This is an optimization exercise on Yosys and OpenROAD, whose aim is small area, a short achievable clock period and few clock cycles, not a production implementation. RTL that was checked went through simulation tests only; none was proved equivalent to the original. Some runs may be left out. An edit can pass the tests and still lose a function that they never use. Only the layout flow was run in runs 2 and 4; the RTL was not checked for function there.

==> run_1/wire_density.png <==
The bar under the picture is 100 um long. The die is cut into 35 by 35 equal tiles; dark purple is low, yellow is high, scaled to the fullest tile. Values are wire area over tile area, all layers added.
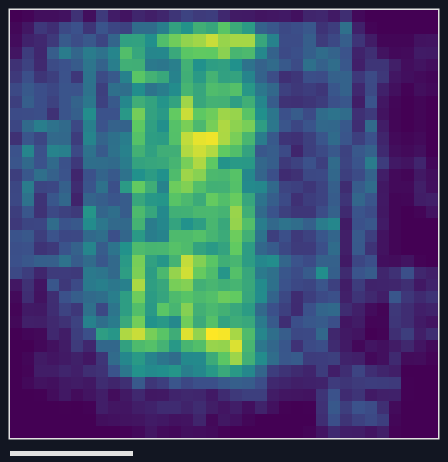
==> run_1/pins.png <==
The bar under the picture is 100 um long. Pins as bars across the die edge, other pins in grey.
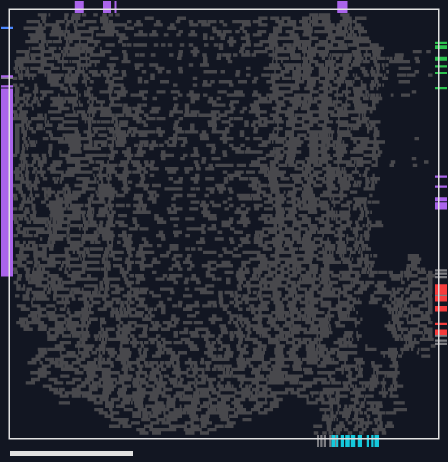
==> run_1/cell_classes.png <==
Fill, decap, tap and diode cells in grey.
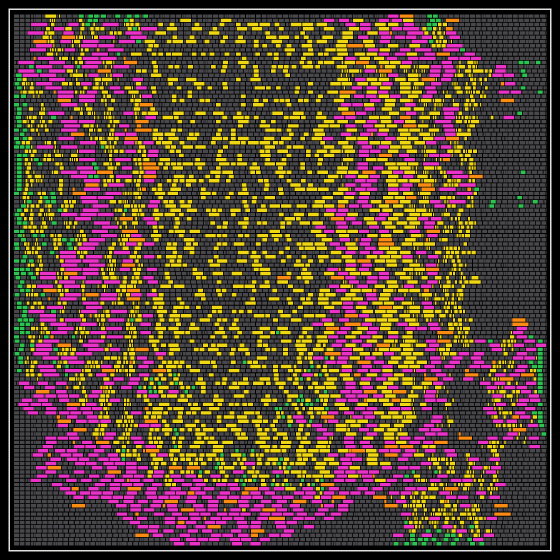
==> run_1/gate_families.png <==
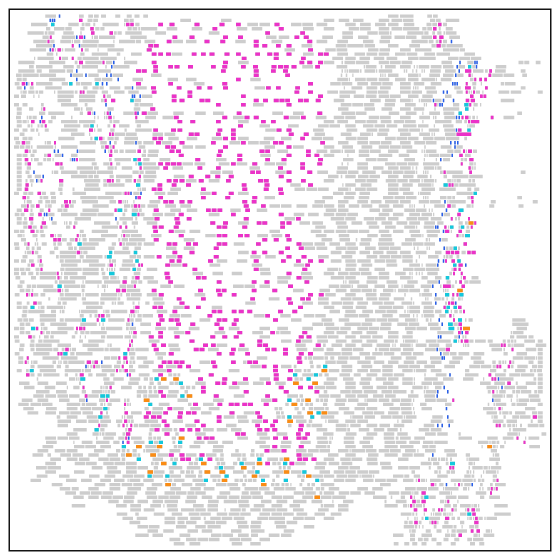
==> flow/design.v, too long to show whole: its modules and the start of the top module <==
// module processor: 4920 lines
// module csa_fa: 6 lines
// module csa_ha: 6 lines
// module sel3: 5 lines
module processor(clk,rst,ld,kernel,o_img_re,o_img_addr,i_img_data,
                 o_out_we,o_out_addr,o_out_data,o_complete);
  // ...
==> flow/run.sh <==
#!/bin/bash
# synth_recipe.tcl (not shown) runs the flow's synth.tcl, then flattens the netlist and writes it again
# the make line also repeats each setting of config.mk as NAME=value (left out here)
make -C /OpenROAD-flow-scripts/flow DESIGN_CONFIG=/design/flow/config.mk WORK_HOME=/design/flow/orfs CLKGATE_MAP_FILE= SYNTH_SCRIPT=/design/flow/synth_recipe.tcl finish
==> flow/config.mk <==
export PLATFORM = sky130hd
export DESIGN_NAME = processor
export DESIGN_NICKNAME = processor
export VERILOG_FILES = /design/flow/design.v
export SDC_FILE = /design/flow/constraint.sdc
export NUM_CORES = 4
export LEC_CHECK = 0
export CAP_MARGIN = 20
export CORE_MARGIN = 2
export CORE_UTILIZATION = 40
export SLEW_MARGIN = 20
export SYNTH_HIERARCHICAL = 1
export SYNTH_MINIMUM_KEEP_SIZE = 0
==> flow/constraint.sdc <==
create_clock -name core_clock -period 11.0 [get_ports {clk}]
set_input_delay 2.2000 -clock core_clock [delete_from_list [all_inputs] [get_ports {clk}]]
set_output_delay 2.2000 -clock core_clock [all_outputs]
set_load 0.01 [all_outputs]
==> flow_summary_export.csv, run 1 <==
group,metric,value,unit
status,status,"timing/DRC/antenna clean",
final_layout,fin_util,46.8,%
critical_path,arrival,4.73,ns
synth,synth_xor_area_share,3.81,%
synth,yosys_warnings,7,
detailed_routing,firstDrtPassIters,19,
synth,synth_area,47300,um2
critical_path,reg2reg_setup_slack,6.88,ns
synth,synth.distinct_cells,79,
synth,synth_top_family_by_area,"adder cells",
sta,slew_headroom,6.76,%
placement,dpl_cell_area,51800,um2
die,start_util,40.2,%
min_path,hold_depth,0,
clock_network,postCtsResizedCells,0,
synth,synth_edf_count,144,
sta,hold_viol,0,
final_layout,nets,4884,
sta,drv_slew,0,
clock_network,cts_tree,"yes",
synth,yosys.area_share.simple,7.17,%
final_layout,largest_reg_flops,216,
global_route,use_met1,41.5,%
clock_network,clock-sinks,875,
synth,yosysSeqAreaShare,40.0,%
critical_path,critPathMaxFanout,4,
die,rows,126,
die,core,118000,um2
sta,max_freq,233,MHz
sta,finClkSkew,0.0594,ns
global_route,use_met3,14.0,%
global_route,grt_busiest_layer,"met2",
sta,setup_viol,0,
global_route,grt_use_total,32.6,%
clock_network,root_buffer,"clkbuf_16",
placement,dp_hpwl,146000,um
global_route,grt_pass1_wl,279000,um
clock_network,cts_hold_buffers,0,
die,die-area,121000,um2
detailed_routing,wire_per_inst,36.0,um
synth,synth_area_leader_cell,"dfxtp_1",
global_route,grt-ovfl-total,0,
critical_path,worstPathRequired,11.45,ns
sta,hold_ws,0.317,ns
placement,gp_congestion,1.02,
die,pin_count,199,
synth,muxShareOfSynthArea,0.856,%
synth,ys_seq_elements,875,
clock_network,cts-buffers-inserted,93,
Testbench counts for the RTL of run 1, summed over its fixed seeds: cycles 445,848.
Back to the opening pictures, wire_density.png:
nearly empty tiles	11%
emptiest ninth of the die	bottom right
fullest tile	1.0

Back to the opening pictures, pins.png:
colour	port	pins	direction	edge
green	`o_out_data`	8	output	right
red	`o_out_addr`	16	output	right
blue	`clk`	1	input	left
cyan	`o_img_addr`	17	output	bottom
purple	`kernel`	144	input	114 left, 22 top, 8 right

Back to the opening pictures, cell_classes.png:
colour	class	cells
magenta	flops	875
orange	clock drivers and dummy loads	174
yellow	all other logic	2,735
green	other buffers and delay cells	267

Back to the opening pictures, gate_families.png:
colour	family	cells	most used
orange	multiplexers	36	mux2_2
cyan	AND-OR and OR-AND gates	92	a22o_1
blue	inverters	128	inv_1
magenta	inverting AOI/OAI gates	814	a222oi_1

## run 1: Yosys cell counts (all sizes together), types with 21 or more instances
cell and n:
a21o 21, and2 45, nor2b 75, xor2 58
nand4 22, edfxtp 144, inv 128, o31ai 38
nand2b 27, ha 121, fa 636, o21ai 88
xnor2 148, nand2 247, nor3 39, mux2 33
clkbuf 36, nor2 116, nand3 30, a222oi 512
dfxtp 731, or3 33, a21oi 72, a22o 33
o41ai 21
## run 1: worst max-delay path, cell delays in order
cell and delay, ns:
clkdlybuf4s50_1 0.47, nor3_1 0.29, nand2b_1 0.24, nor4_1 0.61, nand2_1 0.16, or3_1 0.41
o31ai_1 0.26, xnor2_1 0.09
## run 1: placed cells by master (no fill, tap or decap), drive strengths merged, types with 121 or more instances in the layout
master,count
dfxtp,731
ha,121
inv,136
edfxtp,144
clkdlybuf4s50,197
clkbuf,124
nand2,247
a222oi,512
xnor2,148
fa,636
## run 1: area by class of cell
type                    instances  area, um2
diodes                          1       2.50
clock buffers                 124       2610
clock inverters                50        679
fillers                     10500      62700
inverters                     128        480
multi-input cells            2607      27900
flip-flops and latches        875      19000
well taps                    1536       1920
repair buffers                267       2500
## run 1: cells by family after synthesis
family,count (synthesis)
buffers and inverters,180
xor gates and xnor gates,206
and+or+nand+nor,690
DFF,875
muxes,36
other,1
AOI/OAI and AO/OA,906
adders and majority gates,757
## run 1: routing by layer
| layer | share of wire [%] | routed length (um) |
|---|---|---|
| met3 | 14 | 28400 |
| met5 | 0.16 | 318 |
| met4 | 5.9 | 11900 |
| met2 | 41 | 83300 |
| met1 | 38 | 77100 |
## Run 2: large edit since run 1, in outline
flow/design.v: 4938 -> 4874 lines; modules unchanged: 3
  processor: edited, 4920 -> 4856 lines
==> flow/flow/run.sh (new file) <==
#!/bin/bash
set -euo pipefail
MARGIN=${MARGIN:-7.0}
bash standard.sh finish \
  "BUFFER_PORTS_ARGS=-buffer_cell sky130_fd_sc_hd__buf_2" \
  "SETUP_SLACK_MARGIN=$MARGIN" > standard_finish.log 2>&1
==> flow/standard.sh (new file) <==
#!/bin/bash
# synth_recipe.tcl (not shown) runs the flow's synth.tcl, then flattens the netlist and writes it again
# the make line also repeats each setting of config.mk as NAME=value (left out here)
make -C /OpenROAD-flow-scripts/flow DESIGN_CONFIG=/design/flow/config.mk WORK_HOME=/design/flow/orfs CLKGATE_MAP_FILE= SYNTH_SCRIPT=/design/flow/synth_recipe.tcl "${@:-finish}"
removed: flow/run.sh
==> run 2 against run 1 <==
First-iteration DRC count grew 8.2%. Routed wire length is 1.9% lower. Largest cell class unchanged.
==> flow_summary_export.csv, run 2 <==
group,metric,value,unit
status,status,"timing/DRC/antenna clean",
placement,gp_congestion,1.03,
synth,synth_area_leader_cell,"dfxtp_1",
final_layout,largest_reg_flops,152,
critical_path,critPathSlowestCell,"nor2b_4",
critical_path,arrival,4.61,ns
synth,yosys_warnings,7,
die,pin_count,199,
clock_network,cts_hold_buffers,0,
sta,slew_headroom,21.1,%
synth,synthTopCellsByCount,"667 x dfxtp_1, 636 x fa_1, 512 x a222oi_1",
global_route,met2_usage,46.4,%
sta,finClkSkew,0.0646,ns
global_route,grt_pass1_wl,274000,um
final_layout,final_common_cell,"dfxtp_1",
global_route,use_met1,41.6,%
critical_path,critPathMaxFanout,16,
final_layout,nets,4813,
die,die-area,118000,um2
sta,hold_viol,0,
sta,hold_ws,0.302,ns
detailed_routing,drc,0,
detailed_routing,firstDrtPassIters,22,
clock_network,cts_tree,"yes",
clock_network,cts-buffers-inserted,86,
detailed_routing,wire_per_inst,35.9,um
sta,drv_slew,0,
critical_path,reg2reg_setup_slack,6.93,ns
synth,yosysMostFrequentCell,"dfxtp_1",
global_route,grt_busiest_layer,"met2",
synth,synth_edf_count,144,
global_route,grt_use_total,32.8,%
clock_network,root_buffer,"clkbuf_16",
sta,max_freq,246,MHz
global_route,use_met3,15.3,%
sta,setup_viol,0,
synth,synth_area,46100,um2
die,dieWidth,343,um
final_layout,layout_common_cells,"667 x dfxtp_1, 636 x fa_1, 512 x a222oi_1",
critical_path,crit_top_cell,"fa_1",
global_route,grt-ovfl-total,0,
die,start_util,40.3,%
synth,yosysSeqAreaShare,38.4,%
placement,dp_hpwl,143000,um
min_path,hold_depth,0,
synth,ys_seq_elements,811,
clock_network,clock-sinks,811,
final_layout,layout.area.seq,17700,um2
synth,synth.distinct_cells,79,
-- run 2: cell count changes after synthesis --
cell | previous run | this run
dfxtp_1 | 731 | 667
-- run 2: per-stage QoR --
step	cells	instance area (um2)	utilization [%]
after global routing	5483	52500	46.0
after floorplan	3598	46100	-
final	5486	52600	46.0
after CTS	5479	52500	45.9
after detailed placement	5321	49500	43.3
after global placement	5321	49500	43.3
-- run 2: layer usage --
| metal | up-vias | share of wire [%] |
|---|---|---|
| li1 | 14500 | - |
| met1 | 18600 | 38 |
| met2 | 3204 | 40 |
| met3 | 911 | 15 |
| met4 | 6 | 6.7 |
| met5 | - | 0.062 |
-- run 2: layout make-up --
cell class / instances / area share, %
Timing Repair Buffer: 267 / 2.91
Clock buffer: 110 / 4.56
Multi-Input combinational cell: 2607 / 53.4
Antenna cell: 4 / 0.0190
Tap cell: 1512 / 3.60
Clock inverter: 47 / 0.997
Sequential cell: 811 / 33.6
Inverter: 128 / 0.914
-- run 2: kinds of logic (layout without fill, tap and decap cells) --
group	Yosys count	in the layout	synth area share (%)
adder cells (fa/ha/maj)	757	757	30.9
other	1	16	0.00814
AND/OR/NAND/NOR	690	690	7.37
XOR/XNOR	206	206	3.92
multiplexers	36	36	0.880
AO/OA/AOI/OAI	906	906	17.1
buffers and inverters	180	552	1.47
flip-flops	811	811	38.4
-- run 2: repair_timing --
| item | 4_1_cts | 5_1_grt |
|---|---|---|
| resized for setup | 7 | 15 |
| pin swaps | 2 | 1 |
| endpoints found under the hold margin | 0 | 0 |
| setup buffers | 1 | 2 |
| endpoints found under the setup margin | 49 | 67 |
-- run 2: critical path, delay by kind of cell (launching register included) --
| kind | cells | cell delay [ns] |
|---|---|---|
| AO/OA/AOI/OAI | 1 | 0.35 |
| adder cells (fa/ha/maj) | 4 | 2.23 |
| flip-flops | 1 | 0.45 |
| AND/OR/NAND/NOR | 1 | 0.83 |
==> run_2/pins.png <==
The bar under the picture is 100 um long. Pins as bars across the die edge, other pins in grey.
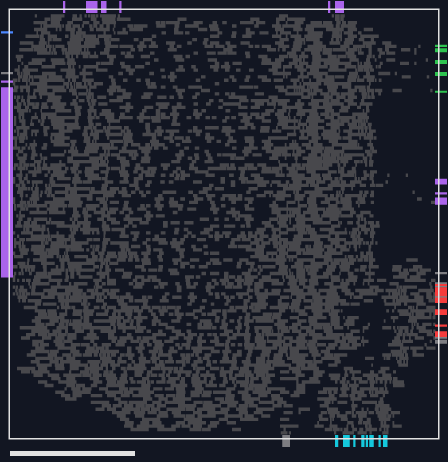
colour	port	pins	direction	edge
green	`o_out_data`	8	output	right
blue	`clk`	1	input	left
red	`o_out_addr`	16	output	right
purple	`kernel`	144	input	113 left, 23 top, 8 right
cyan	`o_img_addr`	17	output	bottom
all pins by edge	115 left, 39 right, 23 top, 22 bottom

==> run_2/wire_density.png <==
The bar under the picture is 100 um long. The die is cut into 34 by 34 equal tiles; dark purple is low, yellow is high, scaled to the fullest tile. Values are wire area over tile area, all layers added.
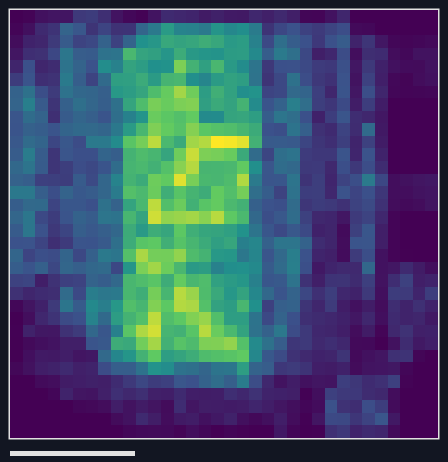
nearly empty tiles	12%
fullest tile	1.1
mean over tiles	0.30

==> run_2/cell_classes.png <==
Fill, decap, tap and diode cells in grey.
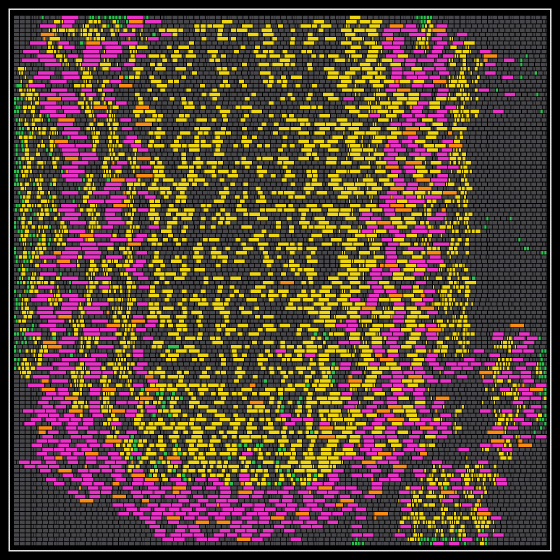
colour	class	cells
magenta	flops	811
yellow	all other logic	2,735
orange	clock drivers and dummy loads	157
green	other buffers and delay cells	267

==> run_2/final_placement.png <==
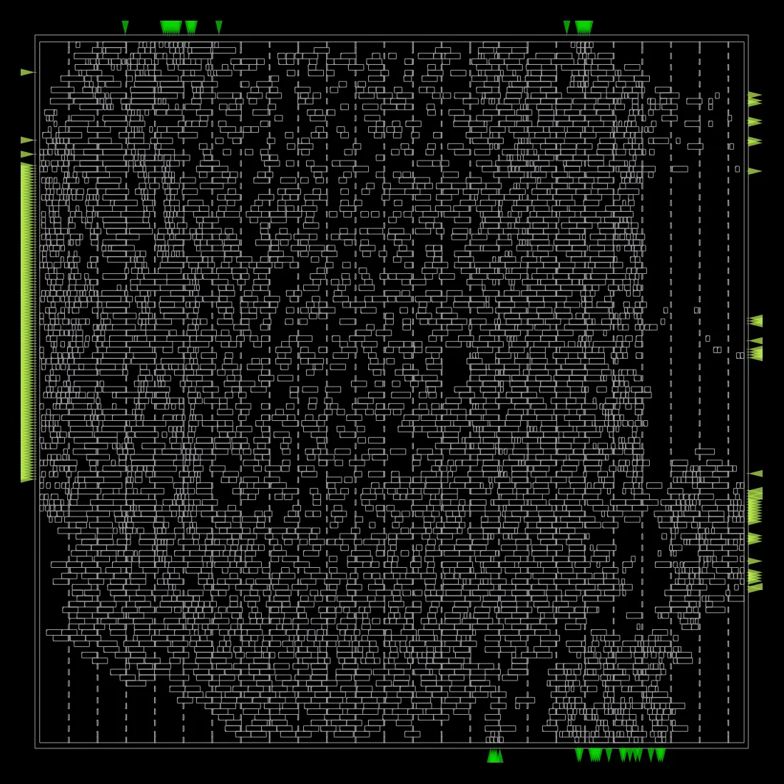
fin util: 46.0%
Floorplan Core Area: 114,000 um2
# rows: 124
Fillers: 10,300

## Run 3: what changed since run 2
--- a/flow/design.v
+++ b/flow/design.v
@@ -2725,2 +2725,20 @@
 wire c2550;
+wire s2551;
+wire c2552;
+wire s2553;
+wire c2554;
+wire s2555;
+wire c2556;
+wire s2557;
+wire c2558;
+wire s2559;
+wire c2560;
+wire s2561;
+wire c2562;
+wire s2563;
+wire c2564;
+wire s2565;
+wire c2566;
+wire s2567;
+wire c2568;
 assign z1 = sr38[0] & ~sr20[0];
@@ -4594,48 +4612,57 @@
 csa_fa u_s2457 (.a(c2442), .b(s2453), .c(c2444), .s(s2457), .co(c2458));
-csa_ha u_s2459 (.a(s2455), .b(c2446), .s(s2459), .co(c2460));
-csa_fa u_s2461 (.a(p1_95), .b(p1_96), .c(p1_97), .s(s2461), .co(c2462));
-csa_fa u_s2463 (.a(p1_98), .b(p1_99), .c(p1_100), .s(s2463), .co(c2464));
-csa_fa u_s2465 (.a(p1_101), .b(p1_102), .c(p1_103), .s(s2465), .co(c2466));
-csa_fa u_s2467 (.a(c2448), .b(c2450), .c(c2452), .s(s2467), .co(c2468));
-csa_fa u_s2469 (.a(s2461), .b(s2463), .c(s2465), .s(s2469), .co(c2470));
-csa_fa u_s2471 (.a(c2454), .b(s2467), .c(s2469), .s(s2471), .co(c2472));
-csa_fa u_s2473 (.a(c2456), .b(s2471), .c(c2458), .s(s2473), .co(c2474));
-csa_fa u_s2475 (.a(p1_104), .b(p1_105), .c(p1_106), .s(s2475), .co(c2476));
-csa_fa u_s2477 (.a(p1_107), .b(p1_108), .c(p1_109), .s(s2477), .co(c2478));
-csa_fa u_s2479 (.a(p1_110), .b(p1_111), .c(p1_112), .s(s2479), .co(c2480));
-csa_fa u_s2481 (.a(c2462), .b(c2464), .c(c2466), .s(s2481), .co(c2482));
-csa_fa u_s2483 (.a(s2475), .b(s2477), .c(s2479), .s(s2483), .co(c2484));
-csa_fa u_s2485 (.a(c2468), .b(c2470), .c(s2481), .s(s2485), .co(c2486));
-csa_fa u_s2487 (.a(s2483), .b(c2472), .c(s2485), .s(s2487), .co(c2488));
-csa_fa u_s2489 (.a(p1_113), .b(p1_114), .c(p1_115), .s(s2489), .co(c2490));
-csa_fa u_s2491 (.a(p1_116), .b(p1_117), .c(p1_118), .s(s2491), .co(c2492));
-csa_fa u_s2493 (.a(p1_119), .b(p1_120), .c(c2476), .s(s2493), .co(c2494));
-csa_fa u_s2495 (.a(c2478), .b(c2480), .c(s2489), .s(s2495), .co(c2496));
-csa_fa u_s2497 (.a(s2491), .b(c2482), .c(c2484), .s(s2497), .co(c2498));
-csa_fa u_s2499 (.a(s2493), .b(s2495), .c(c2486), .s(s2499), .co(c2500));
-csa_ha u_s2501 (.a(s2497), .b(c2488), .s(s2501), .co(c2502));
-csa_fa u_s2503 (.a(p1_121), .b(p1_122), .c(p1_123), .s(s2503), .co(c2504));
-csa_fa u_s2505 (.a(p1_124), .b(p1_125), .c(p1_126), .s(s2505), .co(c2506));
-csa_fa u_s2507 (.a(p1_127), .b(c2490), .c(c2492), .s(s2507), .co(c2508));
-csa_fa u_s2509 (.a(s2503), .b(s2505), .c(c2494), .s(s2509), .co(c2510));
-csa_fa u_s2511 (.a(c2496), .b(s2507), .c(c2498), .s(s2511), .co(c2512));
-csa_fa u_s2513 (.a(s2509), .b(c2500), .c(s2511), .s(s2513), .co(c2514));
-csa_fa u_s2515 (.a(p1_128), .b(p1_129), .c(p1_130), .s(s2515), .co(c2516));
-csa_fa u_s2517 (.a(p1_131), .b(p1_132), .c(p1_133), .s(s2517), .co(c2518));
-csa_fa u_s2519 (.a(c2504), .b(c2506), .c(s2515), .s(s2519), .co(c2520));
-csa_fa u_s2521 (.a(s2517), .b(c2508), .c(s2519), .s(s2521), .co(c2522));
-csa_fa u_s2523 (.a(c2510), .b(s2521), .c(c2512), .s(s2523), .co(c2524));
-csa_fa u_s2525 (.a(p1_134), .b(p1_135), .c(p1_136), .s(s2525), .co(c2526));
-csa_fa u_s2527 (.a(p1_137), .b(p1_138), .c(c2516), .s(s2527), .co(c2528));
-csa_fa u_s2529 (.a(c2518), .b(s2525), .c(c2520), .s(s2529), .co(c2530));
-csa_fa u_s2531 (.a(s2527), .b(c2522), .c(s2529), .s(s2531), .co(c2532));
-csa_fa u_s2533 (.a(p1_139), .b(p1_140), .c(p1_141), .s(s2533), .co(c2534));
-csa_fa u_s2535 (.a(p1_142), .b(c2526), .c(s2533), .s(s2535), .co(c2536));
-csa_fa u_s2537 (.a(c2528), .b(s2535), .c(c2530), .s(s2537), .co(c2538));
-csa_fa u_s2539 (.a(p1_143), .b(p1_144), .c(p1_145), .s(s2539), .co(c2540));
-csa_fa u_s2541 (.a(p1_146), .b(c2534), .c(s2539), .s(s2541), .co(c2542));
-csa_ha u_s2543 (.a(c2536), .b(s2541), .s(s2543), .co(c2544));
-csa_fa u_s2545 (.a(p1_147), .b(p1_148), .c(c2540), .s(s2545), .co(c2546));
-csa_ha u_s2547 (.a(c2542), .b(s2545), .s(s2547), .co(c2548));
-csa_fa u_s2549 (.a(p1_149), .b(p1_150), .c(c2546), .s(s2549), .co(c2550));
+csa_fa u_s2459 (.a(p1_95), .b(p1_96), .c(p1_97), .s(s2459), .co(c2460));
+csa_fa u_s2461 (.a(p1_98), .b(p1_99), .c(p1_100), .s(s2461), .co(c2462));
+csa_fa u_s2463 (.a(p1_101), .b(p1_102), .c(p1_103), .s(s2463), .co(c2464));
+csa_fa u_s2465 (.a(c2448), .b(c2450), .c(c2452), .s(s2465), .co(c2466));
+csa_fa u_s2467 (.a(s2459), .b(s2461), .c(s2463), .s(s2467), .co(c2468));
+csa_fa u_s2469 (.a(c2454), .b(s2465), .c(s2467), .s(s2469), .co(c2470));
+csa_ha u_s2471 (.a(c2456), .b(s2469), .s(s2471), .co(c2472));
+csa_fa u_s2473 (.a(p1_104), .b(p1_105), .c(p1_106), .s(s2473), .co(c2474));
+csa_fa u_s2475 (.a(p1_107), .b(p1_108), .c(p1_109), .s(s2475), .co(c2476));
+csa_fa u_s2477 (.a(p1_110), .b(p1_111), .c(p1_112), .s(s2477), .co(c2478));
+csa_fa u_s2479 (.a(c2460), .b(c2462), .c(c2464), .s(s2479), .co(c2480));
+csa_fa u_s2481 (.a(s2473), .b(s2475), .c(s2477), .s(s2481), .co(c2482));
+csa_fa u_s2483 (.a(c2466), .b(c2468), .c(s2479), .s(s2483), .co(c2484));
+csa_fa u_s2485 (.a(s2481), .b(c2470), .c(s2483), .s(s2485), .co(c2486));
+csa_fa u_s2487 (.a(p1_113), .b(p1_114), .c(p1_115), .s(s2487), .co(c2488));
+csa_fa u_s2489 (.a(p1_116), .b(p1_117), .c(p1_118), .s(s2489), .co(c2490));
+csa_fa u_s2491 (.a(p1_119), .b(p1_120), .c(c2474), .s(s2491), .co(c2492));
+csa_fa u_s2493 (.a(c2476), .b(c2478), .c(s2487), .s(s2493), .co(c2494));
+csa_fa u_s2495 (.a(s2489), .b(c2480), .c(c2482), .s(s2495), .co(c2496));
+csa_fa u_s2497 (.a(s2491), .b(s2493), .c(c2484), .s(s2497), .co(c2498));
+csa_fa u_s2499 (.a(p1_121), .b(p1_122), .c(p1_123), .s(s2499), .co(c2500));
+csa_fa u_s2501 (.a(p1_124), .b(p1_125), .c(p1_126), .s(s2501), .co(c2502));
+csa_fa u_s2503 (.a(p1_127), .b(c2488), .c(c2490), .s(s2503), .co(c2504));
+csa_fa u_s2505 (.a(s2499), .b(s2501), .c(c2492), .s(s2505), .co(c2506));
+csa_fa u_s2507 (.a(c2494), .b(s2503), .c(c2496), .s(s2507), .co(c2508));
+csa_fa u_s2509 (.a(p1_128), .b(p1_129), .c(p1_130), .s(s2509), .co(c2510));
+csa_fa u_s2511 (.a(p1_131), .b(p1_132), .c(p1_133), .s(s2511), .co(c2512));
+csa_fa u_s2513 (.a(c2500), .b(c2502), .c(s2509), .s(s2513), .co(c2514));
+csa_fa u_s2515 (.a(s2511), .b(c2504), .c(s2513), .s(s2515), .co(c2516));
+csa_ha u_s2517 (.a(c2506), .b(s2515), .s(s2517), .co(c2518));
+csa_fa u_s2519 (.a(p1_134), .b(p1_135), .c(p1_136), .s(s2519), .co(c2520));
+csa_fa u_s2521 (.a(p1_137), .b(p1_138), .c(c2510), .s(s2521), .co(c2522));
+csa_fa u_s2523 (.a(c2512), .b(s2519), .c(c2514), .s(s2523), .co(c2524));
+csa_fa u_s2525 (.a(s2521), .b(c2516), .c(s2523), .s(s2525), .co(c2526));
+csa_fa u_s2527 (.a(p1_139), .b(p1_140), .c(p1_141), .s(s2527), .co(c2528));
+csa_fa u_s2529 (.a(p1_142), .b(c2520), .c(s2527), .s(s2529), .co(c2530));
+csa_fa u_s2531 (.a(c2522), .b(s2529), .c(c2524), .s(s2531), .co(c2532));
+csa_fa u_s2533 (.a(p1_143), .b(p1_144), .c(p1_145), .s(s2533), .co(c2534));
+csa_fa u_s2535 (.a(p1_146), .b(c2528), .c(s2533), .s(s2535), .co(c2536));
+csa_ha u_s2537 (.a(c2530), .b(s2535), .s(s2537), .co(c2538));
+csa_fa u_s2539 (.a(p1_147), .b(p1_148), .c(c2534), .s(s2539), .co(c2540));
+csa_ha u_s2541 (.a(c2536), .b(s2539), .s(s2541), .co(c2542));
+csa_fa u_s2543 (.a(p1_149), .b(p1_150), .c(c2540), .s(s2543), .co(c2544));
+csa_ha u_s2545 (.a(p2_30), .b(p2_31), .s(s2545), .co(c2546));
+csa_ha u_s2547 (.a(p2_33), .b(p2_34), .s(s2547), .co(c2548));
+csa_ha u_s2549 (.a(p2_35), .b(p2_36), .s(s2549), .co(c2550));
+csa_fa u_s2551 (.a(p2_37), .b(p2_38), .c(p2_39), .s(s2551), .co(c2552));
+csa_fa u_s2553 (.a(p2_40), .b(p2_41), .c(p2_42), .s(s2553), .co(c2554));
+csa_ha u_s2555 (.a(p2_43), .b(p2_44), .s(s2555), .co(c2556));
+csa_ha u_s2557 (.a(p2_45), .b(p2_46), .s(s2557), .co(c2558));
+csa_ha u_s2559 (.a(p2_47), .b(p2_48), .s(s2559), .co(c2560));
+csa_ha u_s2561 (.a(p2_49), .b(p2_50), .s(s2561), .co(c2562));
+csa_ha u_s2563 (.a(p2_51), .b(p2_52), .s(s2563), .co(c2564));
+csa_ha u_s2565 (.a(p2_53), .b(p2_54), .s(s2565), .co(c2566));
+csa_ha u_s2567 (.a(p2_55), .b(p2_56), .s(s2567), .co(c2568));
 reg [151:0] p1;
@@ -4796,9 +4823,65 @@
 end
-wire [27:0] rowa = {1'b1, p1_151, c2548, c2544, s2543, c2532, s2531, c2514, c2502, s2499, s2487, c2460, s2457, c2434, c2422, c2410, c2398, c2386, s2383, c2366, s2363, c2352, s2349, p1_11, p1_6, p1_4, p1_2, p1_0};
-wire [27:0] rowb = {1'b0, c2550, s2549, s2547, c2538, s2537, c2524, s2523, s2513, s2501, c2474, s2473, s2459, s2445, s2433, s2421, s2409, s2397, s2385, s2375, s2365, s2357, s2351, s2347, p1_7, p1_5, p1_3, p1_1};
-reg [27:0] ra, rb;
+reg [56:0] p2;
+wire p2_0 = p2[0];
+wire p2_1 = p2[1];
+wire p2_2 = p2[2];
+wire p2_3 = p2[3];
+wire p2_4 = p2[4];
+wire p2_5 = p2[5];
+wire p2_6 = p2[6];
+wire p2_7 = p2[7];
+wire p2_8 = p2[8];
+wire p2_9 = p2[9];
+wire p2_10 = p2[10];
+wire p2_11 = p2[11];
+wire p2_12 = p2[12];
+wire p2_13 = p2[13];
+wire p2_14 = p2[14];
+wire p2_15 = p2[15];
+wire p2_16 = p2[16];
+wire p2_17 = p2[17];
+wire p2_18 = p2[18];
+wire p2_19 = p2[19];
+wire p2_20 = p2[20];
+wire p2_21 = p2[21];
+wire p2_22 = p2[22];
+wire p2_23 = p2[23];
+wire p2_24 = p2[24];
+wire p2_25 = p2[25];
+wire p2_26 = p2[26];
+wire p2_27 = p2[27];
+wire p2_28 = p2[28];
+wire p2_29 = p2[29];
+wire p2_30 = p2[30];
+wire p2_31 = p2[31];
+wire p2_32 = p2[32];
+wire p2_33 = p2[33];
+wire p2_34 = p2[34];
+wire p2_35 = p2[35];
+wire p2_36 = p2[36];
+wire p2_37 = p2[37];
+wire p2_38 = p2[38];
+wire p2_39 = p2[39];
+wire p2_40 = p2[40];
+wire p2_41 = p2[41];
+wire p2_42 = p2[42];
+wire p2_43 = p2[43];
+wire p2_44 = p2[44];
+wire p2_45 = p2[45];
+wire p2_46 = p2[46];
+wire p2_47 = p2[47];
+wire p2_48 = p2[48];
+wire p2_49 = p2[49];
+wire p2_50 = p2[50];
+wire p2_51 = p2[51];
+wire p2_52 = p2[52];
+wire p2_53 = p2[53];
+wire p2_54 = p2[54];
+wire p2_55 = p2[55];
+wire p2_56 = p2[56];
 always @(posedge clk) begin
-    ra <= rowa;
-    rb <= rowb;
+    p2 <= {c2544, p1_151, s2543, c2542, s2541, c2538, c2532, s2537, s2531, c2526, s2525, c2518, c2508, s2517, s2507, c2498, s2505, s2497, c2486, s2495, s2485, c2472, c2458, s2471, s2457, c2446, s2455, s2445, c2434, s2433, c2422, s2421, c2410, s2409, c2398, s2397, c2386, s2385, s2383, s2375, c2366, s2365, s2363, s2357, c2352, s2351, s2349, s2347, p1_11, p1_7, p1_6, p1_5, p1_4, p1_3, p1_2, p1_1, p1_0};
 end
+wire [27:0] ra = {1'b1, c2566, c2564, c2562, c2560, c2558, c2556, s2555, c2552, c2550, c2548, c2546, p2_32, p2_28, p2_26, p2_24, p2_22, p2_20, p2_18, p2_16, p2_14, p2_12, p2_10, p2_8, p2_6, p2_4, p2_2, p2_0};
+wire [27:0] rb = {c2568, s2567, s2565, s2563, s2561, s2559, s2557, c2554, s2553, s2551, s2549, s2547, s2545, p2_29, p2_27, p2_25, p2_23, p2_21, p2_19, p2_17, p2_15, p2_13, p2_11, p2_9, p2_7, p2_5, p2_3, p2_1};
 wire [27:0] sum = ~ra + ~rb;
--- a/flow/flow/run.sh
+++ b/flow/flow/run.sh
@@ -2,3 +2,3 @@
 set -euo pipefail
-MARGIN=${MARGIN:-7.0}
+MARGIN=${MARGIN:-7.5}
 bash standard.sh finish \
==> run 3 against run 2 <==
Largest cell class unchanged. Setup slack gained 0.37 ns. Area after synthesis grew 0.37%. Critical endpoint is now p1[36]. Sequential share of layout area shrank 1.7 points. Via count grew 1.1%. Clock skew shrank 0.023 ns. Maximum frequency grew 10%.
==> flow_summary_export.csv, run 3 <==
group,metric,value,unit
synth,muxShareOfSynthArea,0.999,%
synth,synth_top_family_by_area,"adder cells",
critical_path,crit_top_cell,"fa_2",
critical_path,reg2reg_setup_slack,7.30,ns
clock_network,cts_tree,"yes",
clock_network,clock-sinks,814,
final_layout,layout.area.seq,17800,um2
sta,finClkSkew,0.0421,ns
clock_network,cts_hold_buffers,0,
sta,hold_viol,0,
detailed_routing,wire_per_inst,34.1,um
sta,max_freq,270,MHz
final_layout,finalNonFillerCells,5635,
global_route,grt-ovfl-total,0,
placement,dp_hpwl,140000,um
synth,synthAdderAreaFrac,31.0,%
synth,synth_edf_count,144,
sta,slew_headroom,14.4,%
global_route,grt_use_total,31.5,%
detailed_routing,drc,0,
die,rows,124,
synth,yosys.area_share.simple,7.04,%
placement,dpl.cell_count,5294,
sta,drv_slew,0,
final_layout,fin_util,48.7,%
final_layout,fillers,10100,
global_route,grt_pass1_wl,267000,um
synth,yosys_warnings,7,
synth,synth_area,46200,um2
die,start_util,40.4,%
synth,ys_seq_elements,814,
final_layout,largest_reg_flops,152,
synth,synth-compound-area-share,16.9,%
placement,gp_congestion,1.04,
die,core,115000,um2
synth,synth_area_leader_cell,"dfxtp_1",
sta,setup_viol,0,
status,status,"timing/DRC/antenna clean",
synth,synth.distinct_cells,70,
die,die-area,118000,um2
die,pin_count,199,
critical_path,critPathSlowestCell,"a222oi_1",
clock_network,root_buffer,"clkbuf_16",
Testbench counts for the RTL of run 3, summed over its fixed seeds: cycles 445,848.
## run 3: cell families (layout without fill, tap and decap cells)
kind of cell / Yosys count / after routing
mux: 42 / 42
xor+xnor: 215 / 215
other cells: 1 / 16
flops: 814 / 814
compound gates: 904 / 904
buf+inv: 190 / 702
fa+ha+maj: 766 / 766
simple gates: 659 / 664
## run 3: what timing repair did
item,in CTS,in global routing
endpoints found under the setup margin,149,106
buffers inserted,103,69
pin swaps,92,153
resized for setup,179,131
cloned,3,4
## run 3: per-stage QoR
step	hold slack (ns)	area (um2)
2_1_floorplan	0.310	46600
3_3_place_gp	0.310	49700
3_5_place_dp	0.312	49700
4_1_cts	0.302	54600
5_1_grt	0.309	55800
6_report	0.305	55800
## run 3: critical path, delay by kind of cell (launching register included)
family          cells  cell delay (ns)
fa+ha+maj           4             1.86
flops               1             0.36
compound gates      1             1.07
simple gates        1             0.17
buf+inv             1             0.15
## run 3: layer usage
metal  wire length, um  track usage [%]  share of wire (%)
met5               244                0               0.13
met4             12800             15.2                6.7
met3             27500             12.7                 14
met2             80500             46.6                 42
met1             70800             40.0                 37
## run 3: area by class of cell
type                            count  share of cell area [%]
Clock inverter                     51                    1.21
Inverter                          134                   0.901
Sequential cell                   814                    32.0
Multi-Input combinational cell   2603                    51.8
Clock buffer                      107                    4.25
Timing Repair Buffer              410                    6.43
Tap cell                         1512                    3.39
Antenna cell                        4                  0.0179
==> run_3/gate_families.png <==
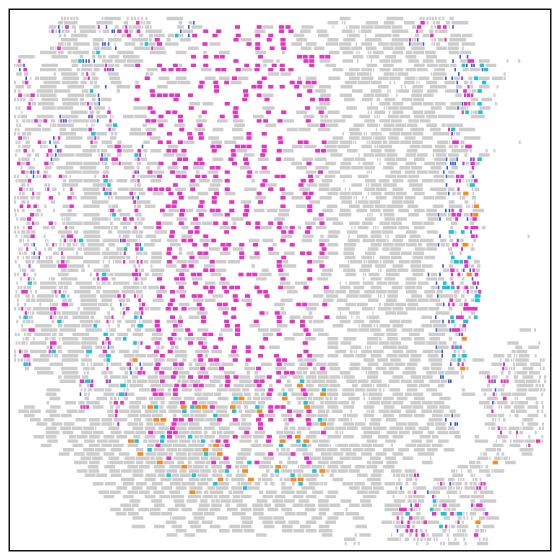
colour	family	cells	most used
blue	inverters	134	inv_1
orange	multiplexers	42	mux2_2
cyan	AND-OR and OR-AND gates	104	a22o_1
magenta	inverting AOI/OAI gates	800	a222oi_1

==> run_3/wire_density.png <==
The bar under the picture is 100 um long. The die is cut into 34 by 34 equal tiles; dark purple is low, yellow is high, scaled to the fullest tile. Values are wire area over tile area, all layers added.
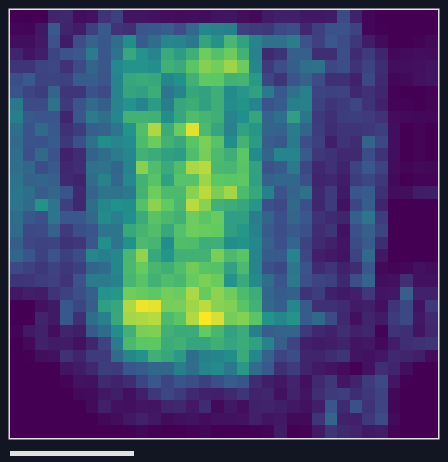
tiles over half the peak	22%
fullest tile	1.0
nearly empty tiles	12%
emptiest ninth of the die	bottom right

==> run_3/cell_classes.png <==
Fill, decap, tap and diode cells in grey.
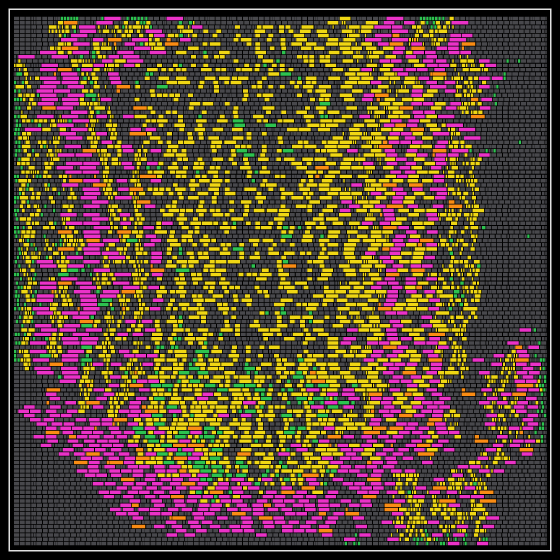
colour	class	cells
yellow	all other logic	2,737
green	other buffers and delay cells	410
magenta	flops	814
orange	clock drivers and dummy loads	158

==> run_3/pins.png <==
The bar under the picture is 100 um long. Pins as bars across the die edge, other pins in grey.
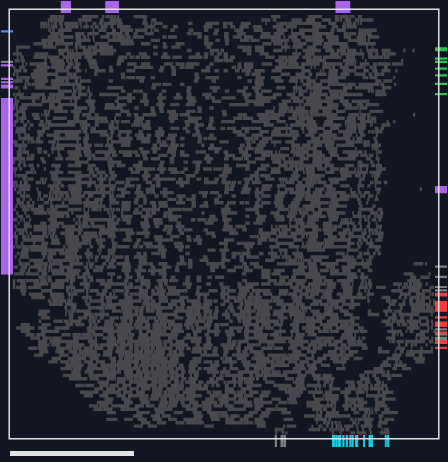
colour	port	pins	direction	edge
purple	`kernel`	144	input	109 left, 31 top, 4 right
blue	`clk`	1	input	left
cyan	`o_img_addr`	17	output	bottom
green	`o_out_data`	8	output	right
red	`o_out_addr`	16	output	right

--- run 4: outline of the changes from run 3 ---
flow/design.v: 4957 -> 4957 lines; modules unchanged: 3
  processor: edited, 4939 -> 4939 lines
--- a/flow/config.mk
+++ b/flow/config.mk
@@ -7,6 +7,10 @@
 export LEC_CHECK = 0
 export CAP_MARGIN = 20
+export CELL_PAD_IN_SITES_DETAIL_PLACEMENT = 1
 export CORE_MARGIN = 2
 export CORE_UTILIZATION = 40
+export CTS_BUF_LIST = sky130_fd_sc_hd__clkbuf_8
+export CTS_CLUSTER_SIZE = 24
+export PLACE_DENSITY = 0.5
 export SLEW_MARGIN = 20
 export SYNTH_HIERARCHICAL = 1
==> run 4 against run 3 <==
Still clean. Synthesized cell count stayed put. Design area is 0.22% higher. Critical path type unchanged. Count of clock-buffer cells in the layout rose by 62.
==> flow_summary_export.csv, run 4 <==
group,metric,value,unit
status,status,"timing/DRC/antenna clean",
clock_network,clock-sinks,814,
synth,synth_edf_count,144,
detailed_routing,drc,0,
placement,dp_hpwl,129000,um
sta,hold_ws,0.311,ns
sta,slew_headroom,22.0,%
final_layout,design_area,55900,um2
clock_network,root_buffer,"clkbuf_8",
critical_path,crit_top_cell,"fa_2",
synth,syn_avg_cell_area,12.9,um2
sta,setup_viol,0,
sta,drv_slew,0,
clock_network,cts_hold_buffers,0,
sta,finClkSkew,0.0539,ns
placement,dpl_cell_area,49700,um2
global_route,grt-ovfl-total,0,
critical_path,reg2reg_setup_slack,7.17,ns
synth,yosys_warnings,7,
placement,gp_congestion,0.957,
sta,max_freq,261,MHz
synth,synth_area_leader_cell,"dfxtp_1",
synth,ys_seq_elements,814,
die,pin_count,199,
global_route,grt_pass1_wl,253000,um
global_route,grt_use_total,29.1,%
detailed_routing,wire_per_inst,30.1,um
die,core,115000,um2
die,start_util,40.4,%
sta,hold_viol,0,
die,die-area,118000,um2
run 4: cell counts after synthesis:
Identical to the previous run, type by type.
run 4: critical path, delay by kind of cell (launching register included):
family	cells	cell delay [ns]
and+or+nand+nor	1	0.20
adders and majority gates	4	2.10
DFF	1	0.40
AOI/OAI and AO/OA	1	0.96
run 4: per-stage QoR:
step,instances,utilization [%],worst slack [ns]
after floorplan,3602,-,7.30
after global placement,5318,43.4,6.80
after detailed placement,5319,43.4,6.76
after CTS,5728,48.2,7.18
after global routing,5779,48.8,7.15
final,5779,48.8,7.17
run 4: cell type report:
cell class	count	area, um2	area share [%]
repair buffers	451	3590	6.42
multi-input cells	2599	28800	51.5
diodes	2	5.00	0.00895
inverters	134	503	0.899
clock buffers	169	2330	4.16
flip-flops and latches	814	18000	32.1
clock inverters	98	826	1.48
well taps	1512	1890	3.38
run 4: logic make-up (layout without fill, tap and decap cells):
logic type,Yosys count,count (layout),share of synthesized area [%]
compound gates,904,904,16.9
xor+xnor,215,215,4.07
fa+ha+maj,766,766,31.0
buf+inv,190,852,1.55
flops,814,814,38.4
mux,42,42,0.999
other cells,1,14,0.00811
simple gates,659,660,7.04
run 4: repair_timing:
| action | 4_1_cts | 5_1_grt |
|---|---|---|
| buffers inserted | 138 | 43 |
| resized for setup | 371 | 118 |
| endpoints found under the setup margin | 190 | 154 |
| endpoints found under the hold margin | 0 | 0 |
| pin swaps | 177 | 190 |
| gates cloned | 4 | 4 |
run 4: metal layers:
| metal | GRT usage [%] | up-vias | part of all wire (%) |
|---|---|---|---|
| li1 | - | 15100 | - |
| met2 | 45.2 | 2292 | 45 |
| met1 | 36.7 | 18200 | 38 |
| met5 | 0.0401 | - | 0.038 |
| met4 | 15.9 | 10 | 6.5 |
| met3 | 8.47 | 535 | 11 |
==> run_4/wire_density.png <==
The bar under the picture is 100 um long. The die is cut into 34 by 34 equal tiles; dark purple is low, yellow is high, scaled to the fullest tile. Values are wire area over tile area, all layers added.
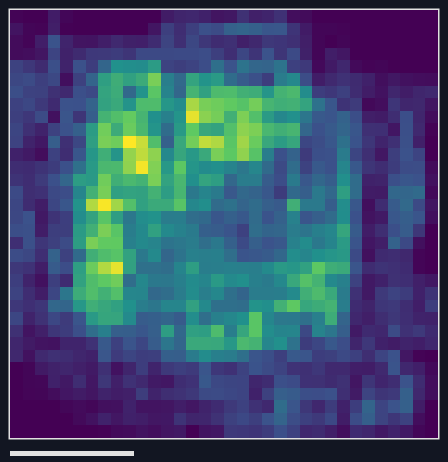
emptiest ninth of the die	top right
nearly empty tiles	9.3%
fullest tile	0.90

==> run_4/pins.png <==
The bar under the picture is 100 um long. Pins as bars across the die edge, other pins in grey.
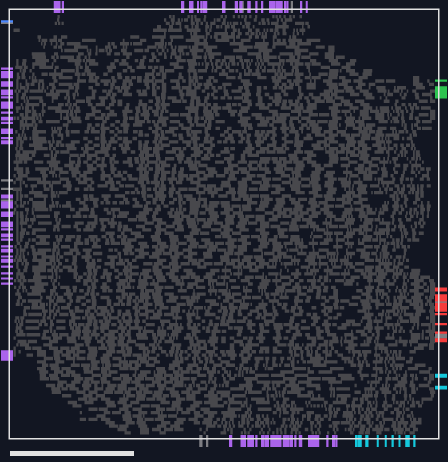
colour	port	pins	direction	edge
green	`o_out_data`	8	output	right
blue	`clk`	1	input	left
purple	`kernel`	144	input	58 left, 48 bottom, 38 top
red	`o_out_addr`	16	output	right
cyan	`o_img_addr`	17	output	13 bottom, 4 right
all pins by edge	64 bottom, 63 left, 40 top, 32 right

==> run_4/cell_classes.png <==
Fill, decap, tap and diode cells in grey.
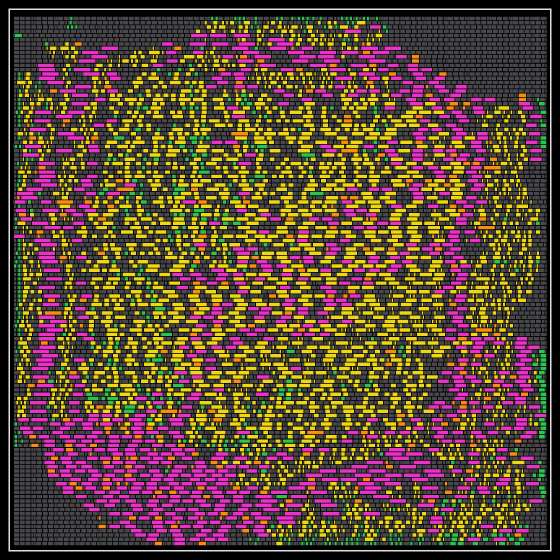
colour	class	cells
green	other buffers and delay cells	451
magenta	flops	814
yellow	all other logic	2,733
orange	clock drivers and dummy loads	267

==> run_4/gate_families.png <==
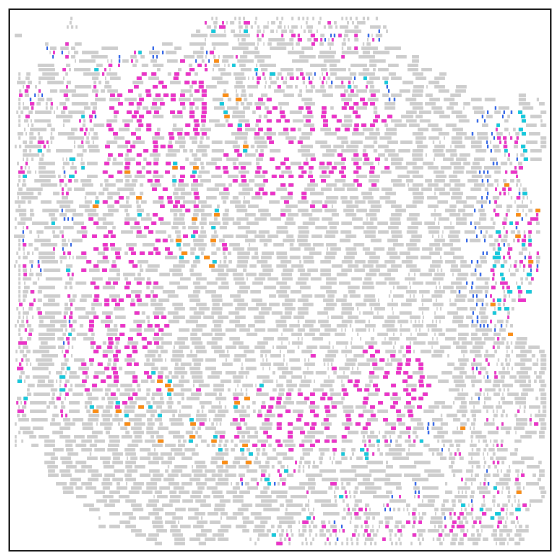
colour	family	cells	most used
magenta	inverting AOI/OAI gates	800	a222oi_1
orange	multiplexers	42	mux2_2
cyan	AND-OR and OR-AND gates	104	a22o_1
blue	inverters	134	inv_1

==> run 5: too many edits to list; what changed since run 4 <==
flow/design.v: 4957 -> 5151 lines; modules unchanged: 3
  processor: edited, 4939 -> 5126 lines
  pair_dec: new, 7 lines
==> module pair_dec as of run 5 <==
module pair_dec(pa, pc, z1, z2, z3);
input pa, pc;
output z1, z2, z3;
assign z1 = pa & ~pc;
assign z2 = ~pa & pc;
assign z3 = pa & pc;
endmodule
==> flow/flow/run.sh (replaced) <==
#!/bin/bash
set -euo pipefail
MARGIN=${MARGIN:-7.0}
bash standard.sh finish \
  "BUFFER_PORTS_ARGS=-buffer_cell sky130_fd_sc_hd__buf_2" \
  "SETUP_SLACK_MARGIN=$MARGIN" > standard_finish.log 2>&1
--- a/flow/config.mk
+++ b/flow/config.mk
@@ -10,6 +10,4 @@
 export CORE_MARGIN = 2
 export CORE_UTILIZATION = 40
-export CTS_BUF_LIST = sky130_fd_sc_hd__clkbuf_8
-export CTS_CLUSTER_SIZE = 24
 export PLACE_DENSITY = 0.5
 export SLEW_MARGIN = 20
==> run 5 against run 4 <==
Still clean. Maximum frequency fell by 7.6%. Routed wire length down 2.5%. Hold slack worse by 0.0045 ns. Critical path depth increased by 1. Synthesized cell count up 1.1%. Clock skew down 0.017 ns. Utilization shrank 3.1 points. Via count shrank 4.1%. Largest cell class unchanged.
==> flow_summary_export.csv, run 5 <==
group,metric,value,unit
sta,drv_slew,0,
clock_network,clock-sinks,811,
placement,dp_hpwl,132000,um
critical_path,critPathLaunchType,"input pin",
clock_network,cts-buffers-inserted,89,
die,start_util,40.2,%
global_route,grt_pass1_vias,35800,
sta,hold_viol,0,
global_route,grt-ovfl-total,0,
sta,setup_viol,0,
critical_path,worstPathRequired,11.45,ns
synth,ys_seq_elements,811,
critical_path,reg2reg_setup_slack,6.94,ns
detailed_routing,drc,0,
synth,synth_edf_count,144,
status,status,"timing/DRC/antenna clean",
sta,max_freq,242,MHz
global_route,grt_max_degree,124,
sta,grt_setup_unrepaired,"true",
clock_network,cts_tree,"yes",
die,die-area,119000,um2
detailed_routing,viasPerCell,6.28,
sta,finClkSkew,0.0370,ns
placement,dpl.cell_count,5311,
global_route,grt_use_total,28.2,%
synth,synth.distinct_cells,70,
detailed_routing,drt_wl_total,169000,um
die,core,116000,um2
global_route,antenna_found_initial,5,
sta,min_period_over_period,37.6,%
die,chipHeight,345,um
synth,synth_flop_cell,"dfxtp_1",
synth,synth_top_area_share,28.7,%
clock_network,cts_hold_buffers,0,
flow_run,maxCapViolations,0,
detailed_routing,wire_per_inst,30.7,um
synth,yosysSeqAreaShare,38.0,%
placement,io_buffers,198,
min_path,hold_depth,0,
die,pin_count,199,
detailed_routing,drt_iter0_drc,7414,
synth,syn_avg_cell_area,12.8,um2
sta,slew_headroom,22.4,%
synth,syn-instance-count,3630,
final_layout,layout.area.seq,17700,um2
synth,synth_area,46500,um2
final_layout,multi_input_area,28200,um2
clock_network,root_buffer,"clkbuf_16",
synth,synth_area_leader_cell,"dfxtp_1",
clock_network,htreeDepth,3,
synth,yosys_warnings,7,
placement,gp_congestion,0.988,
detailed_routing,firstDrtPassIters,17,
global_route,grt_pass1_wl,245000,um
Testbench counts for the RTL of run 5, summed over its fixed seeds: cycles 445,848.
==> run 5: cell types whose count changed after synthesis, sizes merged, moves of 10 or more <==
cell	before	now
a222oi	512	544
a22o	32	1
and2	44	83
and2b	0	64
clkbuf	38	54
ha	131	112
mux2	33	1
nand2b	28	10
nand3	23	40
o21ai	84	94
o41ai	17	5
or4	10	28
xnor2	147	180
xor2	68	34
==> run 5: what timing repair did <==
| action | CTS | global route |
|---|---|---|
| hold endpoints to repair | 0 | 0 |
| setup endpoints to repair | 49 | 49 |
| pin swaps | 20 | 16 |
| setup buffers | 31 | 6 |
| gates resized for setup | 59 | 36 |
==> run 5: kinds of logic after synthesis <==
kind of cell / count (synthesis) / share of synthesized area (%)
compound gates: 875 / 16.3
simple gates: 770 / 9.39
buf+inv: 206 / 1.66
other cells: 1 / 0.00807
fa+ha+maj: 748 / 30.4
xor+xnor: 214 / 4.03
flops: 811 / 38.0
mux: 5 / 0.110
==> run 5: through the flow <==
stage                     worst slack (ns)  cell area [um2]  hold WS, ns  utilization [%]
after floorplan                       6.35            46500        0.310                -
after global placement                6.13            49300        0.310             42.6
after detailed placement              6.09            49300        0.313             42.6
after CTS                             6.88            52800        0.312             45.6
after global routing                  6.81            53000        0.315             45.8
final                                 6.86            53000        0.307             45.8
==> run 5: metal layers <==
layer / part of all wire, % / up-vias / GRT usage [%]
li1: - / 14600 / -
met3: 9.5 / 396 / 6.30
met2: 45 / 1984 / 44.3
met4: 5.7 / 4 / 13.6
met5: 0.072 / - / 0
met1: 40 / 17700 / 37.0
==> run 5: area by class of cell <==
type                       instances  area share (%)
multi-input combinational       2624            53.2
sequential                       811            33.4
clock buffer                     130            4.92
tap                             1524            3.60
timing repair buffer             251            2.94
inverter                         141           0.999
clock inverter                    36           0.905
antenna                            2         0.00945
==> run 5: worst max-delay path, cell delays in order <==
cell,delay [ns]
buf_8,0.10
or4_4,0.54
or3_4,0.36
or4_4,0.45
or4_4,0.44
or2_4,0.26
o31a_1,0.24
==> run_5/pins.png <==
The bar under the picture is 100 um long. Pins as bars across the die edge, other pins in grey.
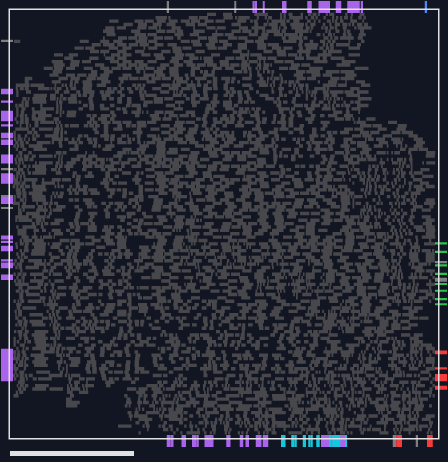
colour	port	pins	direction	edge
green	`o_out_data`	8	output	right
purple	`kernel`	144	input	64 left, 48 bottom, 32 top
blue	`clk`	1	input	top
cyan	`o_img_addr`	17	output	bottom
red	`o_out_addr`	16	output	9 right, 7 bottom
all pins by edge	76 bottom, 68 left, 35 top, 20 right

==> run_5/gate_families.png <==
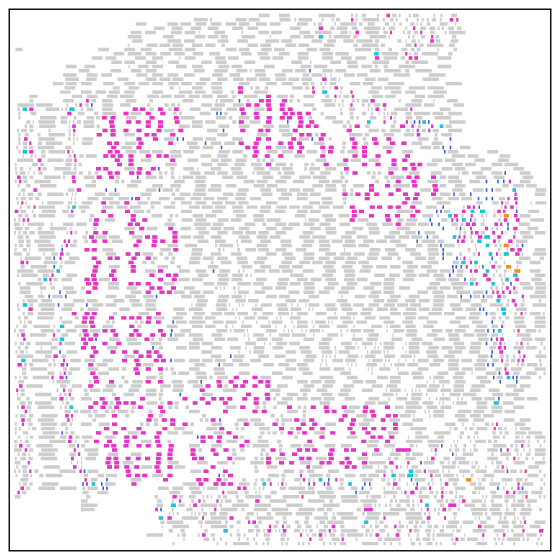
colour	family	cells	most used	where
cyan	AND-OR and OR-AND gates	53	a21o_1	all over the die
orange	multiplexers	5	mux2i_1	right middle
blue	inverters	141	inv_1	all over the die
magenta	inverting AOI/OAI gates	822	a222oi_1	all over the die

==> run_5/wire_density.png <==
The bar under the picture is 100 um long. The die is cut into 34 by 34 equal tiles; dark purple is low, yellow is high, scaled to the fullest tile. Values are wire area over tile area, all layers added.
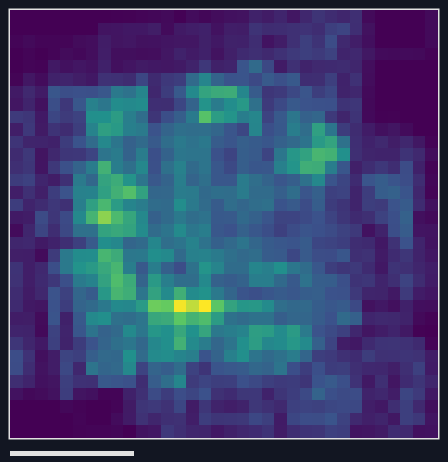
emptiest ninth of the die	top right
fullest tile	1.1
mean over tiles	0.24
tiles over half the peak	7.0%
nearly empty tiles	9.4%

==> run_5/final_placement.png <==
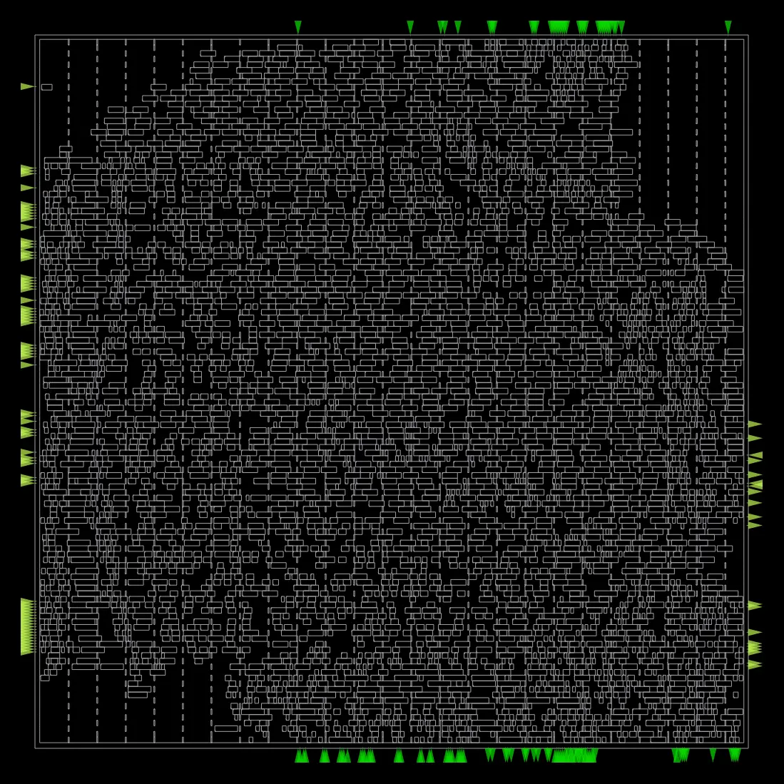
fin util: 45.8%
# rows: 125
Final Instance Count excl. Fillers: 5,519
Tapcells: 1,524

==> run 6: too many edits to list; what changed since run 5 <==
flow/design.v: 5151 -> 5101 lines; modules unchanged: 4
  processor: edited, 5126 -> 5076 lines
==> flow/flow/run.sh (replaced) <==
#!/bin/bash
set -euo pipefail
MARGIN=${MARGIN:-7.6}
bash standard.sh finish \
  "BUFFER_PORTS_ARGS=-buffer_cell sky130_fd_sc_hd__buf_2" \
  "SETUP_SLACK_MARGIN=$MARGIN" > standard_finish.log 2>&1
--- a/flow/config.mk
+++ b/flow/config.mk
@@ -7,8 +7,7 @@
 export LEC_CHECK = 0
 export CAP_MARGIN = 20
-export CELL_PAD_IN_SITES_DETAIL_PLACEMENT = 1
 export CORE_MARGIN = 2
 export CORE_UTILIZATION = 40
-export PLACE_DENSITY = 0.5
+export CTS_CLUSTER_SIZE = 24
 export SLEW_MARGIN = 20
 export SYNTH_HIERARCHICAL = 1
==> run 6 against run 5 <==
Non-clock buffer count shrank 1. Sequential cell count increased by 51. Hold slack improved by 0.0014 ns. Sequential share of layout area increased by 0.65 points. Clock skew shrank 0.012 ns. First-iteration DRC count grew 11%. Critical endpoint is now p1[102]. Area after synthesis is 3.6% higher. Still clean on timing, DRC and antenna. Global-route usage down 2.3 points. Synthesized cell count rose by 4.6%. Highest routed layer is now met4. Setup slack improved by 0.63 ns.
==> flow_summary_export.csv, run 6 <==
group,metric,value,unit
critical_path,worst-path-buf-inv,0,
detailed_routing,wl_met1,62800,um
die,chipHeight,351,um
sta,min_period_over_period,31.9,%
clock_network,cts_tree,"yes",
final_layout,finalNonFillerCells,5772,
status,status,"timing/DRC/antenna clean",
synth,yosysSeqAreaShare,38.8,%
detailed_routing,wire_per_inst,27.9,um
sta,hold_viol,0,
critical_path,path_cells,"a222oi_1 -> fa_1 -> fa_1 -> fa_1",
synth,synth.distinct_cells,77,
synth,synth_area_leader_cell,"dfxtp_1",
global_route,grt_use_total,25.9,%
flow_run,maxCapViolations,0,
clock_network,root_buffer,"clkbuf_16",
sta,slew_headroom,8.21,%
critical_path,path_depth,4,
placement,gp_congestion,0.980,
sta,max_freq,285,MHz
synth,syn-instance-count,3798,
detailed_routing,maxUsedRoutingLayer,"met4",
clock_network,cts-buffers-inserted,94,
global_route,grt_max_degree,73,
global_route,grt-ovfl-total,0,
clock_network,clock-sinks,862,
critical_path,crit_top_cell,"fa_1",
sta,setup_viol,0,
die,start_util,40.2,%
global_route,grt_pass1_wl,234000,um
detailed_routing,firstDrtPassIters,28,
Testbench counts for the RTL of run 6, summed over its fixed seeds: cycles 445,848.
[run 6: cell types whose count changed after synthesis, sizes merged, moves of 14 or more]
cell   change
dfxtp     +51
nand2     +14
or4       -20
inv       +27
ha        +19
xor2      +26
xnor2     -32
or3       +17
nor3      +26
buf       +25
[run 6: layout make-up]
class,count,area (um2),share of cell area (%)
diodes,3,7.51,0.0136
flip-flops and latches,862,18800,34.1
multi-input cells,2702,29000,52.5
clock buffers,122,2670,4.83
inverters,168,658,1.19
repair buffers,250,1480,2.69
clock inverters,53,578,1.05
well taps,1612,2020,3.65
[run 6: cell families (layout without fill, tap and decap cells)]
group	Yosys count	in the layout	share of synthesized area (%)
AO/OA/AOI/OAI	895	895	16.3
flip-flops	862	862	38.8
AND/OR/NAND/NOR	816	816	9.16
adder cells (fa/ha/maj)	766	766	29.8
buffers and inverters	245	593	2.06
XOR/XNOR	208	208	3.78
multiplexers	5	5	0.104
other	1	15	0.00779
[run 6: stage by stage]
step / cell area [um2] / worst slack, ns / hold slack, ns
3_3_place_gp: 51300 / 6.70 / 0.309
6_report: 55300 / 7.49 / 0.308
4_1_cts: 54900 / 7.51 / 0.310
2_1_floorplan: 48600 / 7.26 / 0.310
3_5_place_dp: 51300 / 6.63 / 0.312
5_1_grt: 55200 / 7.53 / 0.317
[run 6: metal layers]
metal | vias to the layer above | track usage, %
met5 | - | 0
met3 | 434 | 6.18
met1 | 17900 | 33.7
met4 | 0 | 13.1
li1 | 15200 | -
met2 | 2268 | 40.2
[run 6: timing repair]
action	in CTS	in global routing
pin swaps	16	19
setup endpoints to repair	87	116
buffers inserted	24	18
resized for setup	73	60
==> run_6/gate_families.png <==
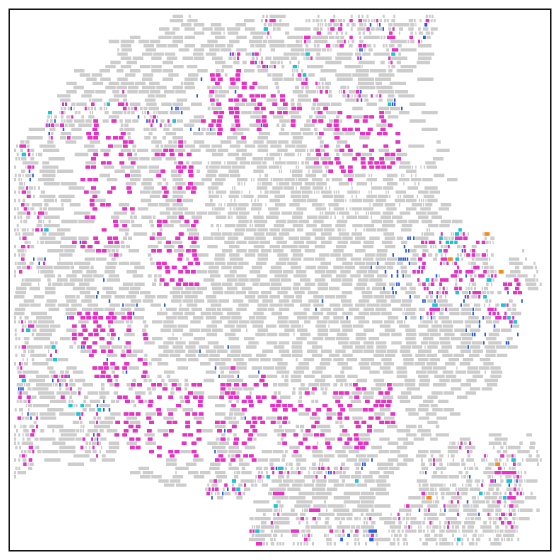
colour	family	cells	most used
cyan	AND-OR and OR-AND gates	47	a21o_1
magenta	inverting AOI/OAI gates	848	a222oi_1
orange	multiplexers	5	mux2i_1
blue	inverters	168	inv_1

==> run_6/wire_density.png <==
The bar under the picture is 100 um long. The die is cut into 35 by 35 equal tiles; dark purple is low, yellow is high, scaled to the fullest tile. Values are wire area over tile area, all layers added.
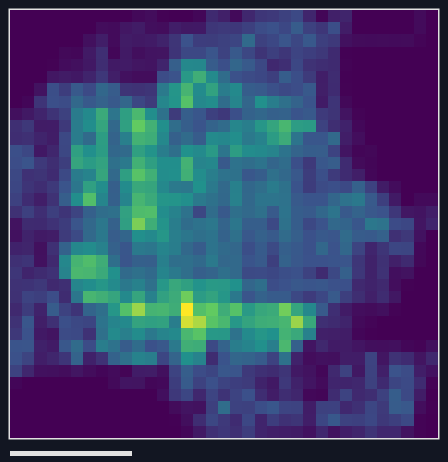
nearly empty tiles	20%
tiles over half the peak	10%
mean over tiles	0.22
fullest tile	1.0

==> run_6/cell_classes.png <==
Fill, decap, tap and diode cells in grey.
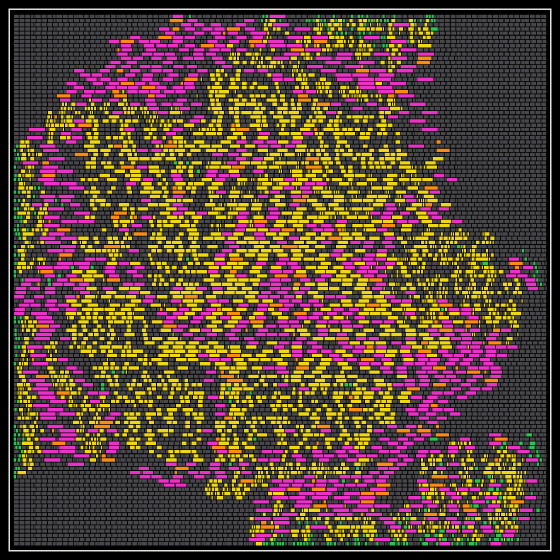
colour	class	cells
yellow	all other logic	2,870
orange	clock drivers and dummy loads	175
magenta	flops	862
green	other buffers and delay cells	250

==> run_6/final_placement.png <==
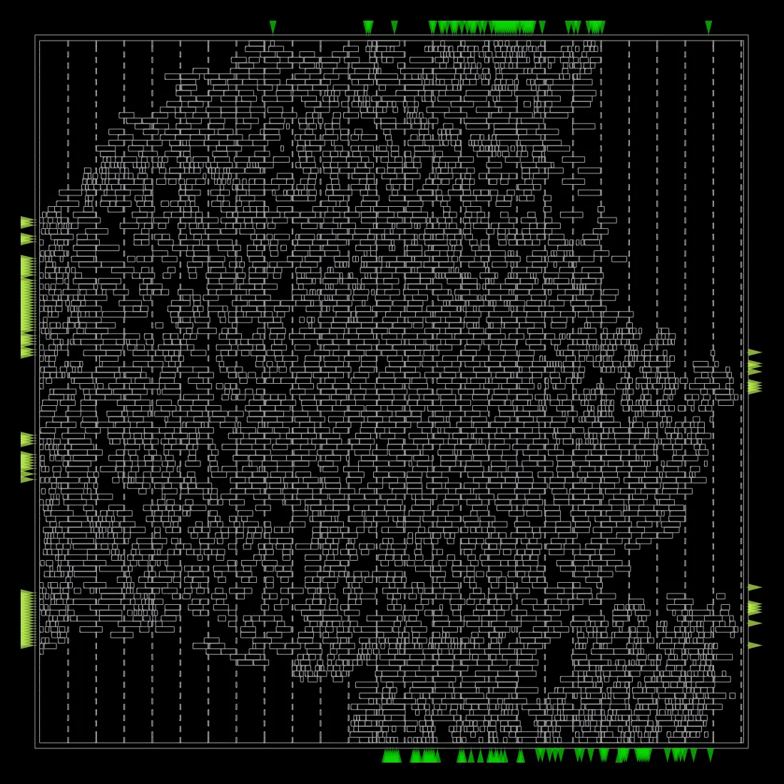
FF+latch count: 862
sequential share of cell area: 34.1%
Tapcells: 1,612
# rows: 127

## Run 7: what changed since run 6
--- a/flow/design.v
+++ b/flow/design.v
@@ -65,3 +65,2 @@
 assign o_img_re = rd_run;
-assign o_img_addr = addr;
 wire r_end = (rr == 17);
@@ -69,2 +68,10 @@
 wire s_end = (rs == 15);
+reg [16:0] naddr;
+always @(*) begin
+    if (ld) naddr = 17'd0;
+    else if (!r_end) naddr = addr + 17'd258;
+    else if (!c_end) naddr = addr - 17'd4385;
+    else naddr = addr - 17'd515;
+end
+out_reg17 u_img_addr (.clk(clk), .d(naddr), .q(o_img_addr));
 always @(posedge clk) begin
@@ -5022,5 +5029,6 @@
 reg [7:0] odata;
+reg [15:0] oaddr;
 reg complete;
 assign o_out_we = we;
-assign o_out_addr = {ws, wr[3:0], wc[7:0]};
+assign o_out_addr = oaddr;
 assign o_out_data = odata;
@@ -5030,21 +5038,4 @@
 wire w_send = (ws == 15);
+wire w_valid = wr_run & ~wr[4] & ~wc[8];
 wire w_last = w_rend & w_cend & w_send;
-wire done_now = we & w_last;
-reg [4:0] nwr;
-reg [8:0] nwc;
-reg [3:0] nws;
-always @(*) begin
-    nwr = wr; nwc = wc; nws = ws;
-    if (!w_rend) begin
-        nwr = wr + 1'b1;
-    end else begin
-        nwr = 5'd30;
-        if (!w_cend) begin
-            nwc = wc + 1'b1;
-        end else begin
-            nwc = 9'd510;
-            nws = ws + 1'b1;
-        end
-    end
-end
 always @(posedge clk) begin
@@ -5059,7 +5050,5 @@
     end else begin
-        we <= wr_run & ~done_now & ~nwr[4] & ~nwc[8];
-        if (done_now) begin
-            wr_run <= 1'b0;
-            complete <= 1'b1;
-        end
+        we <= w_valid;
+        if (w_valid & w_last) wr_run <= 1'b0;
+        if (we & (oaddr == 16'hffff)) complete <= 1'b1;
     end
@@ -5067,9 +5056,18 @@
 always @(posedge clk) begin
+    oaddr <= {ws, wr[3:0], wc[7:0]};
     odata <= clamp;
     if (ld) begin
-        wr <= 5'd12;
+        wr <= 5'd13;
         wc <= 9'd509;
         ws <= 0;
+    end else if (!w_rend) begin
+        wr <= wr + 1'b1;
     end else begin
-        wr <= nwr; wc <= nwc; ws <= nws;
+        wr <= 5'd30;
+        if (!w_cend) begin
+            wc <= wc + 1'b1;
+        end else begin
+            wc <= 9'd510;
+            ws <= ws + 1'b1;
+        end
     end
@@ -5089,2 +5087,8 @@
 endmodule
+module out_reg17(clk, d, q);
+input clk;
+input [16:0] d;
+output reg [16:0] q;
+always @(posedge clk) q <= d;
+endmodule
 module pair_dec(pa, pc, z1, z2, z3);
--- a/flow/flow/run.sh
+++ b/flow/flow/run.sh
@@ -2,3 +2,3 @@
 set -euo pipefail
-MARGIN=${MARGIN:-7.6}
+MARGIN=${MARGIN:-7.7}
 bash standard.sh finish \
--- a/flow/config.mk
+++ b/flow/config.mk
@@ -10,3 +10,2 @@
 export CORE_UTILIZATION = 40
-export CTS_CLUSTER_SIZE = 24
 export SLEW_MARGIN = 20
==> run 7 against run 6 <==
Still clean. Critical path depth up 2. Via count up 0.38%. Synthesized cell count about the same. Register-to-register slack about the same. Global-route usage down 0.64 points. Design area up 2.9%. Clock skew up 0.013 ns. Sequential cell count up 33. Critical path type unchanged. Highest routed layer unchanged.
==> flow_summary_export.csv, run 7 <==
group,metric,value,unit
status,status,"timing/DRC/antenna clean",
detailed_routing,wl_met1,61300,um
final_layout,finalNonFillerCells,5845,
detailed_routing,firstDrtPassIters,22,
synth,synth_area_leader_cell,"dfxtp_1",
global_route,grt_pass1_wl,235000,um
sta,drv_slew,0,
sta,max_freq,284,MHz
sta,slew_headroom,14.1,%
synth,synthArstFlopShare,0,%
die,rows,127,
placement,dp_hpwl,123000,um
clock_network,cts-buffers-inserted,97,
die,dieWidth,352,um
sta,hold_viol,0,
final_layout,design_area,56800,um2
synth,yosysSeqAreaShare,39.9,%
placement,gp_congestion,0.989,
detailed_routing,wire_per_inst,27.4,um
clock_network,cts_tree,"yes",
synth,synth.distinct_cells,72,
sta,min_period_over_period,32.0,%
sta,max_slew.worst_pin.slew,1.29,ns
die,chipHeight,352,um
die,start_util,40.4,%
sta,setup_viol,0,
clock_network,htreeDepth,3,
critical_path,max_stage_delay,1.05,ns
synth,yosysMostFrequentCell,"dfxtp_1",
clock_network,clk_latency,0.70,ns
synth,syn-instance-count,3800,
global_route,grt_use_total,25.2,%
global_route,grt-ovfl-total,0,
placement,io_buffers,198,
global_route,antenna_found_initial,6,
critical_path,reg2reg_setup_slack,7.48,ns
synth,synth_area,48500,um2
placement,dpl_cell_area,51700,um2
critical_path,crit_top_cell,"fa_2",
synth,ys_seq_elements,895,
detailed_routing,maxUsedRoutingLayer,"met4",
detailed_routing,via_count,35900,
placement,dpl.cell_count,5564,
clock_network,root_buffer,"clkbuf_16",
sta,grt_setup_unrepaired,"true",
clock_network,clock-sinks,895,
global_route,grt_max_degree,76,
final_layout,syn2layout_area_growth,17.2,%
flow_run,maxCapViolations,0,
critical_path,path_cells,"nor2b_1 -> buf_4 -> a222oi_1 -> fa_2 -> fa_2 -> fa_2",
Testbench counts for the RTL of run 7, summed over its fixed seeds: cycles 445,848.
-- run 7: critical path, delay by kind of cell, from the launching register on --
kind	cells	cell delay, ns
AND/OR/NAND/NOR	1	0.13
buffers and inverters	1	0.16
AO/OA/AOI/OAI	1	1.05
adder cells (fa/ha/maj)	3	1.71
flip-flops	1	0.37
-- run 7: area by class of cell --
type	count	area, um2	share of cell area, %
sequential	895	19500	34.3
inverter	167	654	1.15
clock buffer	138	2900	5.10
clock inverter	42	687	1.21
tap	1612	2020	3.55
multi-input combinational	2687	29000	51.1
antenna	3	7.51	0.0132
timing repair buffer	301	2050	3.60
-- run 7: cells by family (layout without fill, tap and decap cells) --
group / Yosys count / in the layout / synth area share (%)
AND/OR/NAND/NOR: 794 / 794 / 8.75
multiplexers: 8 / 8 / 0.168
other: 1 / 15 / 0.00773
buffers and inverters: 229 / 648 / 1.79
XOR/XNOR: 212 / 212 / 3.83
flip-flops: 895 / 895 / 39.9
AO/OA/AOI/OAI: 895 / 895 / 15.9
adder cells (fa/ha/maj): 766 / 766 / 29.6
-- run 7: repair_timing --
item	4_1_cts	5_1_grt
buffers inserted	37	60
gates resized for setup	122	124
pin swaps	34	62
setup endpoints to repair	177	155
-- run 7: per-layer routing --
metal	GRT usage [%]	up-vias
met5	0	-
li1	-	15300
met3	6.81	442
met1	32.6	18000
met4	13.3	0
met2	38.7	2259
-- run 7: stage by stage --
stage | setup WS [ns] | hold slack, ns
after floorplan | 7.30 | 0.310
after global placement | 6.92 | 0.310
after detailed placement | 6.90 | 0.312
after CTS | 7.52 | 0.313
after global routing | 7.51 | 0.318
final | 7.48 | 0.312
==> run_7/pins.png <==
The bar under the picture is 100 um long. Pins as bars across the die edge, other pins in grey.
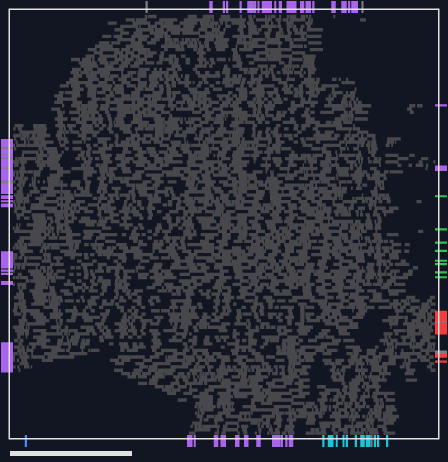
colour	port	pins	direction	edge
blue	`clk`	1	input	bottom
cyan	`o_img_addr`	17	output	bottom
green	`o_out_data`	8	output	right
purple	`kernel`	144	input	64 left, 44 top, 32 bottom, 4 right
red	`o_out_addr`	16	output	right
all pins by edge	70 left, 51 bottom, 47 top, 31 right

==> run_7/cell_classes.png <==
Fill, decap, tap and diode cells in grey.
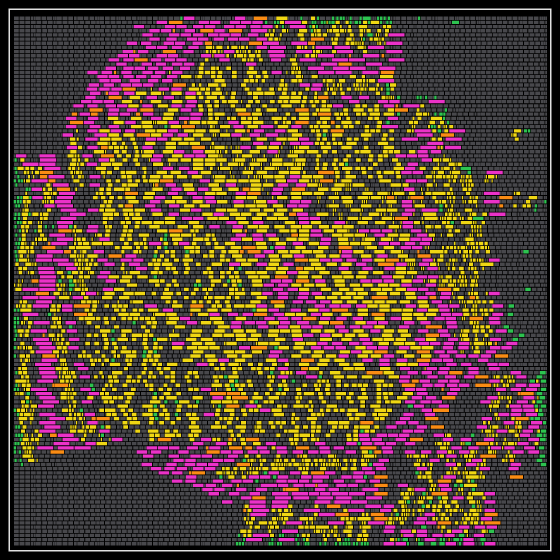
colour	class	cells
magenta	flops	895
green	other buffers and delay cells	301
yellow	all other logic	2,854
orange	clock drivers and dummy loads	180

==> run_7/gate_families.png <==
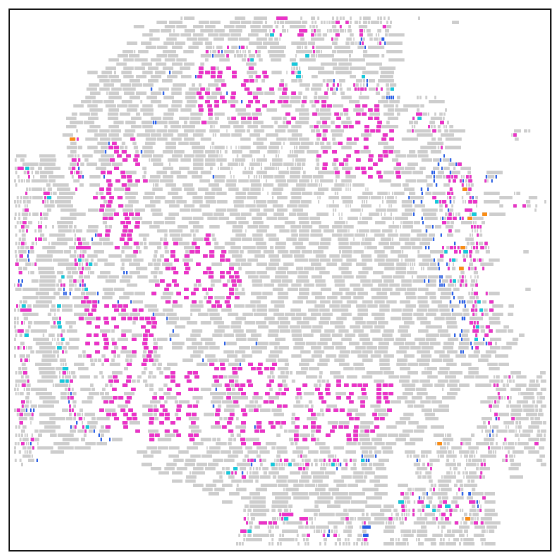
colour	family	cells	most used
magenta	inverting AOI/OAI gates	847	a222oi_1
orange	multiplexers	8	mux2i_1
blue	inverters	167	inv_1
cyan	AND-OR and OR-AND gates	48	a21o_1

==> run_7/final_placement.png <==
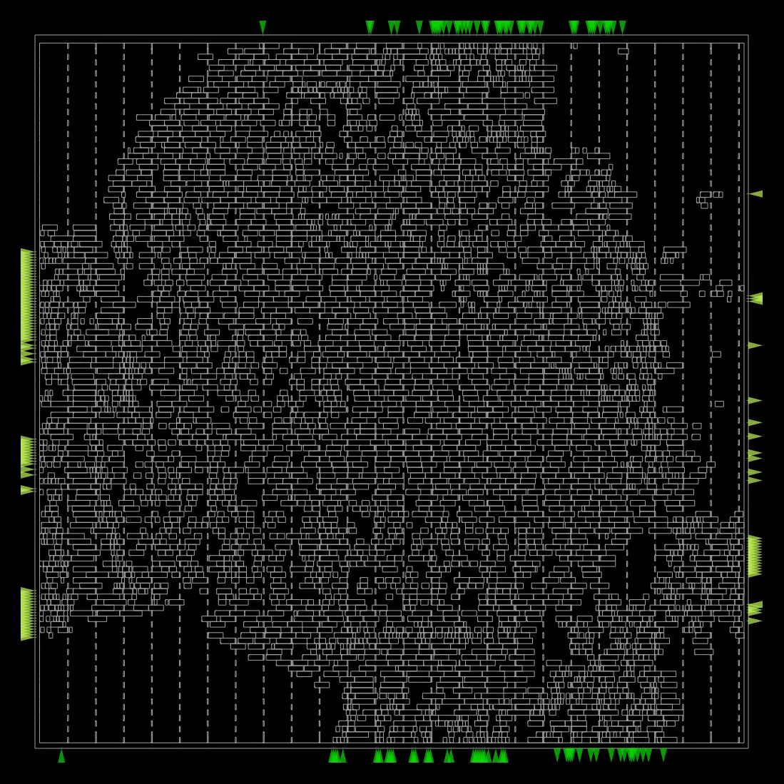
Floorplan Core Area: 120,000 um2
Fillers: 10,800

-- what the ideal ports hide --
In the flow no input, the clock included, has a driving cell. The finished layouts below were timed again as built, in two steps. Step 1 (the two cells are an assumption about what drives the block):
set clk [get_ports {clk}]
set_driving_cell -lib_cell sky130_fd_sc_hd__clkbuf_16 $clk
set_driving_cell -lib_cell sky130_fd_sc_hd__buf_2 [delete_from_list [all_inputs] $clk]
Step 2 moves the port delays by t, midway between the first and last clock arrival at a register: inputs arrive t later, outputs are due t later. That takes back most of the time a late clock gives input paths. Three values: no drivers, after step 1, after step 2; two values: the first two.
run | t, ns | setup slack, ns | slew at the worst register clock pin (ns)
run 1 | 0.753 | 6.713 / 6.762 / 6.009 | 0.07 / 0.07
run 2 | 0.756 | 6.927 / 6.927 / 6.461 | 0.09 / 0.09
run 3 | 0.759 | 7.300 / 7.300 / 6.907 | 0.08 / 0.08
run 4 | 0.925 | 7.173 / 7.173 / 6.920 | 0.07 / 0.07
run 5 | 0.758 | 6.860 / 6.895 / 6.136 | 0.07 / 0.07
run 6 | 0.776 | 7.492 / 7.492 / 6.937 | 0.07 / 0.07
run 7 | 0.751 | 7.480 / 7.480 / 7.016 | 0.07 / 0.07
After both steps setup and hold are still met in every run listed. The setup slack of run 5, which loses most, moves by +0.035 ns with the drivers and by -0.724 ns with both steps.
